This is an optimization exercise on Yosys and OpenROAD, whose aim is small area, not a production implementation. Where RTL was checked, it was by simulation tests only, not by an equivalence proof against the original. The series may have gaps, and a smaller design here may also do less where the tests do not look. The RTL of run 4 was laid out without a check of its function. No activity file was given, so power comes from the tool's default toggle rates.

### Ports around the boundary, run 1

Pins as bars across the die edge, other pins in gray.
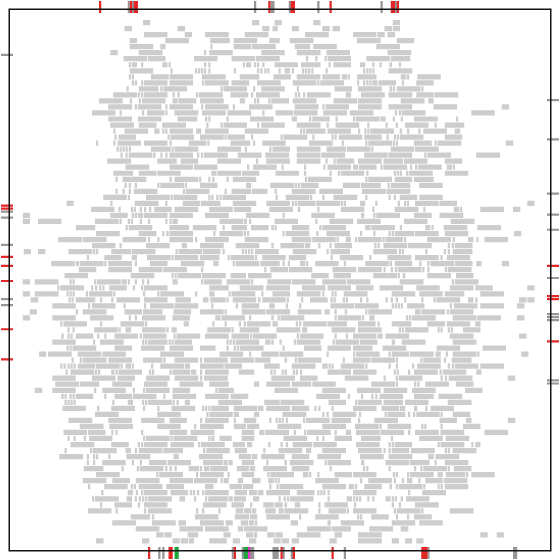
### Congestion heat map, run 1

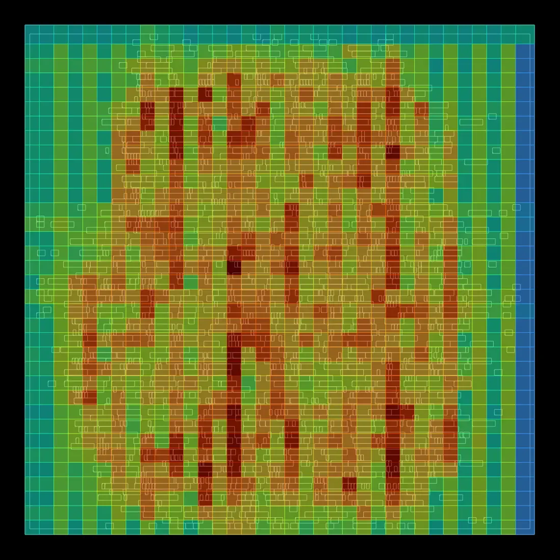
### Routed clock nets over the placement, run 1

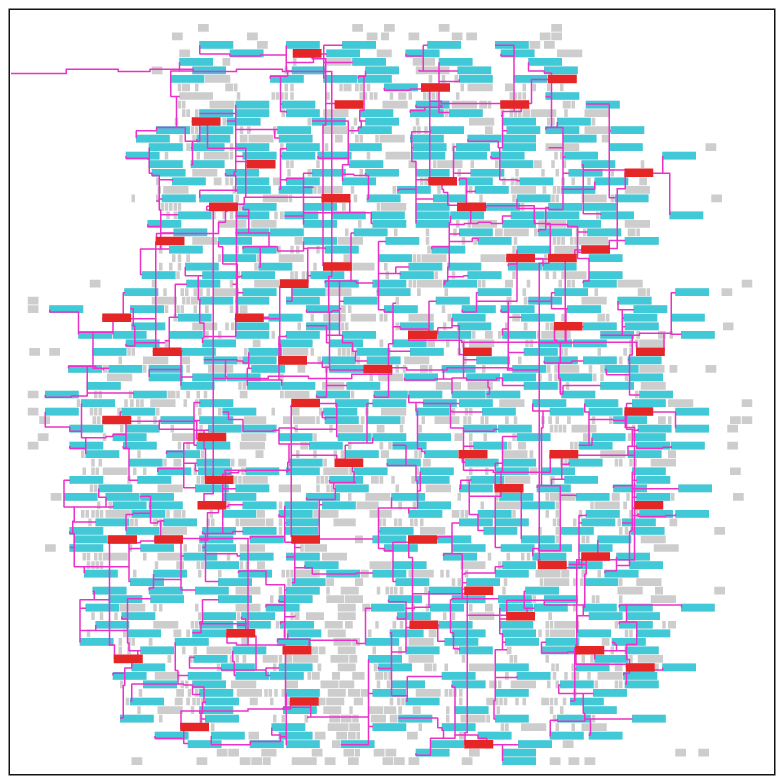
--- flow/config.mk ---
export PLATFORM = sky130hd
export DESIGN_NAME = dp_memory
export DESIGN_NICKNAME = dp_memory
export VERILOG_FILES = /design/flow/design.v
export SDC_FILE = /design/flow/constraint.sdc
export NUM_CORES = 4
export LEC_CHECK = 0
export CAP_MARGIN = 20
export CORE_MARGIN = 2
export CORE_UTILIZATION = 40
export SLEW_MARGIN = 20
--- flow/constraint.sdc ---
create_clock -name core_clock -period 5.0 [get_ports {clk}]
set_input_delay 1.0000 -clock core_clock [delete_from_list [all_inputs] [get_ports {clk}]]
set_output_delay 1.0000 -clock core_clock [all_outputs]
set_load 0.01 [all_outputs]
--- flow/design.v ---
module dp_memory(clk,rst,valid,we,re,r_addr,w_data,w_addr,r_data,ready);
  parameter DATA_SIZE=32;
  parameter ADDR_WIDTH=4;
  input clk,rst,valid,we,re;
  input[DATA_SIZE-1:0]w_data;
  input[ADDR_WIDTH-1:0]w_addr,r_addr;
  output reg [DATA_SIZE-1:0]r_data;
  output reg ready;
  integer i;
  reg[DATA_SIZE-1:0]mem[2**ADDR_WIDTH-1:0];
  always@(posedge clk)
        begin
          if(!rst)
             begin
               for(i=0;i<2**ADDR_WIDTH;i=i+1)
               mem[i]<=0;
             end
		  else
            begin
             if(valid) 
               begin
                 ready<=1;
                 if(we==1 && re==0)
                   begin
                     mem[w_addr]<=w_data;
                   end
                 else if(we==0 && re==1)
                   begin
                     r_data<=mem[r_addr];
                   end
                 else if(we==1 && re==1)
                   begin
                     mem[w_addr]<=w_data;
                     r_data<=mem[r_addr];
                   end
                 else
                   begin
                     for(i=0;i<2**ADDR_WIDTH;i=i+1)
                      mem[i]<=0;
                   end
               end
             else
               begin
                 ready<=0;
               end
            end
        end
endmodule
--- flow/run.sh ---
#!/bin/bash
# synth_recipe.tcl (not shown) runs the flow's synth.tcl, then flattens the netlist and writes it again
# the make line also repeats each setting of config.mk as NAME=value (left out here)
make -C /OpenROAD-flow-scripts/flow DESIGN_CONFIG=/design/flow/config.mk WORK_HOME=/design/flow/orfs CLKGATE_MAP_FILE= SYNTH_SCRIPT=/design/flow/synth_recipe.tcl finish
==> metrics.cfg, run 1 <==
[outcome]
status=finished clean

[floorplanning]
dieArea_um2=59380
start_util_pct=40.59
num_rows=87
io_pins=78
tapCellCount=756

[cts]
root_buffer=clkbuf_16
ctsResizeCount=0
h-tree-depth=2
cts_setup_buffers=0
hold_buffers=0
tritoncts=done
clk_path_buf_depth=3

[detailed_routing]
routedLengthMet1_um=23980
highest_layer=met4
viasPerCell=5.590
remaining_drc_errors=0
antenna_left=0
drtPass1Iterations=8
vias=13540

[finish]
largest_registers=mem x512, r_data x32, ready x1
diodes=0
fillers=4945
seq-cell-share_pct=61.52
regMostFlops=mem
multi_input_area_um2=6347
design_area_um2=26600
largest_reg_flops=512
buffer_area_share_pct=4.651
utilization_pct=47.00
n_all_buffers=119
areaGrowthSynthToFinish_pct=15.79
numSequentialCells=545

[place]
dpl.hpwl_um=36010
routabilityCongestion=0.7683
placed_area_um2=24900

[setup_path]
path_max_fanout=61
cp_slowest_cell=o21ai_4
critical-path-top-delay-family=buffers and inverters
start_kind=input port
r2r_end=r_data[19]
cp-endpoint=mem[1][18]
slowest_delay_ns=0.84
rrSetupSlack_ns=3.44
worstSetupStartpoint=valid
r2r_start=mem[11][19]
critPathBufInv=2
r2r_cells=3
required_ns=5.29

[yosys]
syn_inst=1566
synth_area_um2=22980
netlist.area_leader.share_pct=71.23
muxShareOfSynthArea_pct=12.55
synth_ff_type=edfxtp_1
yosysWarningCount=1
synth_largest_area_cell=edfxtp_1
ys_seq_area_share_pct=71.23
synth_top_family_by_area=multiplexers
synth_nets=1611
synth_cell_types=20
ys_ff_latch=545
yosys-top-cells-count=545 x edfxtp_1, 515 x nor2_1, 161 x nand2_1
synth_xor_area_share_pct=0
synthAdderAreaFrac_pct=0
synthArstFlopShare_pct=0
syn_avg_cell_area_um2=14.67

[power_and_ir_drop]
internal_power_uw=7926
power_density_nw_per_um2=384.2
seq_power_share_pct=52.9
vdd_drop_max_mv=0.2447
p_switching_uw=2296
pg_comb_uw=836

[grt]
grt_remaining_overflow=0
grt_pass1_vias=14190
grt.busiest_layer=met2
grt_antenna_before_repair=0
grt_max_degree=77
grtUsageMet2_pct=35.61

[min_path]
min_from=mem[12][21]
hp-class=flop to flop
min_to=r_data[21]

[flow_run]
cap_violations=0

[timing]
rsz0062_at_grt=no
worstMarginPinSlew_ns=1.155
drv_slew=0
setup_ws_ns=1.748
layout_min_cycle_time_ns=3.252
finalCritPeriodShare_pct=65.05
timing.hold.ws_ns=0.7501

## Picture notes: 'Ports around the boundary'
[valid] magenta | pins: 1 | direction: input | edge: south
[w_addr] green | pins: 4 | direction: input | edge: south
[w_data] red | pins: 32 | direction: input | edge: 11 north, 10 south, 7 west, 4 east
die width: 243.7 um
die span in y: 243.7 um
IO buf count: 77

## Picture notes: 'Congestion heat map'
GR Layer Usage met3: 3.382%
met1 Use GR: 27.27%
GRT Total Usage: 20.98%
drt wl/cell: 25.46 um

## Picture notes: 'Routed clock nets over the placement'
[clock drivers] red | count: 55
[flip-flops] cyan | count: 545
[clock wires] magenta | length: 6550 um
routed clock nets: 56
Clk Latency, worst-skew pair: 0.60 ns
Clk pwr share: 38.9%
Worst Skew: 0.01163 ns
Clock net power: 3970 uW

==> run 2, diff against run 1 <==
==> flow/design.v (replaced) <==
module dp_memory(clk,rst,valid,we,re,r_addr,w_data,w_addr,r_data,ready);
  parameter DATA_SIZE=32;
  parameter ADDR_WIDTH=4;
  localparam DEPTH=2**ADDR_WIDTH;
  input clk,rst,valid,we,re;
  input[DATA_SIZE-1:0]w_data;
  input[ADDR_WIDTH-1:0]w_addr,r_addr;
  output reg [DATA_SIZE-1:0]r_data;
  output reg ready;
  wire clr = ~rst | (valid & ~we & ~re);
  wire wr  = rst & valid & we;
  wire rd  = rst & valid & re;
  reg  [DATA_SIZE*DEPTH-1:0] mem;
  wire [DATA_SIZE*DEPTH-1:0] mem_d;
  wire [DEPTH-1:0] wen, hold;
  wire [DEPTH-1:0] sel;
  genvar i, j;
  generate
    for (i = 0; i < DEPTH; i = i + 1) begin : g_word
      assign wen[i]  = wr & (w_addr == i);
      assign hold[i] = ~(clr | wen[i]);
      assign sel[i]  = rd & (r_addr == i);
      for (j = 0; j < DATA_SIZE; j = j + 1) begin : g_bit
        dpm_a22o u_d (.a1(wen[i]), .a2(w_data[j]), .b1(hold[i]), .b2(mem[i*DATA_SIZE+j]),
                      .y(mem_d[i*DATA_SIZE+j]));
      end
    end
  endgenerate
  always @(posedge clk)
    mem <= mem_d;
  wire rhold = ~rd;
  wire [DATA_SIZE-1:0] r_d;
  generate
    for (j = 0; j < DATA_SIZE; j = j + 1) begin : g_rbit
      wire [4:0] n;   
      for (i = 0; i < 5; i = i + 1) begin : g_grp
        dpm_a222oi u_g (.a1(sel[3*i]),   .a2(mem[(3*i)*DATA_SIZE+j]),
                        .b1(sel[3*i+1]), .b2(mem[(3*i+1)*DATA_SIZE+j]),
                        .c1(sel[3*i+2]), .c2(mem[(3*i+2)*DATA_SIZE+j]),
                        .y(n[i]));
      end
      dpm_fin u_f (.n0(n[0]), .n1(n[1]), .n2(n[2]), .n3(n[3]), .n4(n[4]),
                   .a1(sel[15]), .a2(mem[15*DATA_SIZE+j]), .b1(rhold), .b2(r_data[j]), .y(r_d[j]));
    end
  endgenerate
  always @(posedge clk) begin
    r_data <= r_d;
    if (rst) ready <= valid;
  end
endmodule
module dpm_a22o(a1, a2, b1, b2, y);
  input a1, a2, b1, b2;
  output y;
  assign y = (a1 & a2) | (b1 & b2);
endmodule
module dpm_a22oi(a1, a2, b1, b2, y);
  input a1, a2, b1, b2;
  output y;
  assign y = ~((a1 & a2) | (b1 & b2));
endmodule
module dpm_a222oi(a1, a2, b1, b2, c1, c2, y);
  input a1, a2, b1, b2, c1, c2;
  output y;
  assign y = ~((a1 & a2) | (b1 & b2) | (c1 & c2));
endmodule
module dpm_nand4(a, b, c, d, y);
  input a, b, c, d;
  output y;
  assign y = ~(a & b & c & d);
endmodule
module dpm_nand3b(a_n, b, c, y);
  input a_n, b, c;
  output y;
  assign y = ~(~a_n & b & c);
endmodule
module dpm_fin(n0, n1, n2, n3, n4, a1, a2, b1, b2, y);
  input n0, n1, n2, n3, n4, a1, a2, b1, b2;
  output y;
  assign y = ~(n0 & n1 & n2 & n3 & n4) | (a1 & a2) | (b1 & b2);
endmodule
--- a/flow/config.mk
+++ b/flow/config.mk
@@ -10,2 +10,4 @@
 export CORE_UTILIZATION = 40
 export SLEW_MARGIN = 20
+export SYNTH_HIERARCHICAL = 1
+export SYNTH_MINIMUM_KEEP_SIZE = 0
### Routed clock nets over the placement, run 2

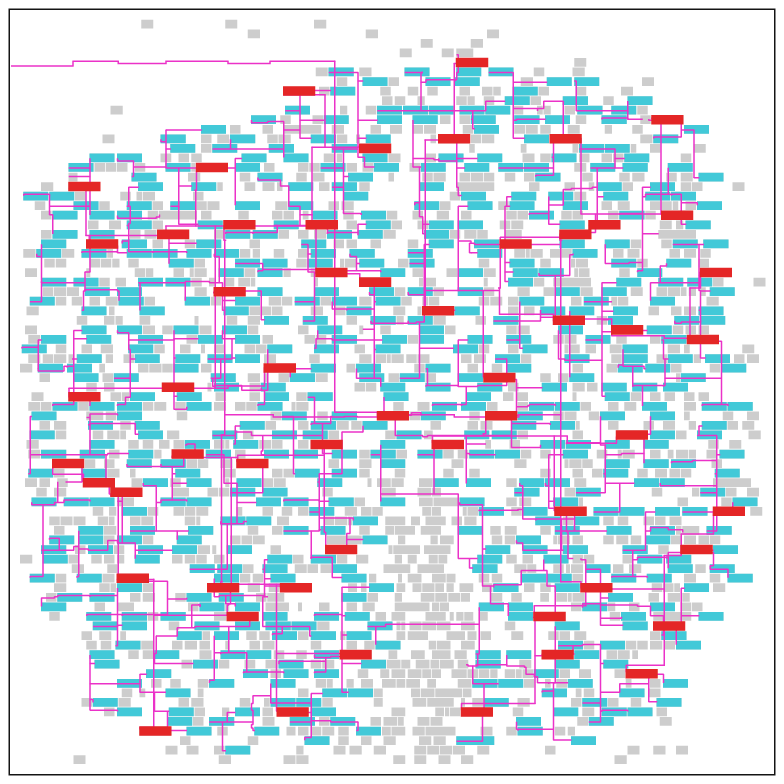
[clock drivers] red | count: 55
[flip-flops] cyan | count: 545
[clock wires] magenta | length: 6280 um
flops lie: widely spread
routed clock nets: 56
Worst Skew: 0.01990 ns
Clk Latency, worst-skew pair: 0.61 ns

### Congestion heat map, run 2

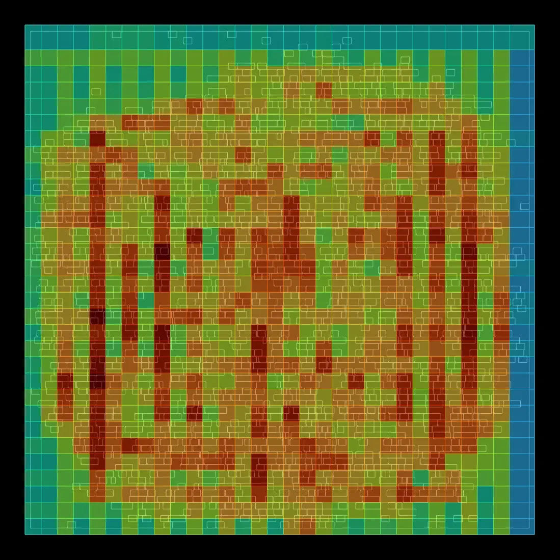
GR peak layer: met2
met1 Use GR: 33.73%
GR Layer Usage met3: 4.198%
utilization after layout: 49.27%

### Ports around the boundary, run 2

Pins as bars across the die edge, other pins in gray.
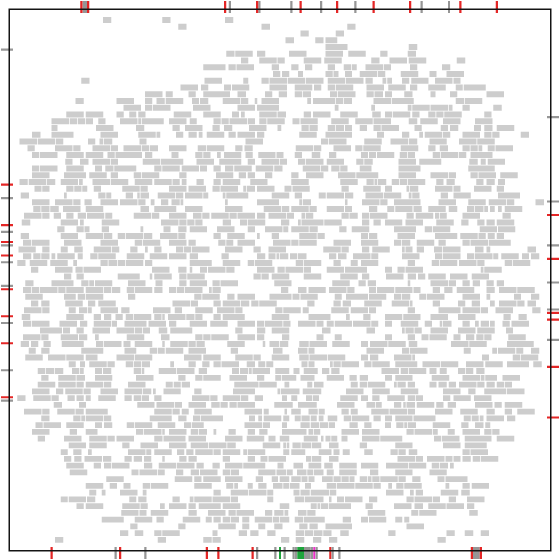
[valid] magenta | pins: 1 | direction: input | edge: south
[w_addr] green | pins: 4 | direction: input | edge: south
[w_data] red | pins: 32 | direction: input | edge: 10 north, 8 south, 8 west, 6 east
all pins by edge: 30 south, 19 north, 17 west, 12 east
die span in y: 217.6 um
die width: 217.6 um

==> metrics.cfg, run 2 <==
[finish]
final-clk-cell-share_pct=8.346  ; was 6.405%
numSequentialCells=545  ; unchanged
dominant_cells=flip-flops and latches  ; unchanged
n_all_buffers=114  ; was 119
nNetsFinal=1631  ; was 1668
largest_registers=mem x512, r_data x32, ready x1  ; unchanged
mostFrequentLayoutCells=544 x a22o_1, 544 x dfxtp_1, 160 x a222oi_1, 77 x clkdlybuf4s50_1, 55 x clkbuf_16  ; was 545 x edfxtp_1, 513 x nor2_1, 161 x nand2_1, 128 x mux4_2, 75 x clkdlybuf4s50_1
areaGrowthSynthToFinish_pct=22.01  ; was 15.79%
seq_area_um2=10920  ; was 16370 um^2
nClkBuffers=72  ; was 68
fin_cells=2229  ; was 2422
largest_reg_flops=512  ; unchanged
multi_input_area_um2=7627  ; was 6347 um^2
multi_input_cells=869  ; was 901
seq-cell-share_pct=49.06  ; was 61.52%
nNonClkInverters=1  ; unchanged
buffer_area_share_pct=4.946  ; was 4.651%
design_area_um2=22260  ; was 26600 um^2
regMostFlops=mem  ; unchanged
multi_input_area_share_pct=34.26  ; was 23.86%
drive_gt1_share_pct=11.23  ; was 16.39%
fillers=3964  ; was 4945
diodes=0  ; unchanged

[power_and_ir_drop]
leakage_uw=0.008511  ; was 0.008498 uW
maxPowerGroup=sequential cells  ; unchanged
internal_power_uw=6966  ; was 7926 uW
pg_comb_uw=358  ; was 836 uW
swShare_pct=22.53  ; was 22.46%
clk-power_uw=4240  ; was 3970 uW
p_switching_uw=2026  ; was 2296 uW
p_clk_share_pct=47.2  ; was 38.9%
power_density_nw_per_um2=403.9  ; was 384.2 nW/um^2
seq_power_share_pct=48.8  ; was 52.9%
seq-power_uw=4390  ; was 5410 uW
vdd_drop_max_mv=0.2518  ; was 0.2447 mV
pwr-share-comb_pct=4.0  ; was 8.2%
total_power_uw=8991  ; was 10220 uW

[detailed_routing]
vias=14820  ; was 13540
antenna_left=0  ; unchanged
routed_wl_um=60850  ; was 61670 um
dr_wl_met2_um=28460  ; was 30920 um
routedLengthMet1_um=25970  ; was 23980 um
highest_layer=met4  ; unchanged
drt_iter0_markers=2017  ; was 1544
remaining_drc_errors=0  ; unchanged
drtPass1Iterations=8  ; unchanged
viasPerCell=6.651  ; was 5.590
wl_per_cell_um=27.30  ; was 25.46 um
wl_met3_um=4858  ; was 4783 um

[yosys]
synth_edf_count=1  ; was 545
synth_cell_types=26  ; was 20
synth-simple-area-share_pct=4.814  ; was 11.47%
synthArstFlopShare_pct=0  ; unchanged
synth_xor_area_share_pct=0  ; unchanged
muxShareOfSynthArea_pct=0  ; was 12.55%
synthAdderAreaFrac_pct=0  ; unchanged
syn_inst=1419  ; was 1566
synth_nets=1464  ; was 1611
synth_top_family_by_area=compound AO/OA/AOI/OAI gates  ; was multiplexers
synth_area_um2=18240  ; was 22980 um^2
synthTopCellsByArea=dfxtp_1 60%, a22o_1 26%, a222oi_1 8.8%, or3_1 1.1%, nand3_1 0.91%  ; was edfxtp_1 71%, mux4_2 13%, nor2_1 8.4%, nand2_1 2.6%, a22oi_1 2.1%
yosysWarningCount=7  ; was 1
ys_ff_latch=545  ; unchanged
synth_largest_area_cell=dfxtp_1  ; was edfxtp_1
yosys-top-cells-count=544 x a22o_1, 544 x dfxtp_1, 160 x a222oi_1  ; was 545 x edfxtp_1, 515 x nor2_1, 161 x nand2_1
syn_avg_cell_area_um2=12.86  ; was 14.67 um^2
netlist.area_leader.share_pct=59.69  ; was 71.23%
synth-compound-area-share_pct=35.19  ; was 2.472%
ys_seq_area_share_pct=59.85  ; was 71.23%
synth_ff_type=dfxtp_1  ; was edfxtp_1

[cts]
cts_buffers=55  ; unchanged
tritoncts=done  ; unchanged
clk_path_buf_depth=3  ; unchanged
path_clk_slew_ns=0.06  ; about the same
root_buffer=clkbuf_16  ; unchanged
cts_setup_buffers=0  ; unchanged
hold_buffers=0  ; unchanged
ctsResizeCount=0  ; unchanged
clock-sinks=545  ; unchanged
h-tree-depth=2  ; unchanged

[grt]
grt_max_degree=34  ; was 77
grt_antenna_before_repair=0  ; unchanged
grt_pass1_wl_um=93130  ; was 91340 um
grt_remaining_overflow=0  ; unchanged
grt_pass1_vias=14810  ; was 14190
grt.total_usage_pct=25.37  ; was 20.98%
grtUsageMet2_pct=41.56  ; was 35.61%

[timing]
timing.hold.ws_ns=0.4689  ; was 0.7501 ns
timing.fmax_mhz=304.5  ; was 307.5 MHz
setup_viol=0  ; unchanged
layout_min_cycle_time_ns=3.284  ; was 3.252 ns
finalCritPeriodShare_pct=65.67  ; was 65.05%
timing.setup.tns_ns=0  ; unchanged
drv_slew=0  ; unchanged
hold_violations=0  ; unchanged
rsz0062_at_grt=no  ; unchanged
slew_headroom_pct=24.32  ; was 22.98%
worstMarginPinSlew_ns=1.133  ; was 1.155 ns
setup_ws_ns=1.716  ; was 1.748 ns

[min_path]
hp-class=flop to flop  ; unchanged
min_to=mem[236]  ; was r_data[21]
whs_path_depth=1  ; was 3
min_from=mem[236]  ; was mem[12][21]

[place]
dpl.cell_count=2129  ; was 2322
dpl.hpwl_um=33220  ; was 36010 um
dp_slack_ns=1.224  ; was 1.130 ns
io_buffers=77  ; unchanged
routabilityCongestion=0.7586  ; was 0.7683
placed_area_um2=20400  ; was 24900 um^2

[floorplanning]
tapCellCount=600  ; was 756
start_util_pct=40.38  ; was 40.59%
coreArea_um2=45190  ; was 56600 um^2
io_pins=78  ; unchanged
dieArea_um2=47340  ; was 59380 um^2
num_rows=78  ; was 87

[outcome]
status=finished clean  ; unchanged

[setup_path]
path_cells=clkdlybuf4s50_1 > nand2b_1 > nor3_4 > buf_4 > nor2_4 > a22o_1  ; was clkdlybuf4s50_1 > nand3_1 > or3_4 > o21ai_4 > buf_12
crit_type=input port to flop  ; unchanged
r2r_start=mem[29]  ; was mem[11][19]
crit_arrival_ns=3.81  ; was 3.54 ns
cp-endpoint=mem[190]  ; was mem[1][18]
cp_num_cells=6  ; was 5
rrSetupSlack_ns=3.59  ; was 3.44 ns
path_max_fanout=33  ; was 61
critical-path-top-delay-family=simple AND/OR/NAND/NOR gates  ; was buffers and inverters
r2r_cells=3  ; unchanged
r2r_end=r_data[29]  ; was r_data[19]
worstSetupStartpoint=w_addr[1]  ; was valid
start_kind=input port  ; unchanged
slowest_delay_ns=0.92  ; was 0.84 ns
cp_slowest_cell=clkdlybuf4s50_1  ; was o21ai_4
required_ns=5.53  ; was 5.29 ns
critPathBufInv=2  ; unchanged
cp-end-kind=flop  ; unchanged

[flow_run]
cap_violations=0  ; unchanged

==> run 3, diff against run 2 <==
--- a/flow/config.mk
+++ b/flow/config.mk
@@ -9,4 +9,5 @@
 export CORE_MARGIN = 2
 export CORE_UTILIZATION = 40
+export CTS_BUF_LIST = sky130_fd_sc_hd__clkbuf_4
 export SLEW_MARGIN = 20
 export SYNTH_HIERARCHICAL = 1
### Routed clock nets over the placement, run 3

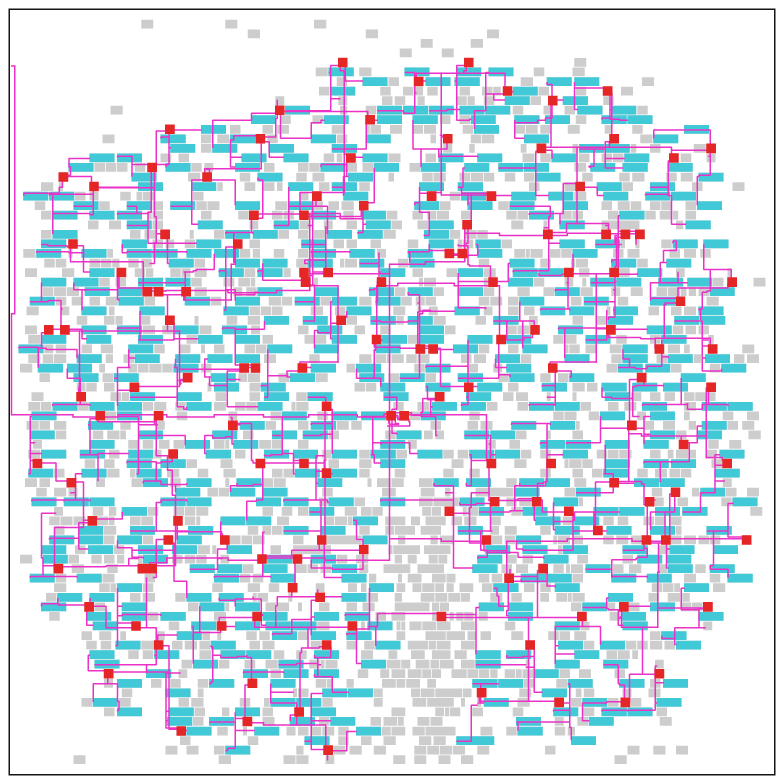
[flip-flops] cyan | count: 545
[clock wires] magenta | length: 7180 um
[clock drivers] red | count: 139
routed clock nets: 140
flops lie: widely spread
Worst Skew: 0.04515 ns
Clk Latency, worst-skew pair: 0.83 ns
Clock net power: 3770 uW
Clk pwr share: 44.3%

### Nets reached from selected ports, run 3

The bar under the picture is 50 um long.
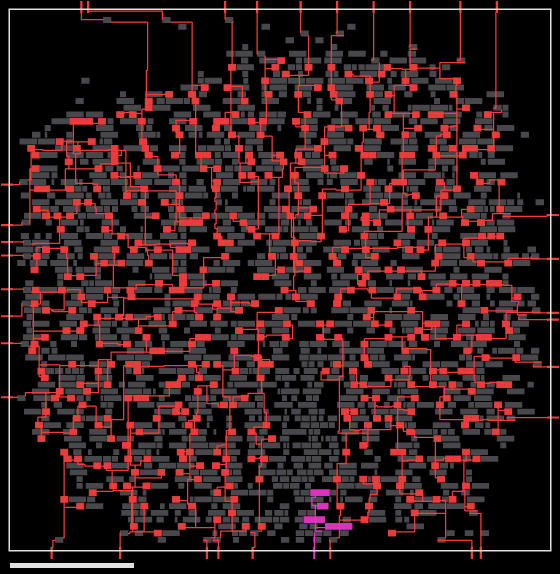
[w_data] red | direction: input | edge: 10 north, 8 south, 8 west, 6 east | end cells: 512 | buffers: 32 | wire: 5380 um
[valid] magenta | direction: input | edge: south | end cells: 5 | buffers: 1 | wire: 36.3 um
I/O pin cnt: 78

### Ports around the boundary, run 3

Pins as bars across the die edge, other pins in gray.
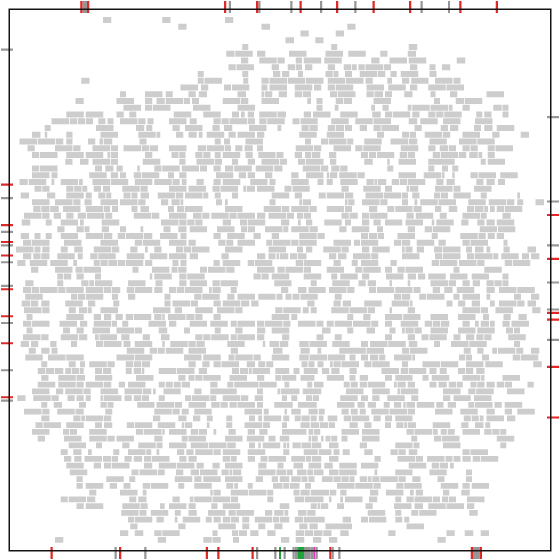
[w_data] red | pins: 32 | direction: input | edge: 10 north, 8 south, 8 west, 6 east
[valid] magenta | pins: 1 | direction: input | edge: south
[w_addr] green | pins: 4 | direction: input | edge: south
all pins by edge: 30 south, 19 north, 17 west, 12 east

==> metrics.cfg, run 3 <==
[outcome]
status=finished clean  ; unchanged

[floorplanning]
num_rows=78  ; unchanged
start_util_pct=40.38  ; unchanged
die_h_um=217.6  ; unchanged
die_x_um=217.6  ; unchanged
coreArea_um2=45190  ; unchanged
dieArea_um2=47340  ; unchanged

[finish]
dominant_cells=flip-flops and latches  ; unchanged
numSequentialCells=545  ; unchanged
nClkBuffers=196  ; was 72
multi_input_area_um2=7627  ; unchanged
multi_input_cells=869  ; unchanged
nNonClkInverters=1  ; unchanged
fin_cells=2363  ; was 2229
drive_gt1_share_pct=17.31  ; was 11.23%
regMostFlops=mem  ; unchanged
seq-cell-share_pct=49.34  ; was 49.06%
seq_area_um2=10920  ; unchanged
design_area_um2=22130  ; was 22260 um^2
largest_reg_flops=512  ; unchanged
mostFrequentLayoutCells=544 x a22o_1, 544 x dfxtp_1, 196 x clkbuf_4, 160 x a222oi_1, 77 x clkdlybuf4s50_1  ; was 544 x a22o_1, 544 x dfxtp_1, 160 x a222oi_1, 77 x clkdlybuf4s50_1, 55 x clkbuf_16
largest_registers=mem x512, r_data x32, ready x1  ; unchanged
multi_input_area_share_pct=34.46  ; was 34.26%
diodes=1  ; was 0

[yosys]
syn_inst=1419  ; unchanged
yosysWarningCount=7  ; unchanged
netlist.area_leader.share_pct=59.69  ; unchanged
synthTopCellsByArea=dfxtp_1 60%, a22o_1 26%, a222oi_1 8.8%, or3_1 1.1%, nand3_1 0.91%  ; unchanged
synth_area_um2=18240  ; unchanged
synth_nets=1464  ; unchanged
synthArstFlopShare_pct=0  ; unchanged
synth_top_family_by_area=compound AO/OA/AOI/OAI gates  ; unchanged
ys_ff_latch=545  ; unchanged
ys_seq_area_share_pct=59.85  ; unchanged
muxShareOfSynthArea_pct=0  ; unchanged
syn_avg_cell_area_um2=12.86  ; unchanged
synth_xor_area_share_pct=0  ; unchanged
synth_edf_count=1  ; unchanged
synth-compound-area-share_pct=35.19  ; unchanged
synth_largest_area_cell=dfxtp_1  ; unchanged

[cts]
clock-sinks=545  ; unchanged
tritoncts=done  ; unchanged
h-tree-depth=4  ; was 2
root_buffer=clkbuf_4  ; was clkbuf_16
hold_buffers=0  ; unchanged
ctsResizeCount=0  ; unchanged
cts_setup_buffers=0  ; unchanged
clk_path_buf_depth=3  ; unchanged

[grt]
grt_pass1_vias=15570  ; was 14810
grt_antenna_before_repair=1  ; was 0
grt.total_usage_pct=25.84  ; was 25.37%
grt.busiest_layer=met2  ; unchanged
grtUsageMet2_pct=41.54  ; was 41.56%
grt.met1_usage_pct=33.20  ; was 33.73%
grt_remaining_overflow=0  ; unchanged
grt.met3_usage_pct=6.485  ; was 4.198%
grt_pass1_wl_um=94570  ; was 93130 um

[setup_path]
crit_type=input port to flop  ; unchanged
cp_num_cells=6  ; unchanged
start_kind=input port  ; unchanged
cp-endpoint=mem[168]  ; was mem[190]
path_cells=clkdlybuf4s50_1 > nand2b_1 > nor3_4 > buf_4 > nor2_4 > a22o_1  ; unchanged
rrSetupSlack_ns=3.50  ; was 3.59 ns
r2r_cells=3  ; unchanged
r2r_start=mem[29]  ; unchanged
cp-end-kind=flop  ; unchanged
cp_slowest_cell=clkdlybuf4s50_1  ; unchanged
path_max_fanout=33  ; unchanged
r2r_end=r_data[29]  ; unchanged
slowest_delay_ns=0.92  ; about the same

[timing]
rsz0062_at_grt=no  ; unchanged
timing.hold.ws_ns=0.4680  ; was 0.4689 ns
timing.fmax_mhz=327.6  ; was 304.5 MHz
setup_viol=0  ; unchanged
timing.setup.tns_ns=0  ; unchanged
drv_slew=0  ; unchanged
finalCritPeriodShare_pct=61.05  ; was 65.67%
hold_violations=0  ; unchanged

[power_and_ir_drop]
total_power_uw=8518  ; was 8991 uW
maxPowerGroup=sequential cells  ; unchanged
power_density_nw_per_um2=384.9  ; was 403.9 nW/um^2
seq-power_uw=4390  ; about the same
pg_comb_uw=359  ; was 358 uW
leakage_uw=0.008615  ; was 0.008511 uW
internal_power_uw=6426  ; was 6966 uW
vdd_drop_max_mv=0.2079  ; was 0.2518 mV
pwr-share-comb_pct=4.2  ; was 4.0%
seq_power_share_pct=51.5  ; was 48.8%

[detailed_routing]
antenna_left=0  ; unchanged
viasPerCell=6.503  ; was 6.651
wl_per_cell_um=26.28  ; was 27.30 um
dr_wl_met2_um=28760  ; was 28460 um
highest_layer=met4  ; unchanged
drtPass1Iterations=7  ; was 8
routed_wl_um=62100  ; was 60850 um
remaining_drc_errors=0  ; unchanged

[place]
routabilityCongestion=0.7586  ; unchanged
placed_area_um2=20400  ; unchanged
dpl.cell_count=2129  ; unchanged

[flow_run]
cap_violations=0  ; unchanged

[min_path]
min_from=mem[432]  ; was mem[236]

==> run 4: a larger rewrite; changed files in full <==
removed: flow/run.sh
==> flow/design.v <==
module dp_memory(clk,rst,valid,we,re,r_addr,w_data,w_addr,r_data,ready);
  parameter DATA_SIZE=32;
  parameter ADDR_WIDTH=4;
  localparam DEPTH=2**ADDR_WIDTH;
  input clk,rst,valid,we,re;
  input[DATA_SIZE-1:0]w_data;
  input[ADDR_WIDTH-1:0]w_addr,r_addr;
  output reg [DATA_SIZE-1:0]r_data;
  output reg ready;
  wire nclr = rst & ~(valid & ~we & ~re);
  wire wr   = rst & valid & we;
  wire rd   = rst & valid & re;
  wire [3:0] wlo, whi, rlo, rhi;
  genvar i, j;
  generate
    for (i = 0; i < 4; i = i + 1) begin : g_pre
      assign wlo[i] = wr & (w_addr[1:0] == i);
      assign whi[i] = (w_addr[3:2] == i);
      assign rlo[i] = rd & (r_addr[1:0] == i);
      assign rhi[i] = (r_addr[3:2] == i);
    end
  endgenerate
  reg  [DATA_SIZE*DEPTH-1:0] mem;
  wire [DATA_SIZE*DEPTH-1:0] mem_d;
  wire [DEPTH-1:0] wen_n, wen, hold;
  wire [DEPTH-1:0] sel;
  generate
    for (i = 0; i < DEPTH; i = i + 1) begin : g_word
      dpm_nand2 u_wn (.a(wlo[i%4]), .b(whi[i/4]), .y(wen_n[i]));
      dpm_inv   u_w  (.a(wen_n[i]), .y(wen[i]));
      dpm_and2  u_h  (.a(nclr), .b(wen_n[i]), .y(hold[i]));
      dpm_and2  u_s  (.a(rlo[i%4]), .b(rhi[i/4]), .y(sel[i]));
      for (j = 0; j < DATA_SIZE; j = j + 1) begin : g_bit
        dpm_a22o u_d (.a1(wen[i]), .a2(w_data[j]), .b1(hold[i]), .b2(mem[i*DATA_SIZE+j]),
                      .y(mem_d[i*DATA_SIZE+j]));
      end
    end
  endgenerate
  always @(posedge clk)
    mem <= mem_d;
  wire rhold = ~rd;
  wire [DATA_SIZE-1:0] r_d;
  generate
    for (j = 0; j < DATA_SIZE; j = j + 1) begin : g_rbit
      wire [4:0] n;   
      wire v, w;
      for (i = 0; i < 5; i = i + 1) begin : g_grp
        dpm_a222oi u_g (.a1(sel[3*i]),   .a2(mem[(3*i)*DATA_SIZE+j]),
                        .b1(sel[3*i+1]), .b2(mem[(3*i+1)*DATA_SIZE+j]),
                        .c1(sel[3*i+2]), .c2(mem[(3*i+2)*DATA_SIZE+j]),
                        .y(n[i]));
      end
      dpm_nand2  u_v (.a(n[3]), .b(n[4]), .y(v));
      dpm_a221oi u_w (.a1(sel[15]), .a2(mem[15*DATA_SIZE+j]), .b1(rhold), .b2(r_data[j]),
                      .c1(v), .y(w));
      dpm_nand4  u_o (.a(n[0]), .b(n[1]), .c(n[2]), .d(w), .y(r_d[j]));
    end
  endgenerate
  always @(posedge clk) begin
    r_data <= r_d;
    if (rst) ready <= valid;
  end
endmodule
module dpm_inv(a, y);
  input a;
  output y;
  assign y = ~a;
endmodule
module dpm_nand2(a, b, y);
  input a, b;
  output y;
  assign y = ~(a & b);
endmodule
module dpm_and2(a, b, y);
  input a, b;
  output y;
  assign y = a & b;
endmodule
module dpm_nand4(a, b, c, d, y);
  input a, b, c, d;
  output y;
  assign y = ~(a & b & c & d);
endmodule
module dpm_a22o(a1, a2, b1, b2, y);
  input a1, a2, b1, b2;
  output y;
  assign y = (a1 & a2) | (b1 & b2);
endmodule
module dpm_a221oi(a1, a2, b1, b2, c1, y);
  input a1, a2, b1, b2, c1;
  output y;
  assign y = ~((a1 & a2) | (b1 & b2) | c1);
endmodule
module dpm_a222oi(a1, a2, b1, b2, c1, c2, y);
  input a1, a2, b1, b2, c1, c2;
  output y;
  assign y = ~((a1 & a2) | (b1 & b2) | (c1 & c2));
endmodule
==> flow/flow/run.sh <==
#!/bin/bash
# Standard synthesis unchanged; then every combinational cell is set to its
# smallest drive strength, and the standard layout steps run with small port
# buffers and a clock tree of small buffers without dummy loads.
set -o pipefail
HERE=$(pwd)
bash standard.sh synth > synth_standard.log 2>&1 || exit 1
RES=$HERE/orfs/results/$FLOW_PLATFORM/dp_memory/base
ODB_FILE=$RES/1_synth.odb openroad -no_init -exit flow/downsize.tcl > downsize.log 2>&1 || exit 1
touch $RES/1_synth.sdc
export REMOVE_ABC_BUFFERS=1
export BUFFER_PORTS_ARGS="-buffer_cell sky130_fd_sc_hd__buf_1"
export CTS_ARGS="-sink_clustering_enable -repair_clock_nets -dont_use_dummy_load -buf_list sky130_fd_sc_hd__clkbuf_4 -sink_clustering_size 10 -sink_clustering_max_diameter 60"
bash standard.sh finish > layout.log 2>&1
==> flow/flow/downsize.tcl <==
# Give every combinational cell of the synthesized netlist the smallest
# drive strength of its function; the layout's repair steps upsize or
# buffer wherever a net needs more drive.
set odb $::env(ODB_FILE)
read_db $odb
set db [ord::get_db]
array set best {}
foreach lib [$db getLibs] {
  foreach m [$lib getMasters] {
    set n [$m getName]
    if {![regexp {^(sky130_fd_sc_hd__[a-z0-9]+)_([0-9]+)$} $n -> fn sz]} { continue }
    set a [expr {[$m getWidth] * [$m getHeight]}]
    if {![info exists best($fn)] || $a < [lindex $best($fn) 1] || ($a == [lindex $best($fn) 1] && $sz == 1)} {
      set best($fn) [list $m $a]
    }
  }
}
set dont_use {sky130_fd_sc_hd__probe_p sky130_fd_sc_hd__probec_p sky130_fd_sc_hd__lpflow_bleeder}
set n 0
foreach inst [[$db getChip] getBlock] { }
foreach inst [[[$db getChip] getBlock] getInsts] {
  set m [$inst getMaster]
  set name [$m getName]
  if {![regexp {^(sky130_fd_sc_hd__[a-z0-9]+)_([0-9]+)$} $name -> fn sz]} { continue }
  # registers keep their cells
  if {[regexp {__(df|edf|sdf|sedf|dl)} $fn]} { continue }
  if {![info exists best($fn)]} { continue }
  set bm [lindex $best($fn) 0]
  if {[$bm getName] eq $name} { continue }
  if {[lindex $best($fn) 1] >= [expr {[$m getWidth] * [$m getHeight]}]} { continue }
  if {[$inst swapMaster $bm]} {
    puts "downsize [$inst getName] $name -> [$bm getName]"
    incr n
  }
}
puts "downsized $n cells"
write_db $odb
==> flow/standard.sh <==
#!/bin/bash
# synth_recipe.tcl (not shown) runs the flow's synth.tcl, then flattens the netlist and writes it again
# the make line also repeats each setting of config.mk as NAME=value (left out here)
make -C /OpenROAD-flow-scripts/flow DESIGN_CONFIG=/design/flow/config.mk WORK_HOME=/design/flow/orfs CLKGATE_MAP_FILE= SYNTH_SCRIPT=/design/flow/synth_recipe.tcl "${@:-finish}"
==> flow/config.mk <==
export PLATFORM = sky130hd
export DESIGN_NAME = dp_memory
export DESIGN_NICKNAME = dp_memory
export VERILOG_FILES = /design/flow/design.v
export SDC_FILE = /design/flow/constraint.sdc
export NUM_CORES = 4
export LEC_CHECK = 0
export CAP_MARGIN = 20
export CORE_MARGIN = 2
export CORE_UTILIZATION = 40
export SLEW_MARGIN = 20
export SYNTH_HIERARCHICAL = 1
export SYNTH_MINIMUM_KEEP_SIZE = 0
### Cell classes on the final placement, run 4

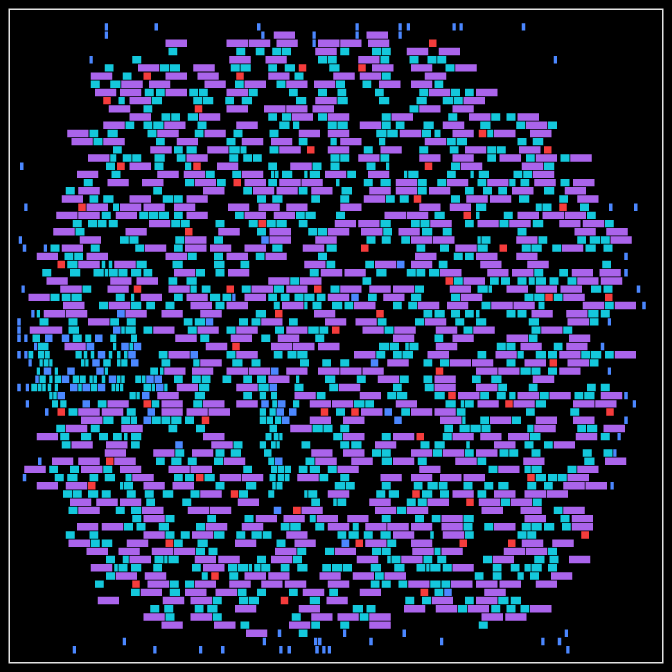
[sequential cells] purple | cells: 545 | share of their area: 57%
[clock drivers] red | cells: 61 | share of their area: 2.4%
[remaining buffers and delay cells] blue | cells: 125 | share of their area: 3.4%
[combinational and other logic] cyan | cells: 856 | share of their area: 37%
site row count: 77
utilization after layout: 44.83%
final non-filler cell area: 19910 um^2
sequential cell area share: 54.84%
core area: 44410 um^2

### Congestion heat map, run 4

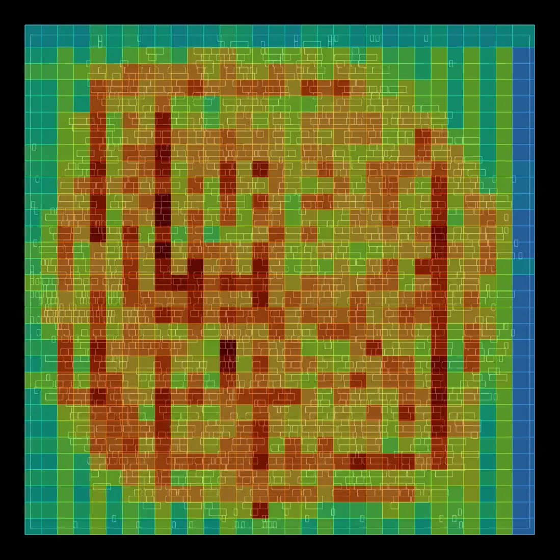
met1 Use GR: 38.29%
GRT Total Usage: 26.43%
met2 Use GR: 39.19%
GR Layer Usage met3: 6.035%

### Ports around the boundary, run 4

Pins as bars across the die edge, other pins in gray.
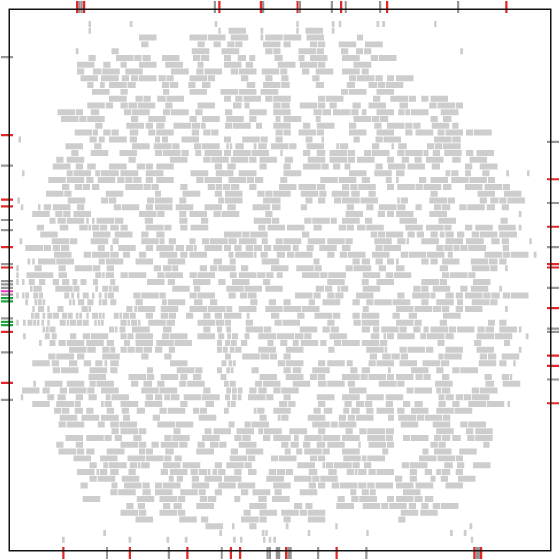
[valid] magenta | pins: 1 | direction: input | edge: west
[w_addr] green | pins: 4 | direction: input | edge: west
[w_data] red | pins: 32 | direction: input | edge: 9 south, 8 east, 8 north, 7 west
all pins by edge: 24 west, 22 south, 17 north, 15 east
die width: 216.4 um
die span in y: 216.4 um

==> metrics.cfg, run 4 <==
[min_path]
min_from=valid  ; was mem[432]
whs_path_depth=1  ; unchanged
min_to=ready  ; was mem[432]

[grt]
grt_max_degree=33  ; was 34
grt_antenna_before_repair=2  ; was 1
grt_remaining_overflow=0  ; unchanged
grt_pass1_wl_um=94660  ; was 94570 um
grt_pass1_vias=14470  ; was 15570
grt.busiest_layer=met2  ; unchanged

[timing]
worstMarginPinSlew_ns=1.198  ; was 1.190 ns
slew_headroom_pct=20.13  ; was 20.48%
setup_ws_ns=2.222  ; was 1.948 ns
layout_min_cycle_time_ns=2.778  ; was 3.052 ns
timing.fmax_mhz=360.0  ; was 327.6 MHz
drv_slew=0  ; unchanged
worst_clock_skew_ns=0.04664  ; was 0.04515 ns
hold_violations=0  ; unchanged
timing.setup.tns_ns=0  ; unchanged
rsz0062_at_grt=no  ; unchanged
setup_viol=0  ; unchanged
finalCritPeriodShare_pct=55.56  ; was 61.05%

[detailed_routing]
wl_per_cell_um=29.21  ; was 26.28 um
drtPass1Iterations=8  ; was 7
remaining_drc_errors=0  ; unchanged
viasPerCell=6.801  ; was 6.503
routed_wl_um=63670  ; was 62100 um
highest_layer=met5  ; was met4
drt_iter0_markers=2436  ; was 1913
wl_met3_um=6437  ; was 5283 um
routedLengthMet1_um=28340  ; was 26440 um
antenna_left=0  ; unchanged

[cts]
h-tree-depth=2  ; was 4
cts_setup_buffers=0  ; unchanged
hold_buffers=0  ; unchanged
clock_latency_ns=0.85  ; was 0.83 ns
cts_buffers=61  ; was 139
tritoncts=done  ; unchanged
root_buffer=clkbuf_4  ; unchanged
path_clk_slew_ns=0.10  ; was 0.06 ns
clk_path_buf_depth=3  ; unchanged

[power_and_ir_drop]
clk-power_uw=1960  ; was 3770 uW
p_switching_uw=1681  ; was 2093 uW
maxPowerGroup=sequential cells  ; unchanged
seq_power_share_pct=65.9  ; was 51.5%
swShare_pct=25.22  ; was 24.57%
vdd_drop_max_mv=0.1372  ; was 0.2079 mV
pg_comb_uw=317  ; was 359 uW
p_clk_share_pct=29.4  ; was 44.3%
internal_power_uw=4985  ; was 6426 uW
seq-power_uw=4390  ; about the same
leakage_uw=0.007503  ; was 0.008615 uW

[finish]
seq_area_um2=10920  ; unchanged
regMostFlops=mem  ; unchanged
n_all_buffers=125  ; was 114
multi_input_area_share_pct=35.50  ; was 34.46%
mostFrequentLayoutCells=544 x dfxtp_1, 512 x a22o_1, 160 x a222oi_1, 77 x buf_1, 61 x clkbuf_4  ; was 544 x a22o_1, 544 x dfxtp_1, 196 x clkbuf_4, 160 x a222oi_1, 77 x clkdlybuf4s50_1
numSequentialCells=545  ; unchanged
final-clk-cell-share_pct=2.300  ; was 7.807%
drive_gt1_share_pct=7.309  ; was 17.31%
areaGrowthSynthToFinish_pct=10.32  ; was 21.31%
nNetsFinal=1634  ; was 1715
dominant_cells=flip-flops and latches  ; unchanged
largest_registers=mem x512, r_data x32, ready x1  ; unchanged
multi_input_cells=837  ; was 869
diodes=1  ; unchanged
largest_reg_flops=512  ; unchanged
buffer_area_share_pct=3.261  ; was 4.975%
fillers=4055  ; was 4062

[setup_path]
critical-path-top-delay-family=simple AND/OR/NAND/NOR gates  ; unchanged
r2r_cells=4  ; was 3
required_ns=5.75  ; was 5.73 ns
crit_type=input port to flop  ; unchanged
worstSetupStartpoint=rst  ; was w_addr[1]
r2r_start=mem[412]  ; was mem[29]
start_kind=input port  ; unchanged
critPathBufInv=2  ; unchanged
cp-endpoint=r_data[15]  ; was mem[168]
cp-end-kind=flop  ; unchanged
path_cells=buf_1 > nand3_2 > nor3_1 > and2_1 > buf_4 > a222oi_1 > nand2_1 > a221oi_1 > nand4_1  ; was clkdlybuf4s50_1 > nand2b_1 > nor3_4 > buf_4 > nor2_4 > a22o_1
crit_arrival_ns=3.53  ; was 3.78 ns
cp_slowest_cell=and2_1  ; was clkdlybuf4s50_1
r2r_end=r_data[28]  ; was r_data[29]
path_max_fanout=17  ; was 33

[yosys]
syn_avg_cell_area_um2=12.88  ; was 12.86 um^2
yosysWarningCount=7  ; unchanged
synth_area_um2=18050  ; was 18240 um^2

[flow_run]
cap_violations=0  ; unchanged

[outcome]
status=finished clean  ; unchanged

[place]
dp_slack_ns=1.536  ; was 1.224 ns
dpl.cell_count=2118  ; was 2129
placed_area_um2=19450  ; was 20400 um^2
routabilityCongestion=0.8176  ; was 0.7586

[floorplanning]
tapCellCount=592  ; was 600
start_util_pct=40.64  ; was 40.38%
io_pins=78  ; unchanged
dieArea_um2=46840  ; was 47340 um^2

==> run 5, diff against run 4 <==
--- a/flow/design.v
+++ b/flow/design.v
@@ -27,8 +27,11 @@
   generate
     for (i = 0; i < DEPTH; i = i + 1) begin : g_word
+      wire hold_n, sel_n;
       dpm_nand2 u_wn (.a(wlo[i%4]), .b(whi[i/4]), .y(wen_n[i]));
       dpm_inv   u_w  (.a(wen_n[i]), .y(wen[i]));
-      dpm_and2  u_h  (.a(nclr), .b(wen_n[i]), .y(hold[i]));
-      dpm_and2  u_s  (.a(rlo[i%4]), .b(rhi[i/4]), .y(sel[i]));
+      dpm_nand2 u_hn (.a(nclr), .b(wen_n[i]), .y(hold_n));
+      dpm_inv   u_h  (.a(hold_n), .y(hold[i]));
+      dpm_nand2 u_sn (.a(rlo[i%4]), .b(rhi[i/4]), .y(sel_n));
+      dpm_inv   u_s  (.a(sel_n), .y(sel[i]));
       for (j = 0; j < DATA_SIZE; j = j + 1) begin : g_bit
         dpm_a22o u_d (.a1(wen[i]), .a2(w_data[j]), .b1(hold[i]), .b2(mem[i*DATA_SIZE+j]),
@@ -39,5 +42,6 @@
   always @(posedge clk)
     mem <= mem_d;
-  wire rhold = ~rd;
+  wire rhold;
+  dpm_inv u_rh (.a(rd), .y(rhold));
   wire [DATA_SIZE-1:0] r_d;
   generate
@@ -72,9 +76,4 @@
   assign y = ~(a & b);
 endmodule
-module dpm_and2(a, b, y);
-  input a, b;
-  output y;
-  assign y = a & b;
-endmodule
 module dpm_nand4(a, b, c, d, y);
   input a, b, c, d;
--- a/flow/flow/downsize.tcl
+++ b/flow/flow/downsize.tcl
@@ -11,6 +11,6 @@
     if {![regexp {^(sky130_fd_sc_hd__[a-z0-9]+)_([0-9]+)$} $n -> fn sz]} { continue }
     set a [expr {[$m getWidth] * [$m getHeight]}]
-    if {![info exists best($fn)] || $a < [lindex $best($fn) 1] || ($a == [lindex $best($fn) 1] && $sz == 1)} {
-      set best($fn) [list $m $a]
+    if {![info exists best($fn)] || $a < [lindex $best($fn) 1] || ($a == [lindex $best($fn) 1] && $sz > [lindex $best($fn) 2])} {
+      set best($fn) [list $m $a $sz]
     }
   }
@@ -28,5 +28,5 @@
   set bm [lindex $best($fn) 0]
   if {[$bm getName] eq $name} { continue }
-  if {[lindex $best($fn) 1] >= [expr {[$m getWidth] * [$m getHeight]}]} { continue }
+  if {[lindex $best($fn) 1] > [expr {[$m getWidth] * [$m getHeight]}]} { continue }
   if {[$inst swapMaster $bm]} {
     puts "downsize [$inst getName] $name -> [$bm getName]"
--- a/flow/config.mk
+++ b/flow/config.mk
@@ -6,8 +6,9 @@
 export NUM_CORES = 4
 export LEC_CHECK = 0
-export CAP_MARGIN = 20
+export CAP_MARGIN = 10
 export CORE_MARGIN = 2
 export CORE_UTILIZATION = 40
-export SLEW_MARGIN = 20
+export GPL_TIMING_DRIVEN = 0
+export SLEW_MARGIN = 10
 export SYNTH_HIERARCHICAL = 1
 export SYNTH_MINIMUM_KEEP_SIZE = 0
### Routed clock nets over the placement, run 5

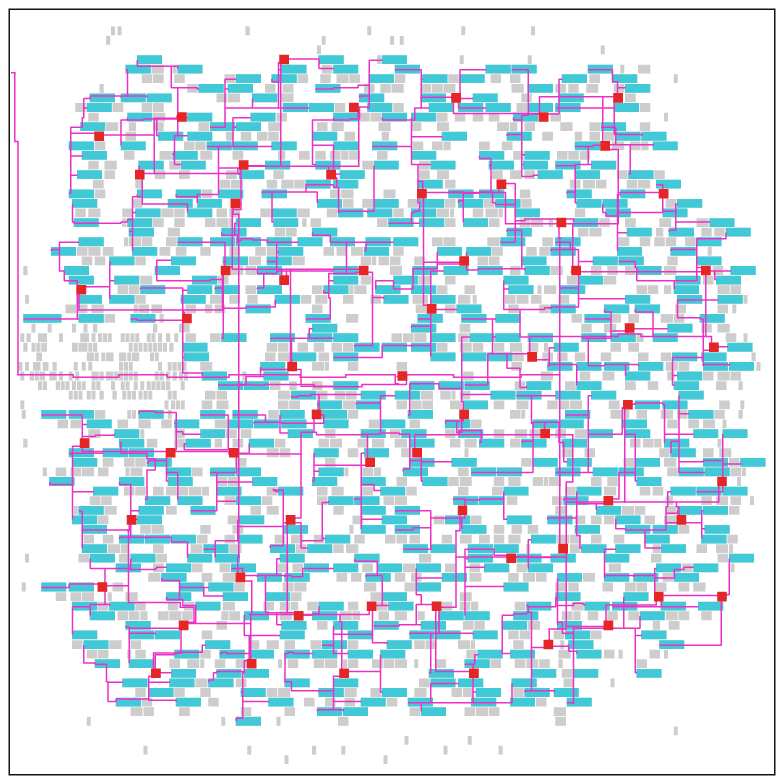
[clock drivers] red | count: 61
[flip-flops] cyan | count: 545
[clock wires] magenta | length: 6160 um
flops lie: widely spread
routed clock nets: 62
Clk Latency, worst-skew pair: 0.84 ns
Clk pwr share: 29.2%
Worst Skew: 0.05597 ns
Clock net power: 1940 uW

### Cell classes on the final placement, run 5

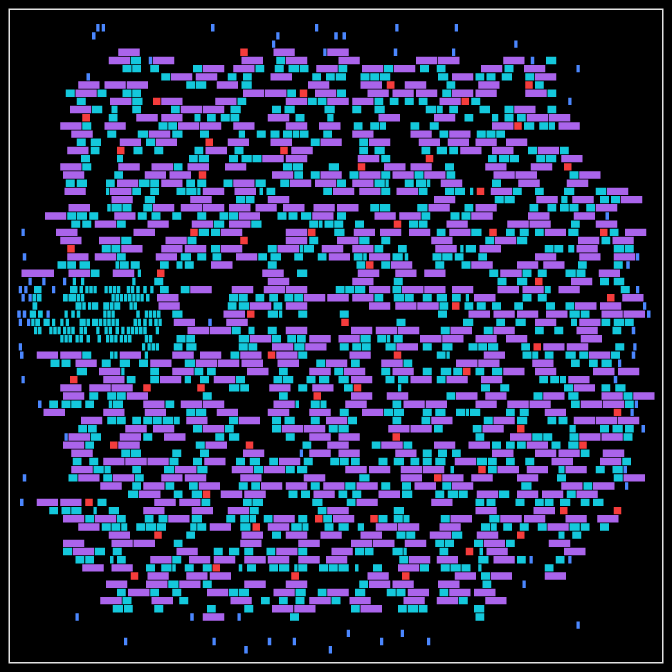
[combinational and other logic] cyan | cells: 888 | share of their area: 38%
[clock drivers] red | cells: 61 | share of their area: 2.4%
[sequential cells] purple | cells: 545 | share of their area: 58%
[remaining buffers and delay cells] blue | cells: 77 | share of their area: 1.5%
utilization after layout: 44.10%
sequential cell area share: 55.75%

### Nets reached from selected ports, run 5

The bar under the picture is 50 um long.
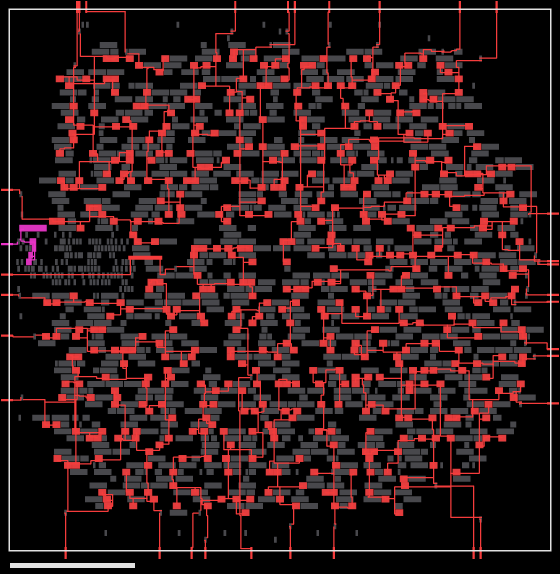
[valid] magenta | direction: input | edge: west | end cells: 5 | buffers: 1 | wire: 26.4 um
[w_data] red | direction: input | edge: 10 north, 9 south, 8 east, 5 west | end cells: 512 | buffers: 32 | wire: 5250 um

==> metrics.cfg, run 5 <==
[outcome]
status=finished clean  ; unchanged

[power_and_ir_drop]
swShare_pct=25.04  ; was 25.22%
pwr-share-comb_pct=4.6  ; was 4.7%
total_power_uw=6632  ; was 6666 uW
seq-power_uw=4390  ; about the same
leakage_uw=0.007384  ; was 0.007503 uW
maxPowerGroup=sequential cells  ; unchanged
internal_power_uw=4972  ; was 4985 uW
pg_comb_uw=305  ; was 317 uW
vdd_drop_max_mv=0.1310  ; was 0.1372 mV
seq_power_share_pct=66.2  ; was 65.9%
power_density_nw_per_um2=338.6  ; was 334.8 nW/um^2
p_switching_uw=1660  ; was 1681 uW

[min_path]
hp-class=flop to flop  ; was input port to flop
min_from=mem[3]  ; was valid
min_to=r_data[3]  ; was ready
whs_path_depth=2  ; was 1

[detailed_routing]
routedLengthMet1_um=27690  ; was 28340 um
wl_met3_um=6883  ; was 6437 um
antenna_left=0  ; unchanged
routed_wl_um=62740  ; was 63670 um
highest_layer=met5  ; unchanged
wl_per_cell_um=28.98  ; was 29.21 um
drt_iter0_markers=2438  ; was 2436
remaining_drc_errors=0  ; unchanged
drtPass1Iterations=8  ; unchanged
viasPerCell=6.936  ; was 6.801
dr_wl_met2_um=26550  ; was 27360 um
vias=15020  ; was 14830

[finish]
n_all_buffers=77  ; was 125
seq_area_um2=10920  ; unchanged
mostFrequentLayoutCells=544 x dfxtp_1, 512 x a22o_1, 160 x a222oi_1, 80 x nand2_1, 77 x buf_1  ; was 544 x dfxtp_1, 512 x a22o_1, 160 x a222oi_1, 77 x buf_1, 61 x clkbuf_4
largest_reg_flops=512  ; unchanged
fin_cells=2165  ; was 2180
largest_registers=mem x512, r_data x32, ready x1  ; unchanged
final_common_cell=dfxtp_1  ; unchanged
nNetsFinal=1618  ; was 1634
numSequentialCells=545  ; unchanged
diodes=2  ; was 1
drive_gt1_share_pct=7.129  ; was 7.309%
regMostFlops=mem  ; unchanged
fillers=4093  ; was 4055
nNonClkInverters=51  ; was 19
multi_input_cells=837  ; unchanged
final-clk-cell-share_pct=2.338  ; was 2.300%
multi_input_area_share_pct=35.65  ; was 35.50%
dominant_cells=flip-flops and latches  ; unchanged
multi_input_area_um2=6983  ; was 7069 um^2
design_area_um2=19590  ; was 19910 um^2
areaGrowthSynthToFinish_pct=8.249  ; was 10.32%
nClkBuffers=61  ; unchanged
buffer_area_share_pct=1.476  ; was 3.261%

[place]
dp_slack_ns=1.662  ; was 1.536 ns
placed_area_um2=19120  ; was 19450 um^2
routabilityCongestion=0.7108  ; was 0.8176
dpl.hpwl_um=30540  ; was 35240 um
io_buffers=77  ; unchanged
dpl.cell_count=2102  ; was 2118

[setup_path]
required_ns=5.77  ; was 5.75 ns
crit_type=input port to flop  ; unchanged
slowest_delay_ns=0.72  ; was 0.80 ns
cp-endpoint=r_data[11]  ; was r_data[15]
critPathBufInv=2  ; unchanged
critical-path-top-delay-family=simple AND/OR/NAND/NOR gates  ; unchanged
cp_num_cells=9  ; unchanged
cp-end-kind=flop  ; unchanged
cp_slowest_cell=inv_2  ; was and2_1
r2r_end=r_data[18]  ; was r_data[28]
rrSetupSlack_ns=3.63  ; was 3.62 ns
path_cells=buf_1 > nand3_1 > nor3b_1 > nand2_1 > inv_2 > a222oi_1 > nand2_1 > a221oi_1 > nand4_1  ; was buf_1 > nand3_2 > nor3_1 > and2_1 > buf_4 > a222oi_1 > nand2_1 > a221oi_1 > nand4_1
path_max_fanout=32  ; was 17
start_kind=input port  ; unchanged
r2r_cells=4  ; unchanged
cp_common_cell=nand2_1
r2r_start=mem[306]  ; was mem[412]
crit_arrival_ns=3.39  ; was 3.53 ns
worstSetupStartpoint=valid  ; was rst

[yosys]
syn_avg_cell_area_um2=12.63  ; was 12.88 um^2
synth_area_um2=18090  ; was 18050 um^2
syn_inst=1433  ; was 1401
yosysWarningCount=7  ; unchanged

[floorplanning]
num_rows=77  ; unchanged
die_h_um=216.7  ; was 216.4 um
io_pins=78  ; unchanged
die_x_um=216.7  ; was 216.4 um
tapCellCount=592  ; unchanged
coreArea_um2=44410  ; unchanged
dieArea_um2=46950  ; was 46840 um^2
start_util_pct=40.74  ; was 40.64%

[cts]
path_clk_slew_ns=0.11  ; was 0.10 ns
root_buffer=clkbuf_4  ; unchanged
clk_path_buf_depth=3  ; unchanged
clock-sinks=545  ; unchanged
tritoncts=done  ; unchanged
cts_setup_buffers=0  ; unchanged
cts_buffers=61  ; unchanged
h-tree-depth=2  ; unchanged
ctsResizeCount=0  ; unchanged
hold_buffers=0  ; unchanged

[grt]
grtUsageMet2_pct=36.75  ; was 39.19%
grt_remaining_overflow=0  ; unchanged
grt_pass1_wl_um=91870  ; was 94660 um
grt.met1_usage_pct=37.94  ; was 38.29%
grt.met3_usage_pct=5.558  ; was 6.035%
grt.total_usage_pct=25.68  ; was 26.43%
grt_antenna_before_repair=2  ; unchanged
grt.busiest_layer=met1  ; was met2
grt_max_degree=33  ; unchanged
grt_pass1_vias=14480  ; was 14470

[timing]
layout_min_cycle_time_ns=2.617  ; was 2.778 ns
drv_slew=0  ; unchanged
rsz0062_at_grt=no  ; unchanged
worstMarginPinSlew_ns=1.120  ; was 1.198 ns
finalCritPeriodShare_pct=52.34  ; was 55.56%
timing.setup.tns_ns=0  ; unchanged
timing.fmax_mhz=382.1  ; was 360.0 MHz
setup_viol=0  ; unchanged
timing.hold.ws_ns=0.4712  ; was 0.4559 ns
slew_headroom_pct=25.15  ; was 20.13%
hold_violations=0  ; unchanged
setup_ws_ns=2.383  ; was 2.222 ns

[flow_run]
cap_violations=0  ; unchanged

==> run 6, diff against run 5 <==
--- a/flow/config.mk
+++ b/flow/config.mk
@@ -8,5 +8,5 @@
 export CAP_MARGIN = 10
 export CORE_MARGIN = 2
-export CORE_UTILIZATION = 40
+export CORE_UTILIZATION = 60
 export GPL_TIMING_DRIVEN = 0
 export SLEW_MARGIN = 10
### Nets reached from selected ports, run 6

The bar under the picture is 50 um long.
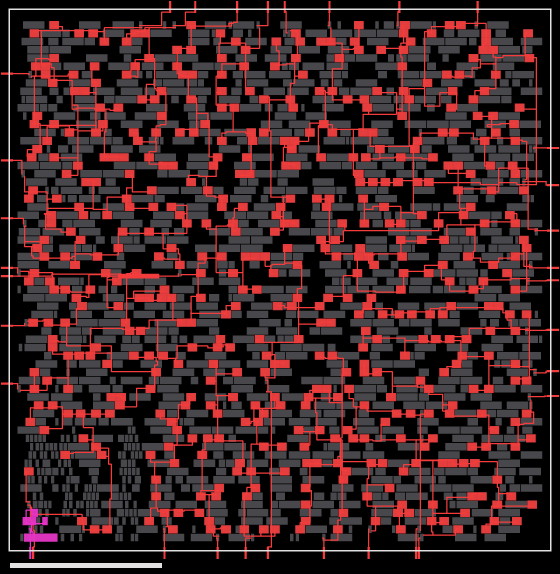
[w_data] red | direction: input | edge: 9 south, 8 north, 8 east, 7 west | end cells: 512 | buffers: 32 | wire: 4670 um
[valid] magenta | direction: input | edge: south | end cells: 5 | buffers: 1 | wire: 29.4 um

### Routed clock nets over the placement, run 6

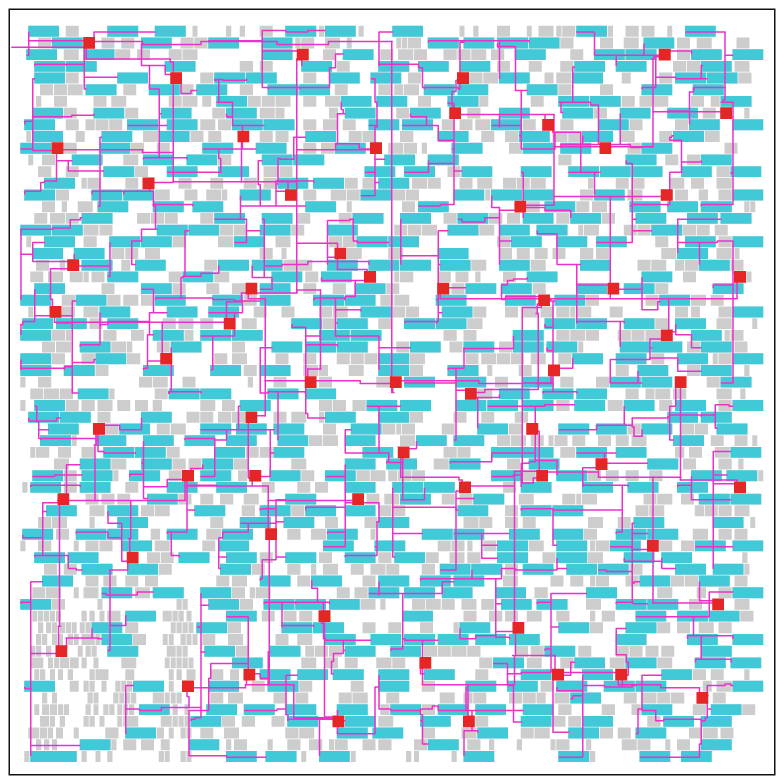
Clock net power: 1890 uW
Clk pwr share: 28.7%
Clk Latency, worst-skew pair: 0.78 ns
Worst Skew: 0.06442 ns

### Ports around the boundary, run 6

Pins as bars across the die edge, other pins in gray.
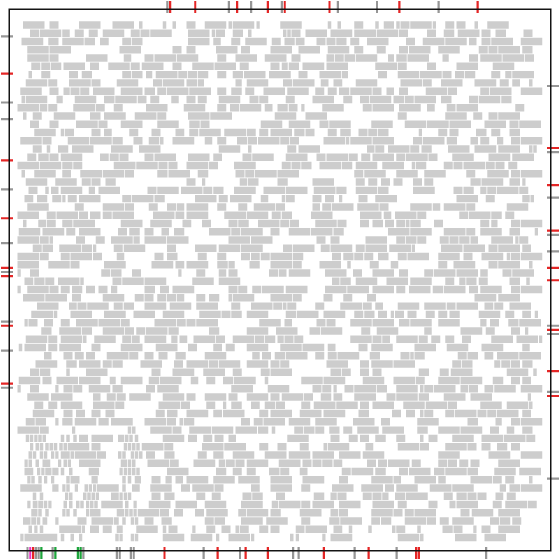
[w_data] red | pins: 32 | direction: input | edge: 9 south, 8 north, 8 east, 7 west
[w_addr] green | pins: 4 | direction: input | edge: south
[valid] magenta | pins: 1 | direction: input | edge: south
all pins by edge: 30 south, 17 east, 16 west, 15 north
die width: 177.7 um
die span in y: 177.7 um

==> metrics.cfg, run 6 <==
[setup_path]
required_ns=5.69  ; was 5.77 ns
cp_common_cell=nand2_1  ; unchanged
cp-end-kind=flop  ; unchanged
critPathBufInv=2  ; unchanged
worstSetupStartpoint=valid  ; unchanged
cp_num_cells=9  ; unchanged
path_cells=buf_1 > nand3_1 > nor3b_1 > nand2_1 > inv_2 > a222oi_1 > nand2_1 > a221oi_1 > nand4_1  ; unchanged
slowest_delay_ns=0.63  ; was 0.72 ns
crit_arrival_ns=3.35  ; was 3.39 ns
r2r_end=r_data[25]  ; was r_data[18]
cp_slowest_cell=inv_2  ; unchanged
crit_type=input port to flop  ; unchanged
critical-path-top-delay-family=simple AND/OR/NAND/NOR gates  ; unchanged
r2r_start=mem[313]  ; was mem[306]
path_max_fanout=32  ; unchanged
rrSetupSlack_ns=3.61  ; was 3.63 ns

[floorplanning]
tapCellCount=390  ; was 592
coreArea_um2=29640  ; was 44410 um^2
start_util_pct=61.05  ; was 40.74%
io_pins=78  ; unchanged
dieArea_um2=31560  ; was 46950 um^2
num_rows=63  ; was 77

[grt]
grt_remaining_overflow=0  ; unchanged
grt_max_degree=33  ; unchanged
grt.met1_usage_pct=51.72  ; was 37.94%
grt_pass1_wl_um=87240  ; was 91870 um
grt.busiest_layer=met2  ; was met1
grtUsageMet2_pct=54.44  ; was 36.75%
grt.total_usage_pct=36.44  ; was 25.68%
grt.met3_usage_pct=8.440  ; was 5.558%
grt_pass1_vias=14200  ; was 14480

[finish]
regMostFlops=mem  ; unchanged
n_all_buffers=77  ; unchanged
fillers=2409  ; was 4093
numSequentialCells=545  ; unchanged
dominant_cells=flip-flops and latches  ; unchanged
fin_cells=1962  ; was 2165
final_common_cell=dfxtp_1  ; unchanged
nNetsFinal=1617  ; was 1618
largest_reg_flops=512  ; unchanged
areaGrowthSynthToFinish_pct=6.811  ; was 8.249%
final-clk-cell-share_pct=2.331  ; was 2.338%
largest_registers=mem x512, r_data x32, ready x1  ; unchanged
nNonClkInverters=51  ; unchanged
utilization_pct=65.21  ; was 44.10%
seq_area_um2=10920  ; unchanged
drive_gt1_share_pct=7.070  ; was 7.129%
multi_input_area_um2=6983  ; unchanged
multi_input_cells=837  ; unchanged
nClkBuffers=60  ; was 61
multi_input_area_share_pct=36.13  ; was 35.65%
buffer_area_share_pct=1.495  ; was 1.476%
diodes=2  ; unchanged

[timing]
timing.hold.ws_ns=0.4773  ; was 0.4712 ns
timing.setup.tns_ns=0  ; unchanged
setup_ws_ns=2.346  ; was 2.383 ns
setup_viol=0  ; unchanged
slew_headroom_pct=29.74  ; was 25.15%
layout_min_cycle_time_ns=2.654  ; was 2.617 ns
finalCritPeriodShare_pct=53.09  ; was 52.34%
timing.fmax_mhz=376.7  ; was 382.1 MHz

[min_path]
min_from=mem[322]  ; was mem[3]
hp-class=flop to flop  ; unchanged
min_to=mem[322]  ; was r_data[3]
whs_path_depth=1  ; was 2

[place]
routabilityCongestion=0.7705  ; was 0.7108
io_buffers=77  ; unchanged
dpl.cell_count=1900  ; was 2102
dp_slack_ns=1.683  ; was 1.662 ns
placed_area_um2=18870  ; was 19120 um^2
dpl.hpwl_um=28240  ; was 30540 um

[cts]
clock-sinks=545  ; unchanged
h-tree-depth=2  ; unchanged
ctsResizeCount=0  ; unchanged
tritoncts=done  ; unchanged
cts_buffers=60  ; was 61
path_clk_slew_ns=0.10  ; was 0.11 ns
clk_path_buf_depth=3  ; unchanged
hold_buffers=0  ; unchanged
cts_setup_buffers=0  ; unchanged

[detailed_routing]
highest_layer=met5  ; unchanged
drt_iter0_markers=2497  ; was 2438
routed_wl_um=59340  ; was 62740 um
vias=15050  ; was 15020
wl_met3_um=7453  ; was 6883 um
viasPerCell=7.669  ; was 6.936
antenna_left=0  ; unchanged
drtPass1Iterations=6  ; was 8
remaining_drc_errors=0  ; unchanged
routedLengthMet1_um=24600  ; was 27690 um
dr_wl_met2_um=25430  ; was 26550 um

[power_and_ir_drop]
total_power_uw=6582  ; was 6632 uW
internal_power_uw=4963  ; was 4972 uW
seq-power_uw=4390  ; about the same
vdd_drop_max_mv=0.2173  ; was 0.1310 mV
swShare_pct=24.60  ; was 25.04%
leakage_uw=0.007380  ; was 0.007384 uW
seq_power_share_pct=66.7  ; was 66.2%
pwr-share-comb_pct=4.6  ; about the same
pg_comb_uw=305  ; about the same
p_switching_uw=1619  ; was 1660 uW
power_density_nw_per_um2=340.6  ; was 338.6 nW/um^2

[outcome]
status=finished clean  ; unchanged

[flow_run]
cap_violations=0  ; unchanged

[yosys]
synth_area_um2=18090  ; unchanged
syn_avg_cell_area_um2=12.63  ; unchanged

## separate check: timing with driven ports
How much do the figures lean on ideal ports? The routed layouts below were timed once more, with nothing changed but the port constraints.
Step 1 assumes that a clkbuf_16 drives the clock port and a buf_2 every other input.
Step 2 times the ports against the registers' clock, not the clock port: input delays grow and output delays shrink by t, the midpoint of the rising clock arrivals with the driver on.
Three values: no drivers, after step 1, after step 2; two values: the first two.
run	t, ns	setup WS [ns]	pins driven straight from the clock port
run 1	0.650	1.748 / 1.771 / 1.121	1
run 2	0.646	1.716 / 1.740 / 1.094	1
run 3	0.861	1.948 / 1.971 / 1.110	1
run 4	0.885	2.222 / 2.256 / 1.371	1
run 5	0.863	2.383 / 2.413 / 1.549	1
run 6	0.799	2.346 / 2.373 / 1.574	1
After both steps setup and hold are still met in every run listed. For run 4, which loses most, drivers alone change the setup slack by +0.034 ns; drivers and shift together by -0.851 ns.
